Background: an optimization exercise with open tools, aiming at small area and a short achievable clock period. Do not read the settings as production practice.
RTL that was checked went through simulation tests only; none was proved equivalent to the original.
Some runs may be left out. An edit can pass the tests and still lose a function that they never use.
The RTL of runs 11 to 14 was laid out without a check of its function.
Power is estimated from default activity; no workload was simulated.

Run 1, the whole layout, all layers:
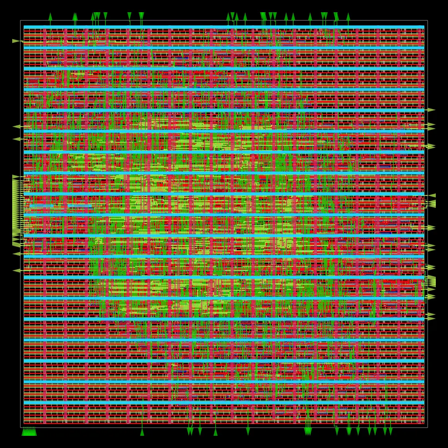
Run 1, placed standard cells:
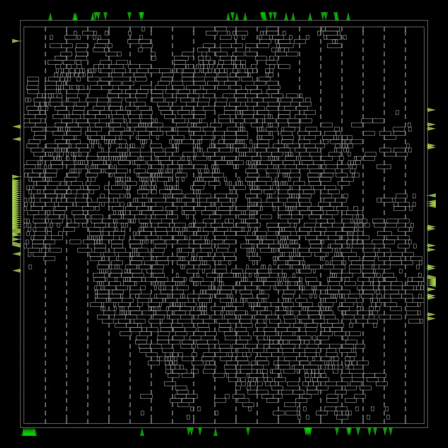
Run 1, signal metal coverage by tile:
The bar under the picture is 100 µm long. The die is cut into 27 by 27 equal tiles; dark blue is low, red is high, scaled to the fullest tile. Values are wire area over tile area, all layers added.
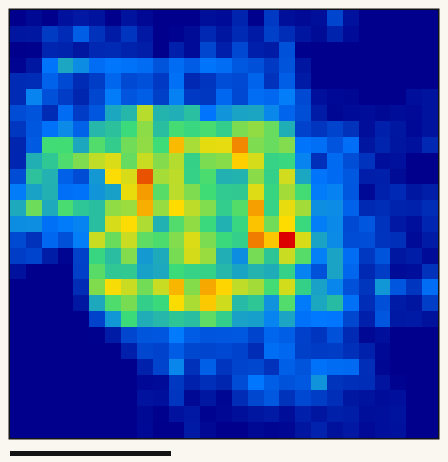
==> flow/design.v, too long to show whole: its modules and the start of the top module <==
// module Power_Spec_Cal: 2566 lines
// module fa: 4 lines
// module ha: 4 lines
// module g_inv: 3 lines
// module g_nor2: 3 lines
// module g_or2: 3 lines
// module g_xnor2: 3 lines
// module g_xor2: 3 lines
// module pfx_net: 261 lines
module Power_Spec_Cal(
           input wire clk,
           input wire rst,
           input wire dv,
           input wire [9:0] xk_index,
           input wire [24:0] fft_data_out_re,
           input wire [24:0] fft_data_out_im,
           output reg [49:0] Power_Spec,
           output reg data_valid,
           output reg dv_FFT
       );
  // ...
==> flow/flow/run.sh <==
#!/bin/bash
set -euo pipefail
MARGIN=$(cat flow/margin.txt)
PORTBUF=$(cat flow/port_buffer.txt)
bash standard.sh "SETUP_SLACK_MARGIN=$MARGIN" "BUFFER_PORTS_ARGS=-buffer_cell $PORTBUF" finish > standard_flow.log 2>&1
==> flow/flow/margin.txt <==
5.3
==> flow/flow/port_buffer.txt <==
sky130_fd_sc_hd__buf_2
==> flow/standard.sh <==
#!/bin/bash
# synth_recipe.tcl (not shown) runs the flow's synth.tcl, then flattens the netlist and writes it again
# the make line also repeats each setting of config.mk as NAME=value (left out here)
make -C /OpenROAD-flow-scripts/flow DESIGN_CONFIG=/design/flow/config.mk WORK_HOME=/design/flow/orfs CLKGATE_MAP_FILE= SYNTH_SCRIPT=/design/flow/synth_recipe.tcl "${@:-finish}"
==> flow/config.mk <==
export PLATFORM = sky130hd
export DESIGN_NAME = Power_Spec_Cal
export DESIGN_NICKNAME = Power_Spec_Cal
export VERILOG_FILES = /design/flow/design.v
export SDC_FILE = /design/flow/constraint.sdc
export NUM_CORES = 4
export LEC_CHECK = 0
export CAP_MARGIN = 20
export CORE_MARGIN = 2
export CORE_UTILIZATION = 40
export CTS_CLUSTER_DIAMETER = 120
export CTS_CLUSTER_SIZE = 25
export PLACE_DENSITY = 0.6
export SLEW_MARGIN = 20
export SYNTH_HIERARCHICAL = 1
export SYNTH_MINIMUM_KEEP_SIZE = 0
export TNS_END_PERCENT = 5
==> flow/constraint.sdc <==
create_clock -name core_clock -period 8.0 [get_ports {clk}]
set_input_delay 1.6000 -clock core_clock [delete_from_list [all_inputs] [get_ports {clk}]]
set_output_delay 1.6000 -clock core_clock [all_outputs]
set_load 0.01 [all_outputs]
==> run notes, run 1 <==
Synth Cell Area -> 27330 µm²
Period minus WS final -> 2.887 ns
Hold Crit Class -> reg2reg
CTS root buf -> clkbuf_16
Starting DRT DRC Count -> 1407
Worst path required time -> 8.46 ns
Relative slew slack -> 50.12%
Final HPWL DP -> 45.23 mm
Antenna Nets Post-Route -> 0
CP endpoint kind -> flip-flop
Synth Warn # -> 7
Share of cells above drive strength 1 -> 10.17%
Static Leak -> 0.01145 µW
Max cap viols -> 0
Worst path bufs/invs -> 1
Crit-path slowest cell -> dfxtp_2
Hold_buf cts -> 0
Commonest cells after routing, fill and taps aside -> nand2_1 (570), fa_1 (554), dfxtp_1 (517), buf_2 (105), nor2_1 (98)
Hold Path Stages -> 0
Cts bufs inserted -> 25
Syn_area_per_cell -> 12.73 µm²
CTS tree -> yes
Unrepaired setup endpoints after global routing -> true
TNS Setup -> 0 ns
Outcome -> complete, no violations
Nets -> 2857
Final period util -> 36.08%
Iteration count of the initial detailed-routing pass -> 7
CTS Buffer Depth -> 3
Crit path depth -> 5
Max Fanout on Critical Path -> 24
CP dominant cell by count -> fa_1
Top Family by Delay on Critical Path -> adder cells
Slack of the worst reg-to-reg path -> 5.11 ns
Port Buf Inserts -> 105
Final setup violation count -> 0
About 'the whole layout, all layers':
I/O pin total: 115
Die W: 265.4 µm
final WL: 68.02 mm
final cell count without fillers: 3115
Core Util, Final: 43.31%

About 'placed standard cells':
Fillers: 6159
tap cells: 873
row cnt: 95
core footprint: 67400 µm²

About 'signal metal coverage by tile':
mean over tiles: 0.16
emptiest ninth of the die: north-east
nearly empty tiles: 24%
densest ninth of the die: center
fullest tile: 0.76
tiles over half the peak: 15%
Total GRT Usage: 19.59%
Routed wire per std cell: 21.84 µm
via count: 16160

[run 1: final cells by class]
cell class | count | area, µm²
fill | 6159 | 38210
multi-input combinational | 1463 | 15620
sequential | 528 | 10600
tap | 873 | 1092
timing repair buffer | 159 | 943.4
clock buffer | 25 | 625.6
inverter | 60 | 232.7
clock inverter | 4 | 60.06
timing repair inverter | 2 | 15.01
antenna | 1 | 2.502
[run 1: power by group]
group          internal, µW  leakage [µW]  switching (µW)
sequential             3810       0.00446             481
clock                   601      0.000338             824
combinational          2130       0.00665            2690
total                  6540        0.0115            4000
[run 1: through the flow]
stage                     std cells  worst slack [ns]  power [µW]  cell area (µm²)  hold slack, ns
final                          3115             5.113       10540            29190          0.3286
after global routing           3114             5.147       11490            29190          0.3355
after CTS                      3111             5.191       10610            29050          0.3254
after detailed placement       3073             4.477        9068            28200          0.3121
after global placement         3073             4.487        8977            28190          0.3122
after floorplan                2147             5.585        7417            27330          0.3096
[run 1: worst register-to-register path: cells and delay by family, from the launching register on]
family,cells,cell delay [ns]
adders and majority gates,3,1.39
buffers and inverters,1,0.27
DFF,1,0.82
and+or+nand+nor,1,0.27
[run 1: routing by layer]
layer,GRT usage (%),up-vias,wire length (µm)
li1,-,6592,-
met1,24.59,8374,25440
met2,32.50,983,32800
met3,5.166,208,7072
met4,7.452,4,2678
met5,0,-,27
[run 1: what timing repair did]
action	in CTS	in global routing
endpoints found under the setup margin	116	64
pin swaps	1	10
hold endpoints to repair	0	0
resized for setup	20	21
cloned	2	0
buffers inserted	7	3
Run 1, clock network drawn from the DEF:
The bar under the picture is 100 µm long.
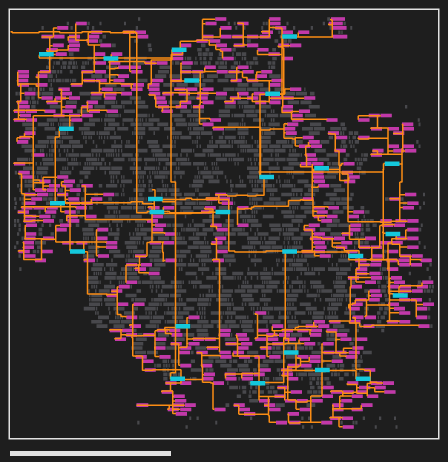

--- run 2 (diff from run 1) ---
--- a/flow/config.mk
+++ b/flow/config.mk
@@ -11,3 +11,3 @@
 export CTS_CLUSTER_DIAMETER = 120
-export CTS_CLUSTER_SIZE = 25
+export CTS_CLUSTER_SIZE = 28
 export PLACE_DENSITY = 0.6
@@ -16,2 +16 @@
 export SYNTH_MINIMUM_KEEP_SIZE = 0
-export TNS_END_PERCENT = 5
Run 2, clock network drawn from the DEF:
The bar under the picture is 100 µm long.
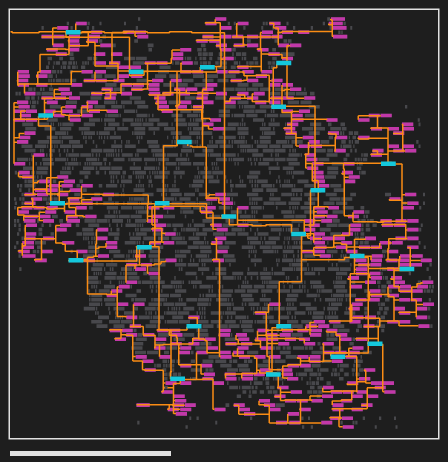
[cyan] clock drivers | count: 23
[magenta] flip-flops | count: 528
[orange] clock wires | length: 5720 µm
flops lie: spread over the die
Clk network pwr share: 12.9%
clock group power: 1360 µW

Run 2, signal metal coverage by tile:
The bar under the picture is 100 µm long. The die is cut into 27 by 27 equal tiles; dark blue is low, red is high, scaled to the fullest tile. Values are wire area over tile area, all layers added.
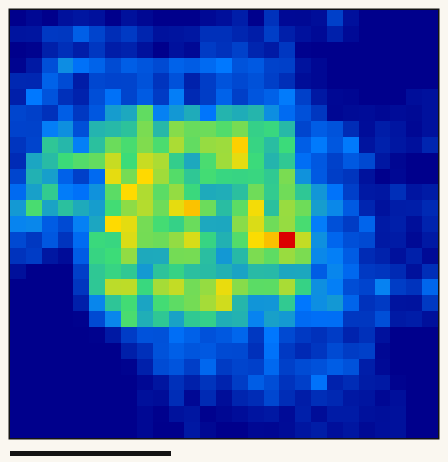
tiles over half the peak: 13%
densest ninth of the die: center
fullest tile: 0.82
emptiest ninth of the die: north-east
mean over tiles: 0.17
Routed wire per std cell: 21.82 µm
via count: 16120
Total GRT Usage: 19.61%
final WL: 68.01 mm

Run 2, placed standard cells:
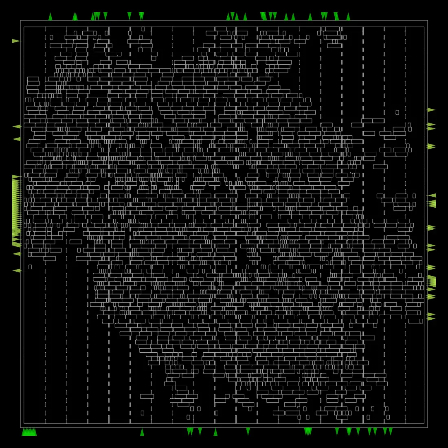
sequential portion of the cell area: 36.30%
final sequential cell count: 528
final cell count without fillers: 3117
Fillers: 6149
Core Util, Final: 43.38%

==> run 2 against run 1 <==
  * Still clean on timing, DRC and antenna
  * Die area unchanged
  * Sequential share of layout area about the same
  * Clock skew up 0.022 ns
  * Final area up 0.17%
  * Hold slack better by 0.0046 ns
  * Wire length barely moved
  * Via count down 0.23%
  * Setup slack better by 0.21 ns
  * Maximum frequency is 7.8% higher
  * Cell count about the same
  * Critical path type unchanged
  * Critical endpoint is now r2[188]$_DFF_P_
==> run notes, run 2 <==
GRT busiest layer -> met2
Met3 layer usage reported by global route -> 5.212%
Setup ws final -> 5.322 ns
Slack of the worst reg-to-reg path -> 5.32 ns
Hold Crit Class -> reg2reg
Synth Cell Area -> 27330 µm²
Iteration count of the initial detailed-routing pass -> 8
Setup slack after placement -> 4.477 ns
Hold Path Stages -> 0
Top Family by Delay on Critical Path -> adder cells
TNS Setup -> 0 ns
Relative slew slack -> 52.92%
Crit path depth -> 6
Starting DRT DRC Count -> 1393
Row cnt -> 95
Die W -> 265.4 µm
Synth Warn # -> 7
Final setup violation count -> 0
Port Buf Inserts -> 105
CTS root buf -> clkbuf_16
Share of cells above drive strength 1 -> 10.56%
CP Launch Type -> flip-flop
CP dominant cell by count -> fa_1
Ant. Diodes -> 0
Period minus WS final -> 2.678 ns
CP endpoint kind -> flip-flop
Final Hold Fails -> 0
# DRC -> 0
Initial antenna violation count -> 2
Worst path bufs/invs -> 2
Unrepaired setup endpoints after global routing -> true
Final HPWL DP -> 45.23 mm
Met2 GRT Util -> 32.42%
I/O pin total -> 115
Max FFs per register -> 228
Nets -> 2859
Static Leak -> 0.01148 µW
Outcome -> complete, no violations
Number of global-route vias before repair -> 18190
Syn_area_per_cell -> 12.73 µm²
Worst path required time -> 8.47 ns
Commonest cells after routing, fill and taps aside -> nand2_1 (571), fa_1 (554), dfxtp_1 (514), buf_2 (105), nor2_1 (97)
Reg clk slew, reported paths -> 0.12 ns
Hold_buf cts -> 0
CTS Buffer Depth -> 3
Core footprint -> 67400 µm²
Max-slew violations -> 0
Antenna Nets Post-Route -> 0
Met1 Use GR -> 24.55%
Final period util -> 33.48%
Max cap viols -> 0
VDD IR max -> 0.0002594 V
CTS tree -> yes
Pwr Total -> 10500 µW
Max Clock Skew -> 0.04315 ns
Cts bufs inserted -> 23
Crit-path slowest cell -> fa_1
Max Fanout on Critical Path -> 24
==> run 2: final cells by class <==
cell class | instances | area (µm²) | area share [%]
multi-input combinational | 1463 | 15630 | 53.47
sequential | 528 | 10610 | 36.30
tap | 873 | 1092 | 3.736
timing repair buffer | 163 | 1016 | 3.475
clock buffer | 24 | 600.6 | 2.054
inverter | 60 | 232.7 | 0.7960
clock inverter | 4 | 35.03 | 0.1198
timing repair inverter | 2 | 15.01 | 0.05135
==> run 2: per-stage QoR <==
step	instances	hold slack (ns)	area, µm²
3_3_place_gp	3073	0.3122	28190
6_report	3117	0.3332	29240
2_1_floorplan	2147	0.3096	27330
3_5_place_dp	3073	0.3121	28200
5_1_grt	3117	0.3395	29240
4_1_cts	3114	0.3292	29060
==> run 2: timing repair <==
item,in CTS,in global routing
cloned,2,0
buffers inserted,11,3
resized for setup,26,35
pin swaps,4,6
endpoints found under the setup margin,120,38
==> run 2: worst register-to-register path: cells and delay by family (launching register included) <==
family                   cells  cell delay [ns]
adder cells (fa/ha/maj)      3             1.41
buffers and inverters        2             0.52
AND/OR/NAND/NOR              1             0.29
flip-flops                   1             0.33
==> run 2: per-layer routing <==
layer,share of wire (%),up-vias
li1,-,6602
met2,48,936
met4,4.2,4
met3,11,219
met5,0.040,-
met1,37,8363
==> run 2: report_power, final <==
part	internal, µW	leakage [µW]	total (µW)	switching (µW)
Combinational	2150	0.00670	4850	2700
Clock	548	0.000315	1360	810
Sequential	3800	0.00446	4290	484
Run 2, the whole layout, all layers:
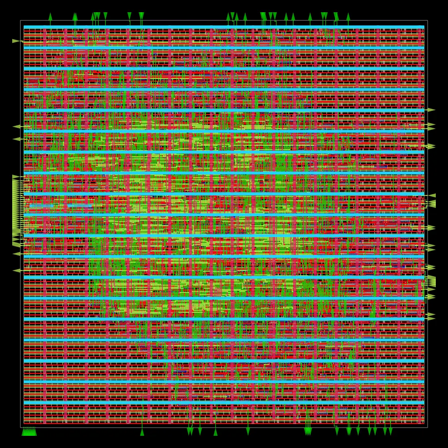

--- run 3 (diff from run 2) ---
==> flow/flow/port_buffer.txt (replaced) <==
sky130_fd_sc_hd__buf_1
Run 3, the whole layout, all layers:
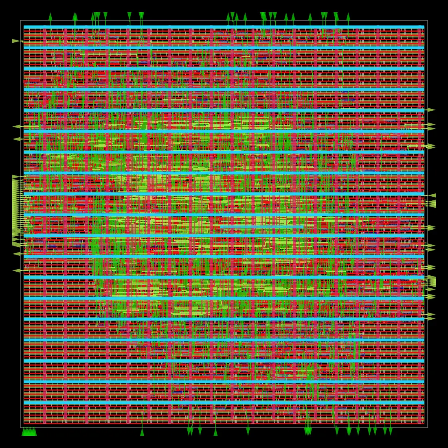
final cell count without fillers: 3125
final WL: 67.85 mm

Run 3, where the registers sit:
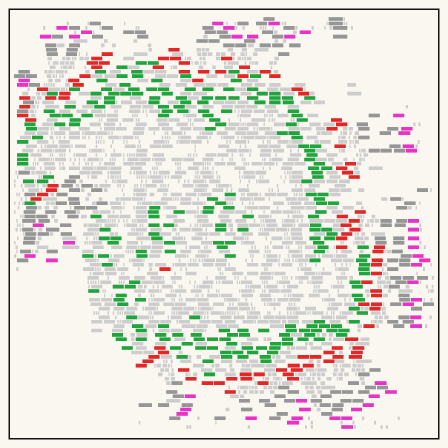
[red] `r3` | sequential cells: 96 | where: spread over the die
[green] `r2` | sequential cells: 228
[magenta] `Power_Spec` | sequential cells: 50 | where: spread over the die
not colored: 154
sequential portion of the cell area: 36.24%
Seq group: 4310 µW
Core Util, Final: 43.55%
FF/Latch Area: 10640 µm²

==> run 3 against run 2 <==
  * Critical endpoint is now data_valid
  * Wire length shrank 0.23%
  * Core utilization rose by 0.17 points
  * Largest power group unchanged
  * Setup slack got worse by 0.0057 ns
==> run notes, run 3 <==
Number of global-route vias before repair -> 18190
CTS Buffer Depth -> 3
Port Buf Inserts -> 105
Worst hold slack -> 0.3227 ns
Final setup violation count -> 0
Nets -> 2867
Ant. Diodes -> 0
Worst path bufs/invs -> 1
CTS tree -> yes
Period minus WS final -> 2.684 ns
Final period util -> 33.55%
Core footprint -> 67400 µm²
Max FFs per register -> 228
Crit-path slowest cell -> dfrtp_1
Static Leak -> 0.01140 µW
CP endpoint kind -> output pin
Outcome -> complete, no violations
Final HPWL DP -> 45.37 mm
Cts bufs inserted -> 23
Synth Warn # -> 7
Top Family by Delay on Critical Path -> flip-flops
Die W -> 265.4 µm
Design area -> 29350 µm²
Reg clk slew, reported paths -> 0.10 ns
Pwr Total -> 10730 µW
Setup ws final -> 5.316 ns
Starting DRT DRC Count -> 1446
Unrepaired setup endpoints after global routing -> true
Max Fanout on Critical Path -> 1
Antenna Nets Post-Route -> 0
Row cnt -> 95
Hold_buf cts -> 0
CP Launch Type -> flip-flop
Run 3, signal metal coverage by tile:
The bar under the picture is 100 µm long. The die is cut into 27 by 27 equal tiles; dark blue is low, red is high, scaled to the fullest tile. Values are wire area over tile area, all layers added.
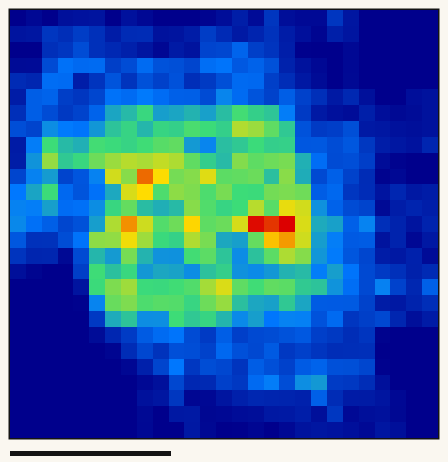
nearly empty tiles: 24%
emptiest ninth of the die: north-east
tiles over half the peak: 13%
mean over tiles: 0.17
densest ninth of the die: center
Routed wire per std cell: 21.71 µm
Total GRT Usage: 19.46%

-- run 3: per-stage QoR --
step / std cells / utilization, %
5_1_grt: 3125 / 43.55
3_3_place_gp: 3074 / 41.65
6_report: 3125 / 43.55
4_1_cts: 3109 / 42.95
3_5_place_dp: 3074 / 41.66
2_1_floorplan: 2147 / -
-- run 3: area by class of cell --
cell class	instances	area [µm²]
clock buffers	23	575.6
inverters	60	229.0
multi-input cells	1463	15690
clock inverters	5	72.57
well taps	873	1092
repair buffers	172	1047
repair inverters	1	7.507
fillers	6151	38050
flip-flops and latches	528	10640
-- run 3: metal layers --
metal  GRT usage, %  share of wire, %
met1          24.45                37
met2          31.86                47
met4          8.978               4.9
met3          4.703                10
met5              0             0.077
-- run 3: what timing repair did --
action / 4_1_cts / 5_1_grt
cloned: 1 / 0
pin swaps: 6 / 24
buffers inserted: 6 / 16
gates resized for setup: 50 / 84
setup endpoints to repair: 133 / 71
-- run 3: power by group --
part / total [µW] / switching [µW] / internal, µW
logic: 5030 / 2750 / 2270
clock network: 1400 / 833 / 564
registers: 4310 / 494 / 3810
--- run 4 (diff from run 3) ---
--- a/flow/config.mk
+++ b/flow/config.mk
@@ -11,3 +11,3 @@
 export CTS_CLUSTER_DIAMETER = 120
-export CTS_CLUSTER_SIZE = 28
+export CTS_CLUSTER_SIZE = 25
 export PLACE_DENSITY = 0.6
@@ -16 +16,2 @@
 export SYNTH_MINIMUM_KEEP_SIZE = 0
+export TNS_END_PERCENT = 20
Run 4, placed standard cells:
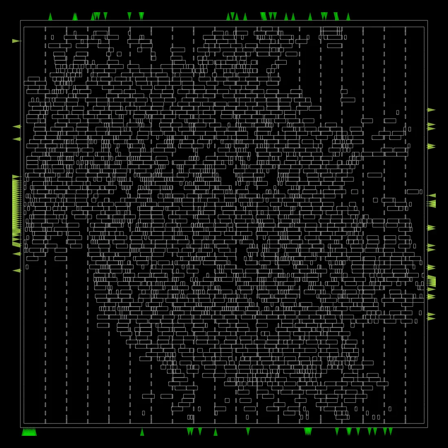
Core Util, Final: 43.15%
sequential portion of the cell area: 36.46%
final cell count without fillers: 3117
Fillers: 6157

Run 4, where the registers sit:
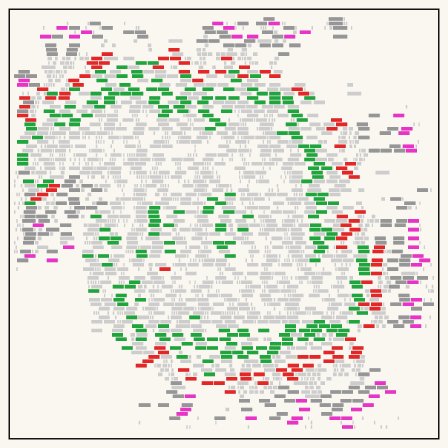
[green] `r2` | sequential cells: 228
[red] `r3` | sequential cells: 96 | where: spread over the die
[magenta] `Power_Spec` | sequential cells: 50 | where: spread over the die
Seq group: 4290 µW
FF/Latch Area: 10600 µm²

Run 4, clock network drawn from the DEF:
The bar under the picture is 100 µm long.
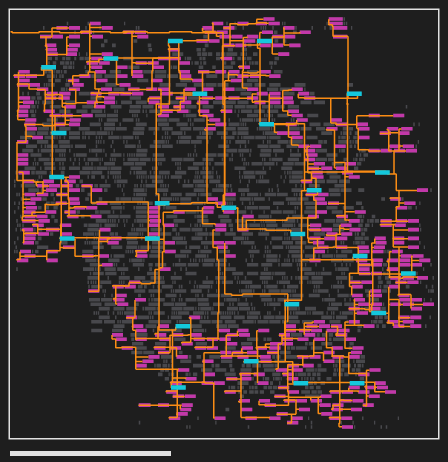
[magenta] flip-flops | count: 528
[orange] clock wires | length: 5820 µm
[cyan] clock drivers | count: 25
routed clock nets: 26
flops lie: spread over the die
Max Clock Skew: 0.01669 ns
Clk Latency, worst-skew pair: 0.59 ns
Clk network pwr share: 13.3%
clock group power: 1400 µW

==> run 4 against run 3 <==
  * Flip-flop and latch count stayed put
  * Largest power group unchanged
  * Combinational power fell by 4%
  * Maximum frequency shrank 1.6%
  * Global-route usage barely moved
  * Critical path depth grew 5
  * Sequential power about the same
  * Sequential share of layout area is 0.22 points higher
  * Area after synthesis stayed put
  * Power decreased by 1.9%
  * Clock skew down 0.018 ns
  * Still clean
==> run notes, run 4 <==
Core footprint -> 67400 µm²
Worst path required time -> 8.48 ns
Row cnt -> 95
Slack of the worst reg-to-reg path -> 5.27 ns
# DRC -> 0
Setup slack after placement -> 4.470 ns
Pwr Total -> 10530 µW
Sw power -> 4011 µW
Die W -> 265.4 µm
Setup ws final -> 5.273 ns
CP endpoint kind -> flip-flop
VDD IR max -> 0.0001935 V
Ant. Diodes -> 0
Synth Cell Area -> 27330 µm²
Initial antenna violation count -> 1
GRT busiest layer -> met2
Met3 layer usage reported by global route -> 4.212%
Relative slew slack -> 53.95%
Hold Path Stages -> 0
Final Hold Fails -> 0
Outcome -> complete, no violations
CP Launch Type -> flip-flop
Number of global-route vias before repair -> 18100
Nets -> 2859
Final setup violation count -> 0
Static Leak -> 0.01118 µW
Final HPWL DP -> 45.37 mm
P_int -> 6523 µW
Share of cells above drive strength 1 -> 5.481%
Cts bufs inserted -> 25
==> run 4: layer usage <==
metal	part of all wire (%)	up-vias
met5	0.016	-
met4	4.2	2
met3	10	200
met2	48	1009
met1	37	8164
li1	-	6607
==> run 4: critical path, stage by stage (launching register included) <==
cell	delay (ns)
dfxtp_1	0.33
buf_4	0.37
inv_1	0.22
nor2_1	0.20
fa_1	0.47
fa_1	0.57
fa_1	0.42
==> run 4: through the flow <==
| step | util (%) | hold WS [ns] | std cells | instance area [µm²] |
|---|---|---|---|---|
| CTS | 42.94 | 0.3238 | 3112 | 28940 |
| detailed placement | 41.66 | 0.3121 | 3074 | 28080 |
| floorplan | - | 0.3096 | 2147 | 27330 |
| global route | 43.15 | 0.3213 | 3117 | 29080 |
| finish | 43.15 | 0.3237 | 3117 | 29080 |
| global placement | 41.65 | 0.3122 | 3074 | 28070 |
==> run 4: layout make-up <==
type / count / area share, %
clock buffers: 27 / 2.212
flip-flops and latches: 528 / 36.46
multi-input cells: 1463 / 53.72
well taps: 873 / 3.756
clock inverters: 3 / 0.1076
inverters: 60 / 0.7874
repair inverters: 1 / 0.02582
repair buffers: 162 / 2.939
==> run 4: repair_timing <==
item,4_1_cts,5_1_grt
setup endpoints to repair,129,79
hold buffers,0,0
gates resized for setup,24,19
cloned,1,0
pin swaps,4,6
buffers inserted,7,5
==> run 4: power by group through the flow <==
stage	clock network, µW	logic (µW)	registers, µW
final	1400	4840	4290
after global routing	1550	5510	4420
after CTS	1470	4850	4300
after detailed placement	0	4700	4360
after global placement	0	4620	4330
after floorplan	0	3100	4310
--- run 5 (diff from run 4) ---
==> flow/flow/margin.txt (replaced) <==
5.35
--- a/flow/config.mk
+++ b/flow/config.mk
@@ -16,2 +16 @@
 export SYNTH_MINIMUM_KEEP_SIZE = 0
-export TNS_END_PERCENT = 20
Run 5, signal metal coverage by tile:
The bar under the picture is 100 µm long. The die is cut into 27 by 27 equal tiles; dark blue is low, red is high, scaled to the fullest tile. Values are wire area over tile area, all layers added.
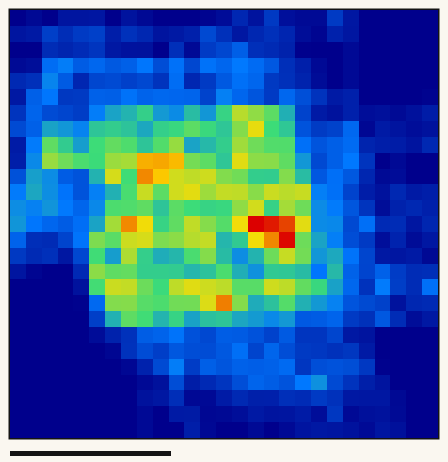
emptiest ninth of the die: north-east
mean over tiles: 0.16
nearly empty tiles: 23%
densest ninth of the die: center
via count: 16050
Routed wire per std cell: 21.71 µm
final WL: 67.70 mm
Total GRT Usage: 19.47%

Run 5, the whole layout, all layers:
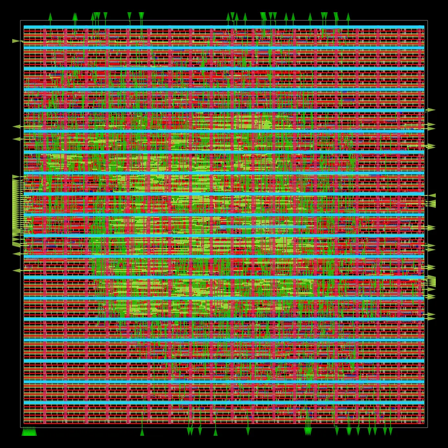
Core Util, Final: 43.68%
die area: 70430 µm²
Die Ht: 265.4 µm
design area: 29440 µm²

Run 5, where the registers sit:
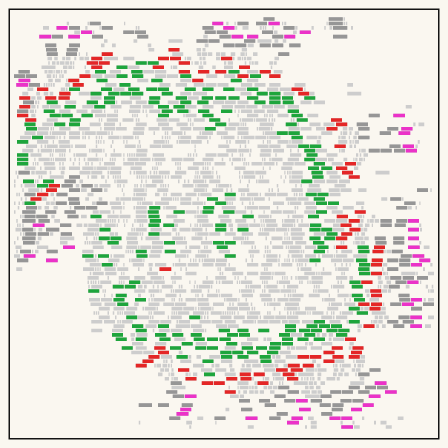
[magenta] `Power_Spec` | sequential cells: 50 | where: spread over the die
[green] `r2` | sequential cells: 228
[red] `r3` | sequential cells: 96 | where: spread over the die
sequential portion of the cell area: 36.18%
Seq group: 4320 µW

==> run 5 against run 4 <==
  * Maximum frequency increased by 2.0%
  * Highest routed layer unchanged
  * Register-to-register slack better by 0.097 ns
  * Still clean on timing, DRC and antenna
  * Largest power group unchanged
  * Sequential share of layout area down 0.28 points
  * Critical path depth is 5 lower
  * Global-route usage is essentially flat
  * Synthesized cell count is the same
  * Largest cell class unchanged
  * Setup slack better by 0.053 ns
  * Non-clock buffer count grew 1
==> run notes, run 5 <==
Crit path largest cell delay -> 0.37 ns
Hold Crit Class -> reg2reg
Hold_buf cts -> 0
Worst path bufs/invs -> 1
Met2 WL -> 32.79 mm
Hold Path Stages -> 0
Row cnt -> 95
Share of cells above drive strength 1 -> 9.488%
Unrepaired setup endpoints after global routing -> true
P_int -> 6653 µW
Max FFs per register -> 228
Met3 WL -> 7.032 mm
Worst path required time -> 6.40 ns
Routed met1 length -> 25.06 mm
Cts bufs inserted -> 25
CP Launch Type -> flip-flop
Static Leak -> 0.01142 µW
Top Family by Delay on Critical Path -> flip-flops
Period minus WS final -> 2.674 ns
Max Clock Skew -> 0.01783 ns
Initial antenna violation count -> 1
Max cap viols -> 0
Die W -> 265.4 µm
CP Cell Sequence -> clkbuf_2
Clk network pwr share -> 13.2%
Logic pwr share -> 46.4%
CP endpoint kind -> output pin
Clk Latency, worst-skew pair -> 0.59 ns
VDD IR max -> 0.0001926 V
Reg clk slew, reported paths -> 0.09 ns
Outcome -> complete, no violations
Starting DRT DRC Count -> 1384
Synth Warn # -> 7
Final HPWL DP -> 45.37 mm
-- run 5: cell type report --
class,instances,area (µm²)
fill,6147,37960
multi-input combinational,1463,15670
sequential,528,10650
timing repair buffer,163,1121
tap,873,1092
clock buffer,27,643.1
inverter,60,229.0
clock inverter,3,31.28
timing repair inverter,1,7.507
-- run 5: repair_timing --
action                     4_1_cts  5_1_grt
pin swaps                        6       12
hold endpoints to repair         0        0
buffers inserted                 6        7
gates cloned                     1        0
resized for setup              101       74
setup endpoints to repair      170       96
-- run 5: metal layers --
metal  GRT usage (%)  vias to the layer above
met5               0                        -
met4           7.787                        2
met3           4.221                      201
met2           32.62                     1014
met1           24.61                     8222
li1                -                     6611
-- run 5: metrics by stage --
step | total power [µW] | setup WS, ns | hold WS [ns] | area (µm²) | cells
floorplan | 7417 | 5.585 | 0.3096 | 27330 | 2147
global placement | 8950 | 4.485 | 0.3122 | 28070 | 3074
detailed placement | 9052 | 4.470 | 0.3121 | 28080 | 3074
CTS | 10700 | 5.275 | 0.3238 | 29090 | 3111
global route | 11630 | 5.258 | 0.3213 | 29440 | 3118
finish | 10690 | 5.326 | 0.3175 | 29440 | 3118
-- run 5: power groups by stage --
stage	combinational [µW]	clock (µW)	sequential [µW]
after floorplan	3100	0	4310
after global placement	4620	0	4330
after detailed placement	4700	0	4360
after CTS	4910	1470	4310
after global routing	5630	1550	4450
final	4960	1410	4320
Run 5, clock network drawn from the DEF:
The bar under the picture is 100 µm long.
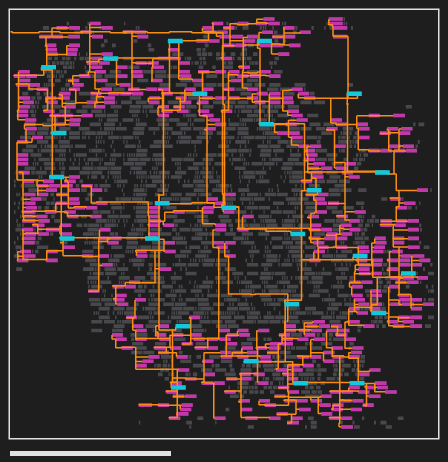

--- run 6 (diff from run 5) ---
==> flow/flow/margin.txt (replaced) <==
5.3
Run 6, clock network drawn from the DEF:
The bar under the picture is 100 µm long.
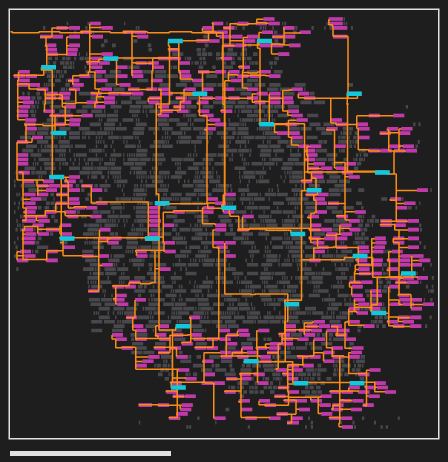
[magenta] flip-flops | count: 528
[cyan] clock drivers | count: 25
[orange] clock wires | length: 5820 µm
routed clock nets: 26
Max Clock Skew: 0.01789 ns

Run 6, placed standard cells:
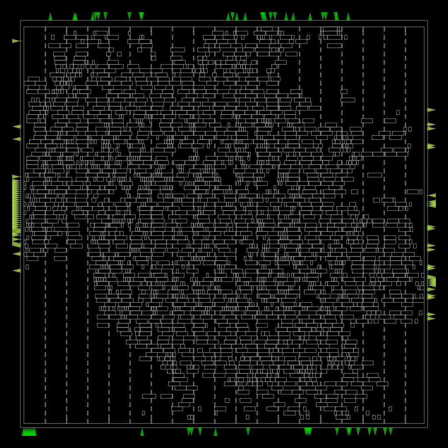
sequential portion of the cell area: 36.39%
Core Util, Final: 43.27%
Fillers: 6152

Run 6, I/O nets highlighted:
The bar under the picture is 100 µm long.
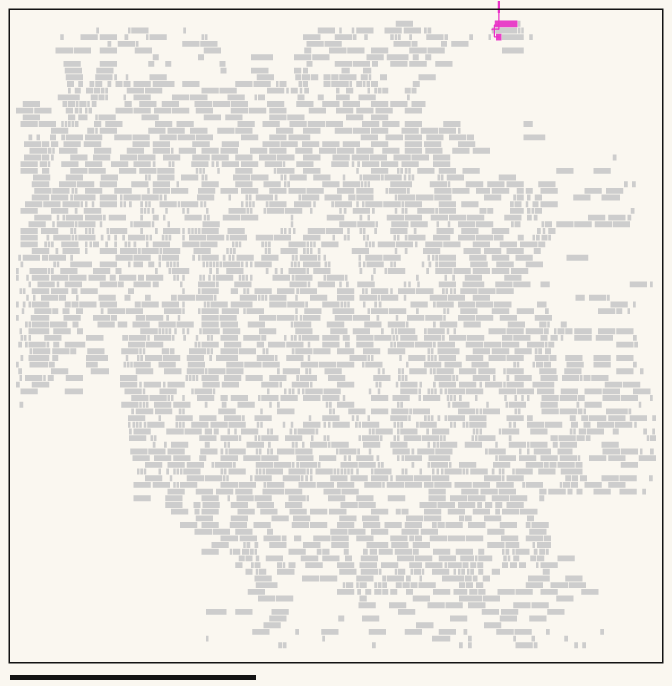
[magenta] `dv` | bits: 1 | direction: input | edge: north | end cells: 2 | buffers: 1 | wire: 19.5 µm
Port Buf Inserts: 105

==> run 6 against run 5 <==
  * Largest power group unchanged
  * Sequential power about the same
  * Critical path depth is the same
  * Die area is the same
==> run notes, run 6 <==
Iteration count of the initial detailed-routing pass -> 5
Slack of the worst reg-to-reg path -> 5.35 ns
CTS root buf -> clkbuf_16
Final period util -> 33.42%
Period minus WS final -> 2.674 ns
Outcome -> complete, no violations
Hold Crit Class -> reg2reg
Via count -> 16020
CTS tree -> yes
Worst hold slack -> 0.3209 ns
Die area -> 70430 µm²
Relative slew slack -> 60.46%
Initial antenna violation count -> 1
Worst path bufs/invs -> 1
Crit path depth -> 1
Die W -> 265.4 µm
Die Ht -> 265.4 µm
TNS Setup -> 0 ns
Crit path largest cell delay -> 0.37 ns
Synth Cell Area -> 27330 µm²
Starting DRT DRC Count -> 1528
CP Cell Sequence -> clkbuf_2
Max FFs per register -> 228
Worst path required time -> 6.40 ns
Hold Path Stages -> 0
CP endpoint kind -> output pin
Core footprint -> 67400 µm²
Met2 WL -> 32.58 mm
Met3 WL -> 6.938 mm
Max Fanout on Critical Path -> 1
Top Family by Delay on Critical Path -> flip-flops
Final setup violation count -> 0
CTS Buffer Depth -> 3
Final HPWL DP -> 45.37 mm
Crit-path slowest cell -> dfrtp_1
Multi-input gate area -> 15620 µm²
Final Hold Fails -> 0
I/O pin total -> 115
Static Leak -> 0.01132 µW
Routed wire per std cell -> 21.70 µm
Clk Latency, worst-skew pair -> 0.59 ns
Row cnt -> 95
Top sig layer -> met5
## run 6: cell count changes in the layout (fill, tap and decap cells not counted), sizes merged
cell    before  now
clkbuf      28   53
buf        162  136
## run 6: final cells by class
cell class | count | area share [%]
timing repair buffer | 162 | 3.175
clock inverter | 3 | 0.1073
clock buffer | 27 | 2.205
inverter | 60 | 0.7852
sequential | 528 | 36.39
multi-input combinational | 1463 | 53.56
timing repair inverter | 1 | 0.02574
tap | 873 | 3.746
## run 6: through the flow
step | setup WS, ns | instance area [µm²] | utilization [%] | instances | total power, µW
3_3_place_gp | 4.485 | 28070 | 41.65 | 3074 | 8950
4_1_cts | 5.255 | 28980 | 43.00 | 3114 | 10640
5_1_grt | 5.259 | 29160 | 43.27 | 3117 | 11510
2_1_floorplan | 5.585 | 27330 | - | 2147 | 7417
3_5_place_dp | 4.470 | 28080 | 41.66 | 3074 | 9052
6_report | 5.326 | 29160 | 43.27 | 3117 | 10560
## run 6: repair_timing
action,4_1_cts,5_1_grt
endpoints found under the setup margin,129,58
gates cloned,1,0
gates resized for setup,44,55
hold buffers,0,0
setup buffers,9,3
pin swaps,4,6
## run 6: power by group
part	leakage (µW)	internal [µW]	switching (µW)
clock	0.000333	581	822
sequential	0.00446	3810	483
combinational	0.00652	2170	2700
total	0.0113	6550	4000
## run 6: metal layers
layer  up-vias  track usage (%)
met5         -                0
met4         2            7.986
met3       228            4.258
met2       993            32.52
met1      8191            24.63
li1       6605                -
Run 6, the whole layout, all layers:
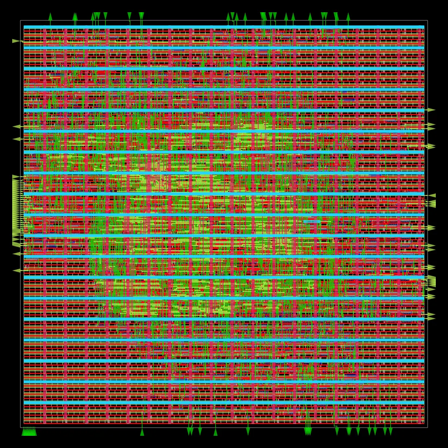

--- run 7 (diff from run 6) ---
--- a/flow/config.mk
+++ b/flow/config.mk
@@ -12,2 +12,3 @@
 export CTS_CLUSTER_SIZE = 25
+export GPL_ROUTABILITY_DRIVEN = 0
 export PLACE_DENSITY = 0.6
Run 7, the whole layout, all layers:
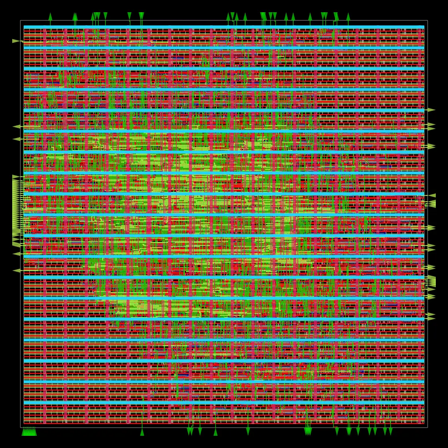
Core Util, Final: 43.49%
final cell count without fillers: 3127
design area: 29310 µm²
final WL: 68.32 mm

Run 7, signal metal coverage by tile:
The bar under the picture is 100 µm long. The die is cut into 27 by 27 equal tiles; dark blue is low, red is high, scaled to the fullest tile. Values are wire area over tile area, all layers added.
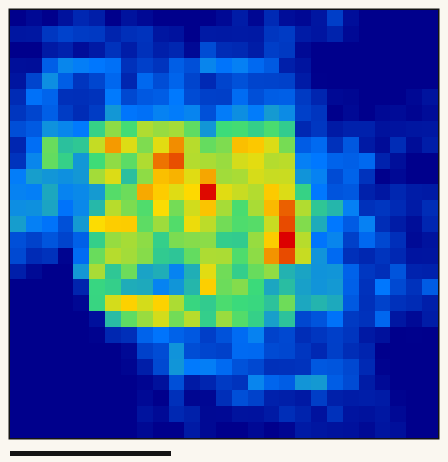
tiles over half the peak: 18%
nearly empty tiles: 24%
emptiest ninth of the die: north-east
mean over tiles: 0.17
Routed wire per std cell: 21.85 µm
via count: 16180

Run 7, placed standard cells:
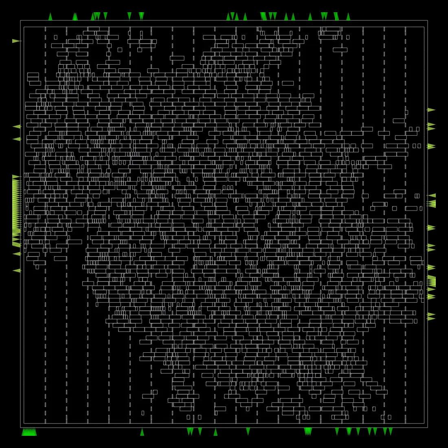
Fillers: 6083
sequential portion of the cell area: 36.19%

==> run 7 against run 6 <==
  * Cell count is 0.32% higher
  * Power is 1.0% higher
  * Global-route usage is 0.20 points higher
  * Register-to-register slack worse by 0.04 ns
  * Critical path type is now reg2reg
  * Clock power is 4% higher
  * Hold slack better by 0.0060 ns
  * Sequential power hardly changed
  * Critical path depth is 3 higher
  * Critical endpoint is now r2[131]$_DFF_P_
==> run notes, run 7 <==
Outcome -> complete, no violations
Port Buf Inserts -> 105
Met1 Use GR -> 24.35%
Period minus WS final -> 2.694 ns
Antenna Nets Post-Route -> 0
CTS Buffer Depth -> 3
VDD IR max -> 0.0002075 V
Clk Latency, worst-skew pair -> 0.61 ns
Hold Crit Class -> reg2reg
Final period util -> 33.67%
Setup ws final -> 5.306 ns
GRT busiest layer -> met2
Setup slack after placement -> 4.588 ns
# DRC -> 0
I/O pin total -> 115
Die area -> 70430 µm²
CP Launch Type -> flip-flop
Max Clock Skew -> 0.02666 ns
Hold_buf cts -> 0
Max cap viols -> 0
Max-slew violations -> 0
TNS Setup -> 0 ns
Syn_area_per_cell -> 12.73 µm²
Iteration count of the initial detailed-routing pass -> 5
Starting DRT DRC Count -> 1300
Number of global-route vias before repair -> 18430
Static Leak -> 0.01138 µW
Synth Cell Area -> 27330 µm²
Hold Path Stages -> 0
Max FFs per register -> 228
Cts bufs inserted -> 25
Met2 GRT Util -> 32.00%
CP Cell Sequence -> nand2_1 -> fa_1 -> fa_1 -> fa_1
Die W -> 265.4 µm
Unrepaired setup endpoints after global routing -> true
Die Ht -> 265.4 µm
CP endpoint kind -> flip-flop
## run 7: report_power, final
part / switching [µW] / leakage, µW / total (µW) / internal (µW)
logic: 2730 / 0.00658 / 4930 / 2200
clock network: 835 / 0.000344 / 1450 / 612
registers: 484 / 0.00446 / 4290 / 3810
total: 4050 / 0.0114 / 10700 / 6620
## run 7: timing repair
action / 4_1_cts / 5_1_grt
gates cloned: 2 / 0
pin swaps: 5 / 13
hold endpoints to repair: 0 / 0
resized for setup: 45 / 63
setup buffers: 9 / 11
endpoints found under the setup margin: 150 / 58
## run 7: cell type report
cell class / count / area [µm²]
Clock buffer: 27 / 643.1
Clock inverter: 4 / 56.30
Fill cell: 6083 / 38090
Inverter: 60 / 232.7
Multi-Input combinational cell: 1463 / 15660
Sequential cell: 528 / 10610
Tap cell: 873 / 1092
Timing Repair Buffer: 170 / 999.7
Timing Repair inverter: 2 / 15.01
## run 7: through the flow
| step | instance area, µm² | utilization, % | total power, µW | hold WS, ns |
|---|---|---|---|---|
| after floorplan | 27330 | - | 7417 | 0.3096 |
| after global placement | 28070 | 41.65 | 8916 | 0.3119 |
| after detailed placement | 28070 | 41.65 | 9026 | 0.3121 |
| after CTS | 29000 | 43.03 | 10590 | 0.3259 |
| after global routing | 29310 | 43.49 | 11600 | 0.3400 |
| final | 29310 | 43.49 | 10660 | 0.3269 |
## run 7: worst register-to-register path, cell delays in order (launching register included)
cell	delay [ns]
dfxtp_2	0.73
nand2_1	0.18
fa_1	0.68
fa_1	0.52
fa_1	0.46
## run 7: metal layers
| layer | routed length [µm] | vias to the layer above |
|---|---|---|
| li1 | - | 6620 |
| met1 | 25160 | 8299 |
| met2 | 32170 | 1043 |
| met3 | 7852 | 220 |
| met4 | 3140 | 0 |
| met5 | 0 | - |
--- run 8 (diff from run 7) ---
--- a/flow/config.mk
+++ b/flow/config.mk
@@ -7,3 +7,3 @@
 export LEC_CHECK = 0
-export CAP_MARGIN = 20
+export CAP_MARGIN = 0
 export CORE_MARGIN = 2
@@ -12,5 +12,4 @@
 export CTS_CLUSTER_SIZE = 25
-export GPL_ROUTABILITY_DRIVEN = 0
 export PLACE_DENSITY = 0.6
-export SLEW_MARGIN = 20
+export SLEW_MARGIN = 0
 export SYNTH_HIERARCHICAL = 1
Run 8, clock network drawn from the DEF:
The bar under the picture is 100 µm long.
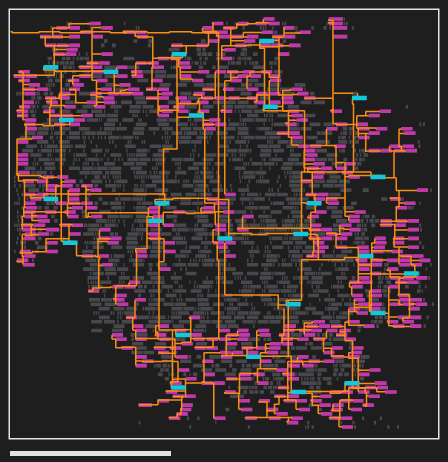
[magenta] flip-flops | count: 528
[orange] clock wires | length: 5860 µm
[cyan] clock drivers | count: 25
flops lie: spread over the die
Max Clock Skew: 0.01592 ns
Clk network pwr share: 13.2%
Clk Latency, worst-skew pair: 0.60 ns

Run 8, placed standard cells:
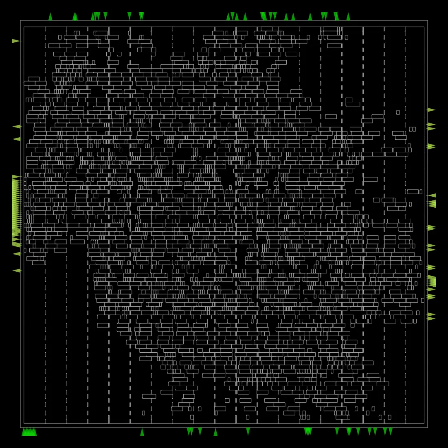
Core Util, Final: 43.39%
sequential portion of the cell area: 36.30%
Fillers: 6171
final cell count without fillers: 3118

Run 8, the whole layout, all layers:
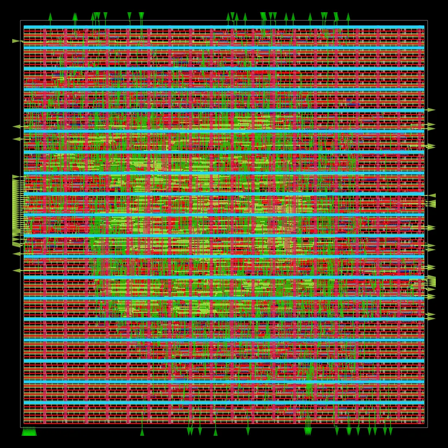
final WL: 67.43 mm
design area: 29240 µm²

==> run 8 against run 7 <==
  * Cell count shrank 0.29%
  * Die area did not move
  * Final area is 0.23% lower
  * Sequential share of layout area up 0.12 points
  * Power down 0.52%
  * Critical endpoint is now r2[188]$_DFF_P_
  * Critical path depth is 2 higher
  * Clock-buffer cell count unchanged
  * Core utilization is 0.098 points lower
  * Hold slack lost 0.0023 ns
  * Flip-flop and latch count unchanged
==> run notes, run 8 <==
Total GRT Usage -> 19.48%
Logic pwr share -> 46.2%
# DRC -> 0
Max Fanout on Critical Path -> 24
Via count -> 15940
Row cnt -> 95
CP Cell Sequence -> buf_6 -> inv_1 -> nor2_1 -> fa_1 -> fa_1 -> fa_1
Worst path required time -> 8.47 ns
Setup slack after placement -> 4.464 ns
CP Launch Type -> flip-flop
Iteration count of the initial detailed-routing pass -> 6
Synth Warn # -> 7
Cts bufs inserted -> 25
Starting DRT DRC Count -> 1287
Reg power frac -> 40.6%
Final period util -> 33.49%
CTS Buffer Depth -> 3
CTS root buf -> clkbuf_16
Max cap viols -> 0
Final setup violation count -> 0
Synth Cell Area -> 27330 µm²
Static Leak -> 0.01134 µW
Initial antenna violation count -> 0
Share of cells above drive strength 1 -> 8.200%
Sw power -> 4046 µW
Crit-path slowest cell -> fa_1
VDD IR max -> 0.0002021 V
Antenna Nets Post-Route -> 0
Hold Path Stages -> 0
Max FFs per register -> 228
P_int -> 6561 µW
CP dominant cell by count -> fa_1
Hold_buf cts -> 0
Switching Fraction -> 38.14%
Slack of the worst reg-to-reg path -> 5.32 ns
CTS tree -> yes
Commonest cells after routing, fill and taps aside -> nand2_1 (571), fa_1 (554), dfxtp_1 (510), nor2_1 (96), xor2_1 (81)
Outcome -> complete, no violations
Die W -> 265.4 µm
Relative slew slack -> 54.32%
-- run 8: cell count changes in the layout (fill, tap and decap cells not counted), sizes merged --
cell	delta
clkbuf	+1
bufinv	-1
diode	+1
buf	-9
clkinv	+1
clkinvlp	-2
-- run 8: final cells by class --
type                            instances  area, µm²  share of cell area, %
Multi-Input combinational cell       1463      15690                  53.65
Sequential cell                       528      10620                  36.30
Tap cell                              873       1092                  3.735
Timing Repair Buffer                  162      937.1                  3.205
Clock buffer                           27      633.1                  2.165
Inverter                               60      229.0                 0.7830
Clock inverter                          3      36.28                 0.1241
Timing Repair inverter                  1      7.507                0.02567
Antenna cell                            1      2.502               0.008558
-- run 8: repair_timing --
item                                    4_1_cts  5_1_grt
endpoints found under the setup margin      222       61
cloned                                        1        0
setup buffers                                 4        8
gates resized for setup                      58       61
pin swaps                                     5        7
hold endpoints to repair                      0        0
-- run 8: per-stage QoR --
stage / std cells / cell area (µm²) / hold slack (ns) / total power, µW / utilization, %
3_5_place_dp: 3074 / 28070 / 0.3121 / 9043 / 41.65
5_1_grt: 3117 / 29240 / 0.3175 / 11530 / 43.38
6_report: 3118 / 29240 / 0.3246 / 10610 / 43.39
2_1_floorplan: 2147 / 27330 / 0.3096 / 7417 / -
4_1_cts: 3109 / 28960 / 0.3188 / 10610 / 42.97
3_3_place_gp: 3074 / 28070 / 0.3122 / 8950 / 41.65
-- run 8: metal layers --
layer  wire length (µm)  part of all wire [%]  vias up  global-route usage [%]
li1                   -                     -     6614                       -
met1              25320                    38     8175                   24.27
met2              32190                    48      930                   32.35
met3               6782                    10      223                   4.814
met4               3143                   4.7        0                   8.307
met5                  0                     0        -                       0
-- run 8: power groups by stage --
stage                     logic (µW)  clock network [µW]  registers [µW]
final                           4900                1400            4300
after floorplan                 3100                   0            4310
after CTS                       4850                1460            4300
after global routing            5550                1550            4430
after detailed placement        4690                   0            4350
after global placement          4620                   0            4330
-- run 8: critical path, delay by kind of cell, from the launching register on --
kind / cells / cell delay [ns]
fa+ha+maj: 3 / 1.49
buf+inv: 2 / 0.46
flops: 1 / 0.33
simple gates: 1 / 0.27
--- run 9 (diff from run 8) ---
--- a/flow/config.mk
+++ b/flow/config.mk
@@ -7,3 +7,3 @@
 export LEC_CHECK = 0
-export CAP_MARGIN = 0
+export CAP_MARGIN = 10
 export CORE_MARGIN = 2
@@ -13,3 +13,3 @@
 export PLACE_DENSITY = 0.6
-export SLEW_MARGIN = 0
+export SLEW_MARGIN = 10
 export SYNTH_HIERARCHICAL = 1
==> run 9 against run 8 <==
  * Setup slack unchanged
  * Wire length unchanged
  * Global-route usage unchanged
  * Hold slack unchanged
  * Maximum frequency unchanged
  * Sequential share of layout area unchanged
  * Critical path type unchanged
  * Largest power group unchanged
  * Highest routed layer unchanged
==> run notes, run 9 <==
Synth Cell Area -> 27330 µm²
CP Cell Sequence -> buf_6 -> inv_1 -> nor2_1 -> fa_1 -> fa_1 -> fa_1
Port Buf Inserts -> 105
CTS root buf -> clkbuf_16
Final WL -> 67.43 mm
Period minus WS final -> 2.679 ns
Final setup violation count -> 0
Hold Crit Class -> reg2reg
Outcome -> complete, no violations
Worst hold slack -> 0.3246 ns
Switching Fraction -> 38.14%
Synth Warn # -> 7
CTS Buffer Depth -> 3
Max FFs per register -> 228
Cell Area, Placed -> 28070 µm²
Crit-path slowest cell -> fa_1
Nets -> 2859
Relative slew slack -> 54.32%
Row cnt -> 95
Starting DRT DRC Count -> 1287
Die area -> 70430 µm²
Logic pwr share -> 46.2%
Share of cells above drive strength 1 -> 8.200%
Static Leak -> 0.01134 µW
Reg clk slew, reported paths -> 0.10 ns
## run 9: cell counts in the layout (fill, tap and decap cells not counted)
No cell type changed its count.
## run 9: layout make-up
type | count | area [µm²]
inverter | 60 | 229.0
clock inverter | 3 | 36.28
sequential | 528 | 10620
fill | 6171 | 38150
timing repair buffer | 162 | 937.1
multi-input combinational | 1463 | 15690
clock buffer | 27 | 633.1
tap | 873 | 1092
timing repair inverter | 1 | 7.507
antenna | 1 | 2.502
## run 9: per-layer routing
| layer | routed length, µm | track usage, % | part of all wire, % | vias to the layer above |
|---|---|---|---|---|
| li1 | - | - | - | 6614 |
| met1 | 25320 | 24.27 | 38 | 8175 |
| met2 | 32190 | 32.35 | 48 | 930 |
| met3 | 6782 | 4.814 | 10 | 223 |
| met4 | 3143 | 8.307 | 4.7 | 0 |
| met5 | 0 | 0 | 0 | - |
## run 9: timing repair
| action | in CTS | in global routing |
|---|---|---|
| resized for setup | 58 | 61 |
| pin swaps | 5 | 7 |
| endpoints found under the setup margin | 222 | 61 |
| cloned | 1 | 0 |
| setup buffers | 4 | 8 |
## run 9: critical path, delay by kind of cell (launching register included)
family	cells	cell delay, ns
adder cells (fa/ha/maj)	3	1.49
buffers and inverters	2	0.46
flip-flops	1	0.33
AND/OR/NAND/NOR	1	0.27
## run 9: per-stage QoR
stage                     power, µW  instances
after floorplan                7417       2147
after global placement         8950       3074
after detailed placement       9043       3074
after CTS                     10610       3109
after global routing          11530       3117
final                         10610       3118
## run 9: power by group through the flow
stage / Combinational (µW) / Clock, µW / Sequential, µW
global placement: 4620 / 0 / 4330
global route: 5550 / 1550 / 4430
finish: 4900 / 1400 / 4300
CTS: 4850 / 1460 / 4300
detailed placement: 4690 / 0 / 4350
floorplan: 3100 / 0 / 4310
Run 9, where the registers sit:
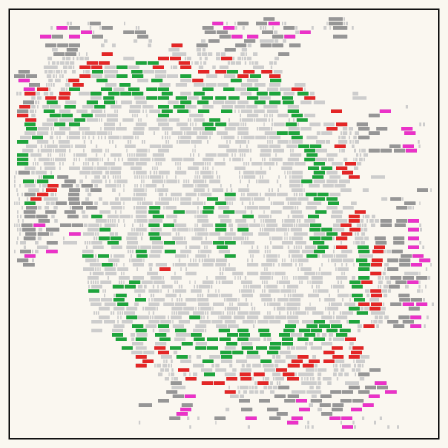
[red] `r3` | sequential cells: 96 | where: spread over the die
[magenta] `Power_Spec` | sequential cells: 50 | where: spread over the die
[green] `r2` | sequential cells: 228
not colored: 154
FF/Latch Area: 10620 µm²
Seq group: 4300 µW

Run 9, I/O nets highlighted:
The bar under the picture is 100 µm long.
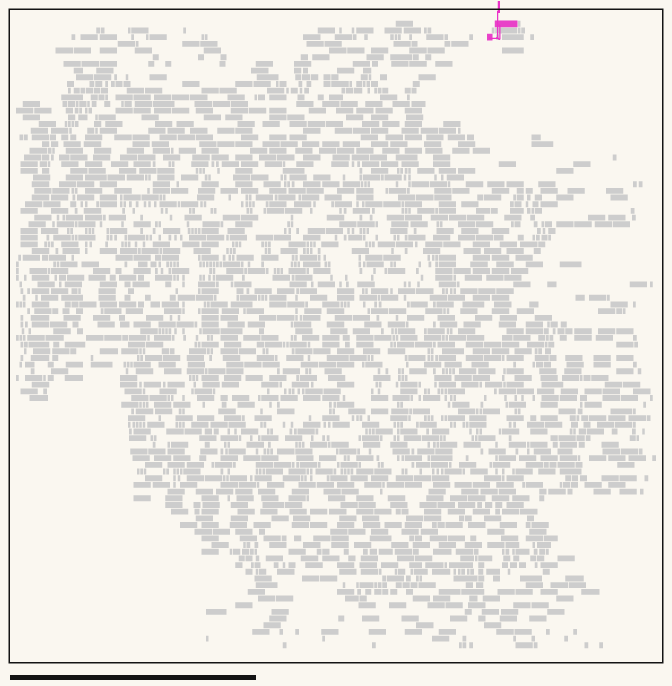
[magenta] `dv` | bits: 1 | direction: input | edge: north | end cells: 2 | buffers: 1 | wire: 23.0 µm

Run 9, signal metal coverage by tile:
The bar under the picture is 100 µm long. The die is cut into 27 by 27 equal tiles; dark blue is low, red is high, scaled to the fullest tile. Values are wire area over tile area, all layers added.
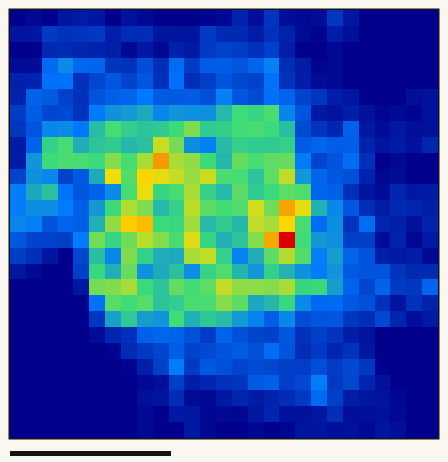
nearly empty tiles: 24%
fullest tile: 0.82
tiles over half the peak: 13%
emptiest ninth of the die: north-east
Total GRT Usage: 19.48%
via count: 15940
Routed wire per std cell: 21.63 µm

--- run 10 (diff from run 9) ---
==> flow/flow/run.sh (replaced) <==
#!/bin/bash
# Layout flow: the standard ORFS flow (standard.sh: standard synthesis,
# floorplan, place, CTS, route, finish), with these changes to how the layout
# is optimised; the clock period and all constraints stay the design's:
#  - the port buffers that the standard flow inserts are the cell in
#    flow/port_buffer.txt instead of the resizer's default choice;
#  - before the resizer's design repair, flow/presize.tcl gives the heavily
#    loaded input registers a stronger drive (same flip-flop type).
# Every tool's output goes to the ORFS logs under orfs/logs/, and the make
# output to standard_flow.log in this folder.
set -euo pipefail
MARGIN=$(cat flow/margin.txt)
PORTBUF=$(cat flow/port_buffer.txt)
bash standard.sh "SETUP_SLACK_MARGIN=$MARGIN" "BUFFER_PORTS_ARGS=-buffer_cell $PORTBUF" \
  "PRE_RESIZE_TCL=$PWD/flow/presize.tcl" finish > standard_flow.log 2>&1
==> flow/flow/presize.tcl (new file) <==
set lc [get_lib_cell sky130_fd_sc_hd__dfxtp_4]
set n 0
foreach inst [get_cells -quiet {re1* im1*}] {
  if {[get_property [get_property $inst liberty_cell] name] eq "sky130_fd_sc_hd__dfxtp_1"} {
    replace_cell $inst $lc
    incr n
  }
}
puts "presize: $n input registers set to dfxtp_4"
--- a/flow/config.mk
+++ b/flow/config.mk
@@ -7,3 +7,3 @@
 export LEC_CHECK = 0
-export CAP_MARGIN = 10
+export CAP_MARGIN = 20
 export CORE_MARGIN = 2
@@ -13,3 +13,3 @@
 export PLACE_DENSITY = 0.6
-export SLEW_MARGIN = 10
+export SLEW_MARGIN = 20
 export SYNTH_HIERARCHICAL = 1
Run 10, placed standard cells:
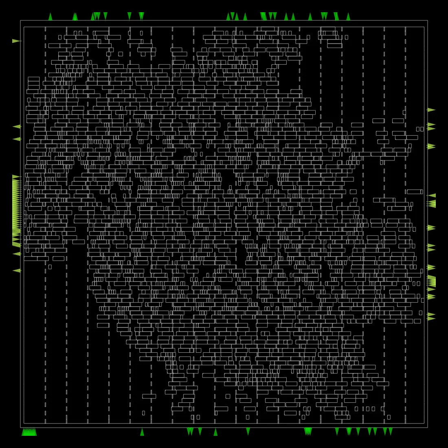
sequential portion of the cell area: 36.57%
final cell count without fillers: 3134
Fillers: 6153
Core Util, Final: 43.79%

Run 10, the whole layout, all layers:
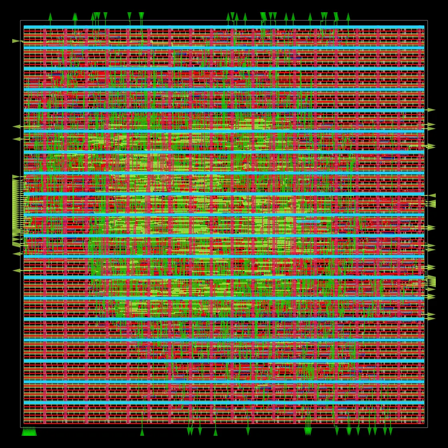
final WL: 67.77 mm
design area: 29520 µm²

Run 10, signal metal coverage by tile:
The bar under the picture is 100 µm long. The die is cut into 27 by 27 equal tiles; dark blue is low, red is high, scaled to the fullest tile. Values are wire area over tile area, all layers added.
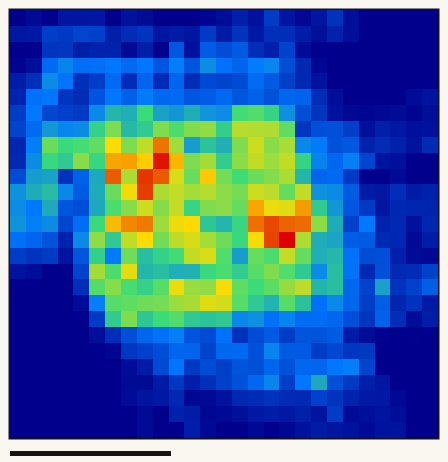
fullest tile: 0.71
mean over tiles: 0.16
emptiest ninth of the die: north-east
Total GRT Usage: 19.48%
via count: 16090
Routed wire per std cell: 21.62 µm

==> run 10 against run 9 <==
  * Still clean on timing, DRC and antenna
  * Non-clock buffer count rose by 8
  * Core utilization rose by 0.41 points
  * Register-to-register slack barely moved
  * Clock skew rose by 0.0085 ns
  * Die area did not move
  * Clock-buffer cell count rose by 8
  * Power rose by 0.94%
  * Final area rose by 0.94%
  * Setup slack got worse by 0.00079 ns
  * Hold slack got worse by 0.0013 ns
  * Sequential power barely moved
  * Maximum frequency barely moved
  * Critical endpoint is now data_valid
==> run notes, run 10 <==
Pwr Total -> 10710 µW
Max FFs per register -> 228
Unrepaired setup endpoints after global routing -> true
Max Clock Skew -> 0.02444 ns
Final period util -> 33.50%
I/O pin total -> 115
Period minus WS final -> 2.680 ns
Static Leak -> 0.01142 µW
Final HPWL DP -> 45.42 mm
CTS tree -> yes
Logic pwr share -> 46.7%
Hold_buf cts -> 0
P_int -> 6637 µW
Synth Warn # -> 7
FF/Latch Area -> 10790 µm²
Outcome -> complete, no violations
Port Buf Inserts -> 105
Number of global-route vias before repair -> 18260
Reg power frac -> 40.1%
Iteration count of the initial detailed-routing pass -> 6
Reg clk slew, reported paths -> 0.09 ns
Placed insts -> 3074
Cts bufs inserted -> 25
Die W -> 265.4 µm
Row cnt -> 95
Sw power -> 4070 µW
==> run 10: what timing repair did <==
item | in CTS | in global routing
hold endpoints to repair | 0 | 0
gates resized for setup | 51 | 69
pin swaps | 6 | 21
gates cloned | 1 | 0
buffers inserted | 8 | 12
setup endpoints to repair | 129 | 63
==> run 10: routing by layer <==
| metal | vias to the layer above | track usage [%] |
|---|---|---|
| met2 | 971 | 32.90 |
| met4 | 2 | 7.085 |
| met3 | 219 | 5.064 |
| li1 | 6636 | - |
| met5 | - | 0 |
| met1 | 8258 | 24.14 |
==> run 10: final cells by class <==
class,instances,area share (%)
well taps,873,3.701
clock buffers,35,2.247
repair buffers,170,3.451
inverters,60,0.7758
clock inverters,4,0.1314
multi-input cells,1463,53.10
flip-flops and latches,528,36.57
repair inverters,1,0.02543
==> run 10: metrics by stage <==
step / cell area (µm²) / util [%]
floorplan: 27330 / -
global placement: 28070 / 41.65
global route: 29520 / 43.79
detailed placement: 28260 / 41.93
finish: 29520 / 43.79
CTS: 29210 / 43.34
==> run 10: power by group through the flow <==
stage	Combinational, µW	Clock (µW)	Sequential [µW]
floorplan	3100	0	4310
global placement	4620	0	4330
detailed placement	4700	0	4350
CTS	4880	1480	4300
global route	5670	1570	4420
finish	5000	1410	4300
--- run 11: outline of the changes from run 10 ---
flow/design.v: 2851 -> 2851 lines; modules unchanged: 8
  Power_Spec_Cal: edited, 2566 -> 2566 lines
==> flow/flow/run.sh (replaced) <==
#!/bin/bash
set -euo pipefail
MARGIN=$(cat flow/margin.txt)
PORTBUF=$(cat flow/port_buffer.txt)
bash standard.sh "SETUP_SLACK_MARGIN=$MARGIN" "BUFFER_PORTS_ARGS=-buffer_cell $PORTBUF" finish > standard_flow.log 2>&1
==> flow/flow/port_buffer.txt (replaced) <==
sky130_fd_sc_hd__buf_2
removed: flow/flow/presize.tcl
==> run 11 against run 10 <==
  * Global-route usage is 0.056 points higher
  * Non-clock buffer count is 2 higher
  * Clock power hardly changed
  * Maximum frequency is 0.70% lower
  * Area after synthesis stayed put
  * Final area is 0.64% lower
  * Sequential share of layout area is 0.39 points lower
==> run notes, run 11 <==
Outcome -> complete, no violations
Reg clk slew, reported paths -> 0.10 ns
Routed wire per std cell -> 21.87 µm
Period minus WS final -> 2.699 ns
Starting DRT DRC Count -> 1508
Antenna Nets Post-Route -> 0
Reg power frac -> 40.1%
Worst hold slack -> 0.3222 ns
Final setup violation count -> 0
Final HPWL DP -> 46.08 mm
VDD IR max -> 0.0002253 V
Iteration count of the initial detailed-routing pass -> 6
CP Class -> reg2reg
Fillers -> 6163
Multi-input gate area -> 15690 µm²
Max Fanout on Critical Path -> 24
Cell Area, Placed -> 28210 µm²
# DRC -> 0
Hold Crit Class -> reg2reg
Logic pwr share -> 46.8%
Sw power -> 4073 µW
Die area -> 70430 µm²
CP endpoint kind -> flip-flop
Cts bufs inserted -> 25
Pwr Total -> 10680 µW
I/O pin total -> 115
Core footprint -> 67400 µm²
Syn_area_per_cell -> 12.73 µm²
Initial Util -> 40.55%
Final period util -> 33.74%
Die Ht -> 265.4 µm
Synth Warn # -> 7
Ant. Diodes -> 0
CTS tree -> yes
Switching Fraction -> 38.14%
Port Buf Inserts -> 105
Share of cells above drive strength 1 -> 11.28%
Worst path required time -> 8.45 ns
Row cnt -> 95
Total GRT Usage -> 19.54%
Design area -> 29330 µm²
Static Leak -> 0.01153 µW
Max cap viols -> 0
CP Launch Type -> flip-flop
Final Hold Fails -> 0
P_int -> 6606 µW
Relative slew slack -> 52.17%
Unrepaired setup endpoints after global routing -> true
CTS Buffer Depth -> 3
Nets -> 2868
Commonest cells after routing, fill and taps aside -> nand2_1 (571), fa_1 (554), dfxtp_1 (510), buf_2 (103), nor2_1 (97)
Via count -> 16000
FF/Latch Area -> 10610 µm²
Slack of the worst reg-to-reg path -> 5.30 ns
Die W -> 265.4 µm
TNS Setup -> 0 ns
Max-slew violations -> 0
Hold Path Stages -> 0
Final WL -> 68.34 mm
run 11: layout make-up:
cell class / instances / area share (%)
Inverter: 60 / 0.7679
Multi-Input combinational cell: 1463 / 53.50
Tap cell: 873 / 3.724
Timing Repair Buffer: 172 / 3.588
Clock inverter: 3 / 0.09386
Clock buffer: 26 / 2.146
Sequential cell: 528 / 36.18
run 11: per-stage QoR:
| stage | cells | setup WS [ns] |
|---|---|---|
| after global routing | 3125 | 5.219 |
| after CTS | 3107 | 5.195 |
| after global placement | 3074 | 4.364 |
| after detailed placement | 3074 | 4.308 |
| after floorplan | 2147 | 5.585 |
| final | 3125 | 5.301 |
run 11: timing repair:
item	in CTS	in global routing
pin swaps	6	26
hold buffers	0	0
resized for setup	28	39
setup endpoints to repair	119	20
setup buffers	4	18
run 11: power by group through the flow:
stage / logic, µW / registers, µW / clock network [µW]
final: 4990 / 4290 / 1400
after floorplan: 3060 / 4300 / 0
after CTS: 4830 / 4290 / 1460
after global placement: 4590 / 4320 / 0
after detailed placement: 4720 / 4340 / 0
after global routing: 5650 / 4410 / 1540
run 11: worst max-delay path, stage by stage, from the launching register on:
cell and delay (ns):
dfxtp_1 0.33, buf_4 0.40, inv_1 0.25, fa_1 0.55, fa_1 0.57, fa_1 0.44
run 11: routing by layer:
| layer | track usage, % | up-vias | part of all wire [%] |
|---|---|---|---|
| met2 | 32.02 | 936 | 47 |
| met5 | 0 | - | 0.019 |
| met4 | 7.436 | 2 | 3.9 |
| met3 | 5.184 | 198 | 11 |
| li1 | - | 6621 | - |
| met1 | 24.84 | 8245 | 38 |
Run 11, where the registers sit:
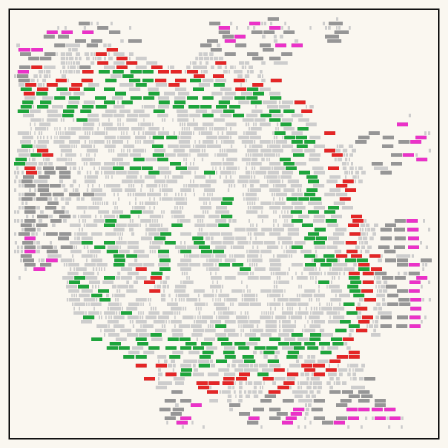
[magenta] `Power_Spec` | sequential cells: 50 | where: spread over the die
[red] `r3` | sequential cells: 96 | where: spread over the die
[green] `r2` | sequential cells: 228
not colored: 154
Seq group: 4290 µW
Core Util, Final: 43.52%

Run 11, clock network drawn from the DEF:
The bar under the picture is 100 µm long.
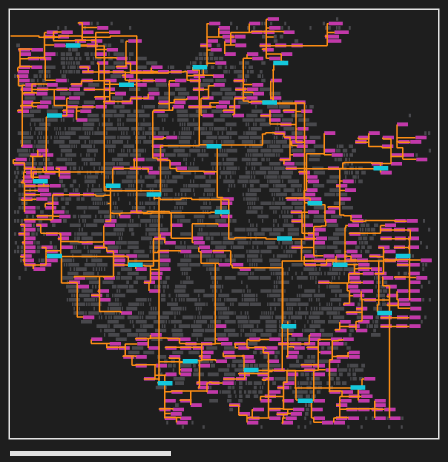
[magenta] flip-flops | count: 528
[orange] clock wires | length: 5950 µm
[cyan] clock drivers | count: 25
flops lie: spread over the die
routed clock nets: 26
Clk Latency, worst-skew pair: 0.61 ns
Clk network pwr share: 13.1%
Max Clock Skew: 0.04078 ns

Run 11, I/O nets highlighted:
The bar under the picture is 100 µm long.
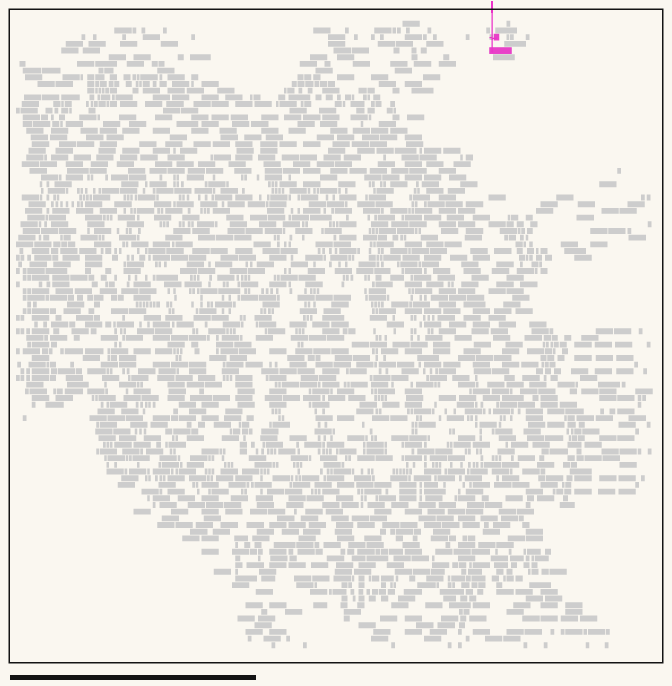
[magenta] `dv` | bits: 1 | direction: input | edge: north | end cells: 2 | buffers: 1 | wire: 20.0 µm

--- run 12: outline of the changes from run 11 ---
flow/design.v: 2851 -> 2854 lines; modules unchanged: 8
  Power_Spec_Cal: edited, 2566 -> 2566 lines
  g_and2: new, 3 lines
==> module g_and2 as of run 12 <==
module g_and2 (input wire a, input wire b, output wire y);
assign y = a & b;
endmodule
==> run 12 against run 11 <==
  * Clock skew is 0.018 ns lower
  * Hold slack worse by 0.0077 ns
  * Combinational power is 4.8% lower
  * Sequential power hardly changed
  * First-iteration DRC count is 1.1% lower
  * Largest cell class unchanged
  * Maximum frequency hardly changed
  * Area after synthesis is 0.44% higher
  * Largest power group unchanged
  * Critical path type is now reg2out
  * Core utilization is 0.37 points lower
  * Still clean on timing, DRC and antenna
  * Critical endpoint is now data_valid
  * Clock power hardly changed
  * Via count is 0.65% lower
==> run notes, run 12 <==
Top sig layer -> met5
Hold Crit Class -> reg2reg
Slack of the worst reg-to-reg path -> 5.33 ns
Row cnt -> 96
CP Class -> reg2out
TNS Setup -> 0 ns
Hold Path Stages -> 0
Worst path bufs/invs -> 1
Outcome -> complete, no violations
Initial Util -> 40.23%
Port Buf Inserts -> 105
Routed met1 length -> 26.41 mm
CP Launch Type -> flip-flop
Antenna Nets Post-Route -> 0
Die Ht -> 266.0 µm
Crit-path slowest cell -> dfrtp_1
Pwr Total -> 10480 µW
Number of global-route vias before repair -> 18350
Static Leak -> 0.01152 µW
Commonest cells after routing, fill and taps aside -> nand2_1 (571), fa_1 (554), dfxtp_1 (496), buf_2 (95), xor2_1 (81)
CTS Buffer Depth -> 3
Max FFs per register -> 228
Max-slew violations -> 0
Fillers -> 6217
Final period util -> 33.74%
Syn_area_per_cell -> 12.78 µm²
Crit path largest cell delay -> 0.36 ns
Final setup violation count -> 0
-- run 12: report_power, final --
group          switching [µW]  internal (µW)  total [µW]
logic                    2590           2170        4750
registers                 506           3810        4320
clock network             842            573        1420
-- run 12: layout make-up --
cell class                 count  area [µm²]  share of cell area, %
timing repair buffer         164        1056                  3.587
tap                          882        1104                  3.749
multi-input combinational   1463       15750                  53.49
sequential                   528       10630                  36.12
clock buffer                  25       625.6                  2.125
inverter                      60       225.2                 0.7651
clock inverter                 3       45.04                 0.1530
antenna                        1       2.502               0.008501
-- run 12: per-stage QoR --
step / utilization [%] / std cells / hold slack, ns / setup slack [ns] / instance area (µm²)
CTS: 42.80 / 3116 / 0.3214 / 5.263 / 29200
floorplan: - / 2147 / 0.3096 / 5.585 / 27450
global placement: 41.55 / 3084 / 0.3121 / 4.507 / 28340
finish: 43.15 / 3126 / 0.3145 / 5.301 / 29440
detailed placement: 41.55 / 3084 / 0.3121 / 4.501 / 28340
global route: 43.14 / 3125 / 0.3345 / 5.215 / 29430
-- run 12: what timing repair did --
item,in CTS,in global routing
resized for setup,31,45
pin swaps,6,23
setup buffers,4,9
endpoints found under the setup margin,44,65
-- run 12: per-layer routing --
metal,GRT usage [%],vias up
met1,25.19,8208
met4,8.093,2
li1,-,6604
met2,32.06,886
met5,0,-
met3,4.288,198
Run 12, clock network drawn from the DEF:
The bar under the picture is 100 µm long.
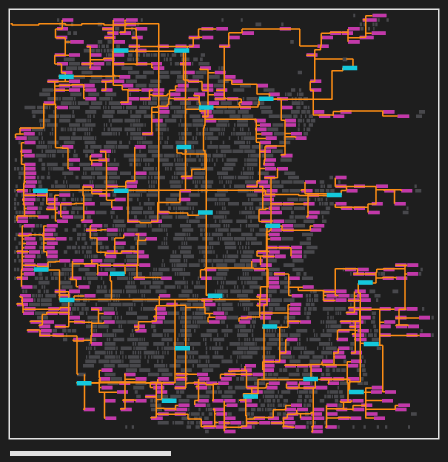
[magenta] flip-flops | count: 528
[cyan] clock drivers | count: 25
[orange] clock wires | length: 5870 µm
routed clock nets: 26
Clk network pwr share: 13.5%
Max Clock Skew: 0.02234 ns
Clk Latency, worst-skew pair: 0.62 ns
clock group power: 1420 µW

Run 12, placed standard cells:
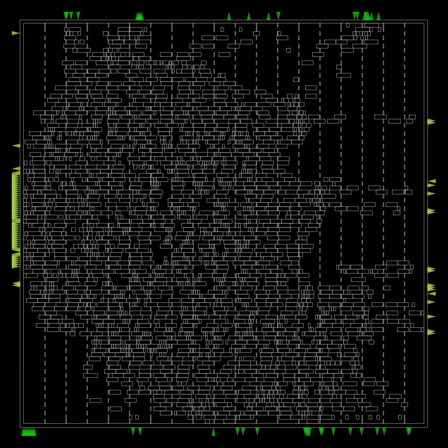
tap cells: 882
sequential portion of the cell area: 36.12%
final cell count without fillers: 3126
core footprint: 68230 µm²

Run 12, signal metal coverage by tile:
The bar under the picture is 100 µm long. The die is cut into 27 by 27 equal tiles; dark blue is low, red is high, scaled to the fullest tile. Values are wire area over tile area, all layers added.
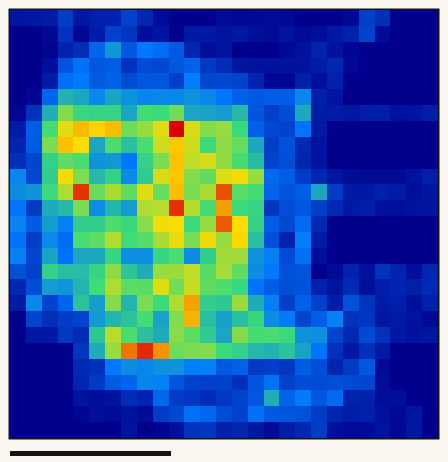
densest ninth of the die: center
nearly empty tiles: 22%
fullest tile: 0.72
mean over tiles: 0.16
emptiest ninth of the die: north-east
tiles over half the peak: 17%
Total GRT Usage: 19.56%
via count: 15900

--- run 13 (diff from run 12) ---
==> flow/flow/port_buffer.txt (replaced) <==
sky130_fd_sc_hd__buf_1
==> run 13 against run 12 <==
  * Still clean on timing, DRC and antenna
  * Setup slack improved by 0.015 ns
  * Clock skew is 0.0033 ns higher
  * Largest cell class unchanged
  * Flip-flop and latch count stayed put
  * Critical path type is now reg2reg
  * Synthesized cell count unchanged
  * Largest power group unchanged
==> run notes, run 13 <==
Outcome -> complete, no violations
Routed wire per std cell -> 21.66 µm
Max cap viols -> 0
Initial Util -> 40.23%
Max Fanout on Critical Path -> 4
Die area -> 70730 µm²
Syn_area_per_cell -> 12.78 µm²
Initial antenna violation count -> 2
Cts bufs inserted -> 25
Antenna Nets Post-Route -> 0
Hold_buf cts -> 0
Met2 WL -> 32.04 mm
Nets -> 2866
Pwr Total -> 10470 µW
Placed insts -> 3085
Max-slew violations -> 0
Setup ws final -> 5.316 ns
Worst path required time -> 8.47 ns
CP Class -> reg2reg
Port Buf Inserts -> 105
Core footprint -> 68230 µm²
CTS Buffer Depth -> 3
Die W -> 266.0 µm
I/O pin total -> 115
Synth Warn # -> 7
Relative slew slack -> 59.50%
Routed met1 length -> 26.53 mm
Number of global-route vias before repair -> 18250
Hold Path Stages -> 0
CTS root buf -> clkbuf_16
Reg clk slew, reported paths -> 0.09 ns
# DRC -> 0
Final setup violation count -> 0
CP Launch Type -> flip-flop
Share of cells above drive strength 1 -> 8.004%
Slack of the worst reg-to-reg path -> 5.32 ns
Synth Cell Area -> 27450 µm²
Period minus WS final -> 2.684 ns
Hold Crit Class -> reg2reg
Starting DRT DRC Count -> 1451
CP endpoint kind -> flip-flop
TNS Setup -> 0 ns
VDD IR max -> 0.0002402 V
Ant. Diodes -> 0
CTS tree -> yes
Die Ht -> 266.0 µm
Final HPWL DP -> 43.70 mm
Setup slack after placement -> 4.477 ns
Max FFs per register -> 228
Iteration count of the initial detailed-routing pass -> 5
## run 13: what timing repair did
action	4_1_cts	5_1_grt
cloned	0	0
setup buffers	4	14
pin swaps	7	19
gates resized for setup	38	55
setup endpoints to repair	57	53
## run 13: routing by layer
metal,track usage [%],vias up
li1,-,6604
met1,25.36,8203
met2,31.64,913
met3,4.002,206
met4,8.518,4
met5,0,-
## run 13: where the power goes
part,switching (µW),internal [µW]
Clock,835,577
Sequential,496,3800
Combinational,2610,2150
Total,3940,6530
## run 13: critical path, stage by stage (launching register included)
cell,delay (ns)
dfxtp_2,0.35
xor2_2,0.17
a41o_1,0.24
o22a_2,0.26
a32oi_1,0.20
o21a_2,0.29
or2_4,0.18
a21oi_4,0.08
a41o_1,0.32
a211o_1,0.32
xor2_1,0.16
## run 13: layout make-up
cell class | count | area, µm²
fill | 6226 | 38920
multi-input combinational | 1463 | 15740
inverter | 60 | 225.2
tap | 882 | 1104
clock buffer | 26 | 639.4
clock inverter | 2 | 27.53
timing repair buffer | 170 | 958.4
sequential | 528 | 10610
## run 13: stage by stage
step	area (µm²)	hold WS [ns]
4_1_cts	29040	0.3317
3_3_place_gp	28220	0.3117
5_1_grt	29310	0.3348
6_report	29310	0.3299
2_1_floorplan	27450	0.3096
3_5_place_dp	28220	0.3121
Run 13, placed standard cells:
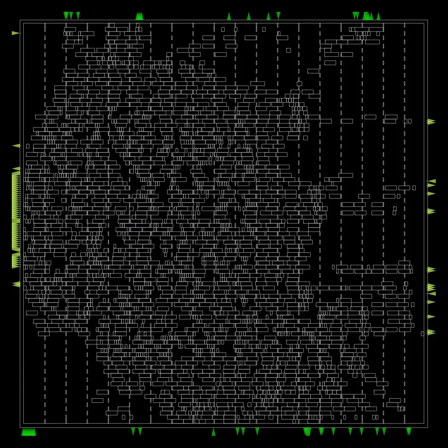
row cnt: 96
Fillers: 6226
Core Util, Final: 42.95%
final cell count without fillers: 3131

Run 13, clock network drawn from the DEF:
The bar under the picture is 100 µm long.
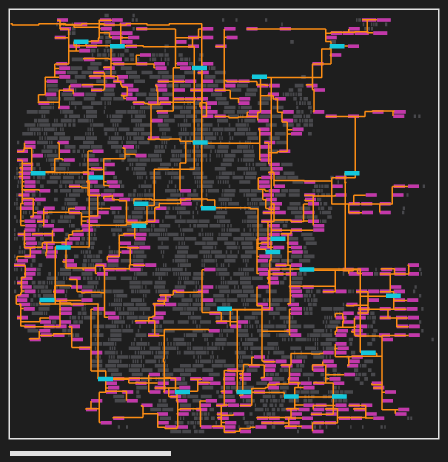
[magenta] flip-flops | count: 528
[orange] clock wires | length: 6030 µm
[cyan] clock drivers | count: 25
routed clock nets: 26
clock group power: 1410 µW
Clk Latency, worst-skew pair: 0.60 ns
Max Clock Skew: 0.02563 ns

Run 13, signal metal coverage by tile:
The bar under the picture is 100 µm long. The die is cut into 27 by 27 equal tiles; dark blue is low, red is high, scaled to the fullest tile. Values are wire area over tile area, all layers added.
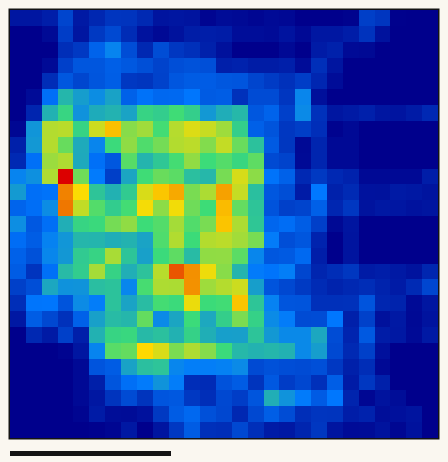
nearly empty tiles: 21%
emptiest ninth of the die: north-east
tiles over half the peak: 14%
densest ninth of the die: center
mean over tiles: 0.16
Total GRT Usage: 19.48%
via count: 15930
final WL: 67.82 mm

## Run 14: large edit since run 13, in outline
flow/design.v: 2854 -> 3281 lines; modules unchanged: 7
  Power_Spec_Cal: edited, 2566 -> 2991 lines
  g_a22oi: new, 3 lines
  g_nand2: new, 3 lines
  pfx_net: edited, 261 -> 260 lines
  removed: g_and2
==> module g_a22oi as of run 14 <==
module g_a22oi (input wire a, input wire b, input wire c, input wire d, output wire y);
assign y = ~((a & b) | (c & d));
endmodule
==> module g_nand2 as of run 14 <==
module g_nand2 (input wire a, input wire b, output wire y);
assign y = ~(a & b);
endmodule
==> flow/flow/port_buffer.txt (replaced) <==
sky130_fd_sc_hd__buf_2
Run 14, clock network drawn from the DEF:
The bar under the picture is 100 µm long.
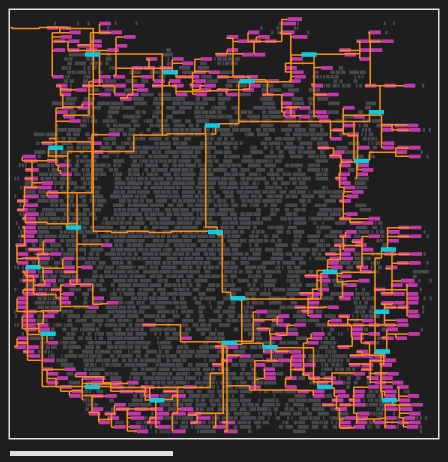
[magenta] flip-flops | count: 468
[orange] clock wires | length: 5340 µm
[cyan] clock drivers | count: 23
routed clock nets: 24
Max Clock Skew: 0.02343 ns
Clk Latency, worst-skew pair: 0.61 ns

Run 14, where the registers sit:
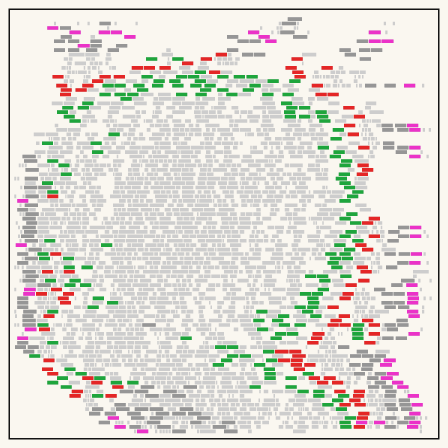
[green] `r2` | sequential cells: 168 | where: spread over the die
[magenta] `Power_Spec` | sequential cells: 50 | where: spread over the die
[red] `r3` | sequential cells: 96 | where: spread over the die
not colored: 154
FF/Latch Area: 9600 µm²
Seq group: 4070 µW
sequential portion of the cell area: 26.36%
Core Util, Final: 55.20%

==> run 14 against run 13 <==
  * Highest routed layer unchanged
  * Non-clock buffer count rose by 352
  * Setup slack got worse by 0.36 ns
  * Critical path type unchanged
  * Clock skew fell by 0.0022 ns
  * Largest power group unchanged
==> run notes, run 14 <==
CTS root buf -> clkbuf_16
Hold Path Stages -> 0
CP Cell Sequence -> buf_12 -> xor2_4 -> buf_12 -> a22oi_2 -> xor2_1 -> fa_2 -> fa_2 -> fa_2
Max cap viols -> 0
Reg clk slew, reported paths -> 0.10 ns
VDD IR max -> 0.0002424 V
Switching Fraction -> 39.20%
Max Fanout on Critical Path -> 7
Die W -> 262.6 µm
Clk network pwr share -> 11.2%
Ant. Diodes -> 0
Via count -> 18850
Period minus WS final -> 3.047 ns
Synth Cell Area -> 26750 µm²
Share of cells above drive strength 1 -> 49.66%
Final period util -> 38.09%
Cts bufs inserted -> 23
Final setup violation count -> 0
Final HPWL DP -> 45.99 mm
Iteration count of the initial detailed-routing pass -> 5
CP Launch Type -> flip-flop
Nets -> 3035
Final WL -> 89.85 mm
Initial antenna violation count -> 1
Reg power frac -> 34.9%
Die area -> 68970 µm²
Syn_area_per_cell -> 13.23 µm²
Logic pwr share -> 53.9%
Unrepaired setup endpoints after global routing -> true
Design area -> 36420 µm²
Crit-path slowest cell -> fa_2
Routed wire per std cell -> 25.83 µm
Max-slew violations -> 0
Outcome -> complete, no violations
Slack of the worst reg-to-reg path -> 4.95 ns
Crit path largest cell delay -> 0.56 ns
Static Leak -> 0.01435 µW
Core footprint -> 65980 µm²
CP dominant cell by count -> fa_2
Run 14, placed standard cells:
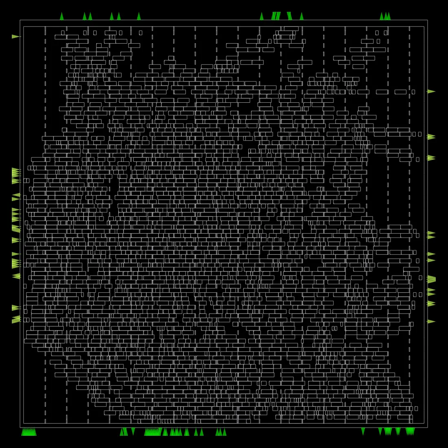
row cnt: 94
tap cells: 864

## run 14: what timing repair did
| item | in CTS | in global routing |
|---|---|---|
| gates cloned | 10 | 7 |
| setup endpoints to repair | 181 | 121 |
| pin swaps | 159 | 152 |
| gates resized for setup | 168 | 119 |
| buffers inserted | 328 | 74 |
## run 14: area by class of cell
class                   instances  area [µm²]  share of cell area [%]
multi-input cells            1506       19280                   52.93
flip-flops and latches        468        9600                   26.36
repair buffers                522        5470                   15.02
well taps                     864        1081                   2.968
clock buffers                  29       598.1                   1.642
inverters                      82       315.3                  0.8657
clock inverters                 5       65.06                  0.1786
repair inverters                2       15.01                 0.04122
## run 14: per-layer routing
layer | up-vias | track usage (%) | wire [µm]
met5 | - | 0 | 11
met4 | 2 | 13.20 | 5745
met3 | 350 | 5.660 | 8276
met2 | 1038 | 40.15 | 40450
met1 | 9519 | 31.68 | 35360
li1 | 7944 | - | -
## run 14: critical path, delay by kind of cell (launching register included)
| kind | cells | cell delay [ns] |
|---|---|---|
| adders and majority gates | 3 | 1.53 |
| xor gates and xnor gates | 2 | 0.46 |
| buffers and inverters | 2 | 0.30 |
| DFF | 1 | 0.40 |
| AOI/OAI and AO/OA | 1 | 0.23 |
## run 14: per-stage QoR
step / setup WS, ns / hold WS [ns] / total power, µW
2_1_floorplan: 4.755 / 0.3096 / 7768
3_3_place_gp: 4.054 / 0.3115 / 9466
3_5_place_dp: 4.037 / 0.3121 / 9586
4_1_cts: 5.039 / 0.3306 / 11550
5_1_grt: 4.917 / 0.3348 / 12710
6_report: 4.953 / 0.3296 / 11670
## run 14: power groups by stage
stage	Sequential, µW	Combinational (µW)	Clock, µW
global placement	4230	5240	0
detailed placement	4250	5330	0
floorplan	4130	3630	0
CTS	4080	6100	1370
finish	4070	6290	1310
global route	4190	7060	1450

## Gallery

I/O nets highlighted.
The bar under the picture is 100 µm long.
Plate I
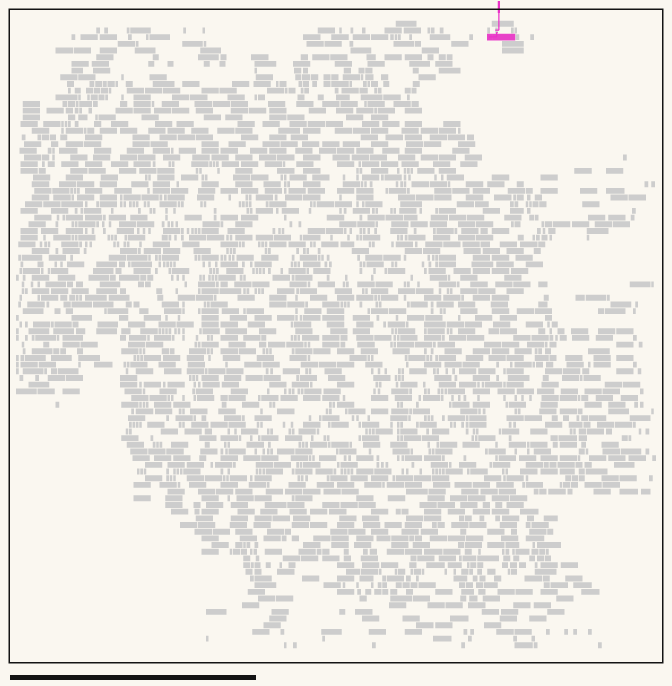
Plate II
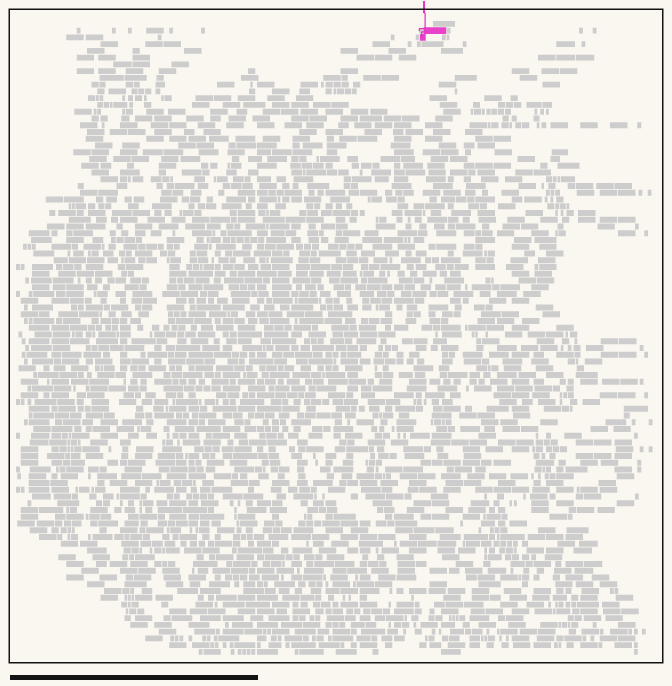
Plate III
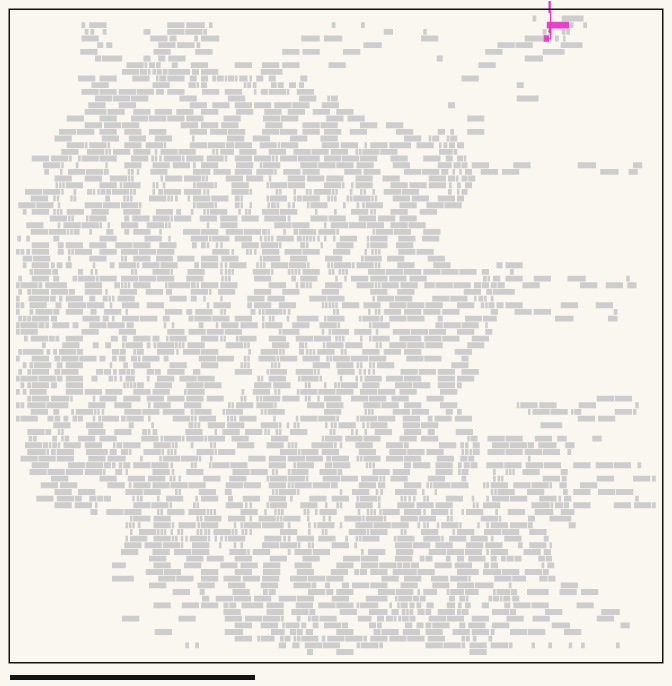
run 10 -> Plate I
run 12 -> Plate III
run 14 -> Plate II

Key to Plate II:
[magenta] `dv` | bits: 1 | direction: input | edge: north | end cells: 2 | buffers: 1 | wire: 15.6 µm

## re-timing with driven ports
No port has a modelled driver above. Below, the same layouts with a new extraction and two added sets of constraints. Step 1: set_driving_cell puts a clkbuf_16 on clk and a buf_2 on each other input, an assumption about the parent block. Step 2 moves the port delays by t, midway between the first and last clock arrival at a register: inputs arrive t later, outputs are due t later. That takes back most of the time a late clock gives input paths. a / b / c = ideal / step 1 / step 2; a / b = the first two.
run	t, ns	setup WS [ns]	latest minus earliest clock arrival (ns)	worst register clock-pin slew, ns
run 1	0.651	5.113 / 5.113 / 5.113	0.022 / 0.021	0.11 / 0.11
run 2	0.639	5.322 / 5.273 / 5.322	0.045 / 0.045	0.12 / 0.12
run 3	0.647	5.316 / 5.255 / 5.349	0.035 / 0.035	0.12 / 0.12
run 4	0.645	5.273 / 5.250 / 5.273	0.016 / 0.017	0.11 / 0.11
run 5	0.645	5.326 / 5.266 / 5.369	0.018 / 0.018	0.11 / 0.11
run 6	0.643	5.326 / 5.266 / 5.346	0.018 / 0.018	0.11 / 0.11
run 7	0.658	5.306 / 5.261 / 5.306	0.028 / 0.028	0.11 / 0.11
run 8	0.653	5.321 / 5.257 / 5.321	0.016 / 0.017	0.11 / 0.11
run 9	0.653	5.321 / 5.257 / 5.321	0.016 / 0.017	0.11 / 0.11
run 10	0.649	5.320 / 5.260 / 5.330	0.025 / 0.025	0.12 / 0.12
run 11	0.650	5.301 / 5.271 / 5.301	0.044 / 0.044	0.11 / 0.11
run 12	0.663	5.301 / 5.242 / 5.332	0.023 / 0.023	0.11 / 0.11
run 13	0.644	5.316 / 5.277 / 5.316	0.029 / 0.028	0.11 / 0.11
run 14	0.659	4.953 / 4.953 / 4.953	0.025 / 0.025	0.11 / 0.11
After both steps setup and hold are still met in every run listed.
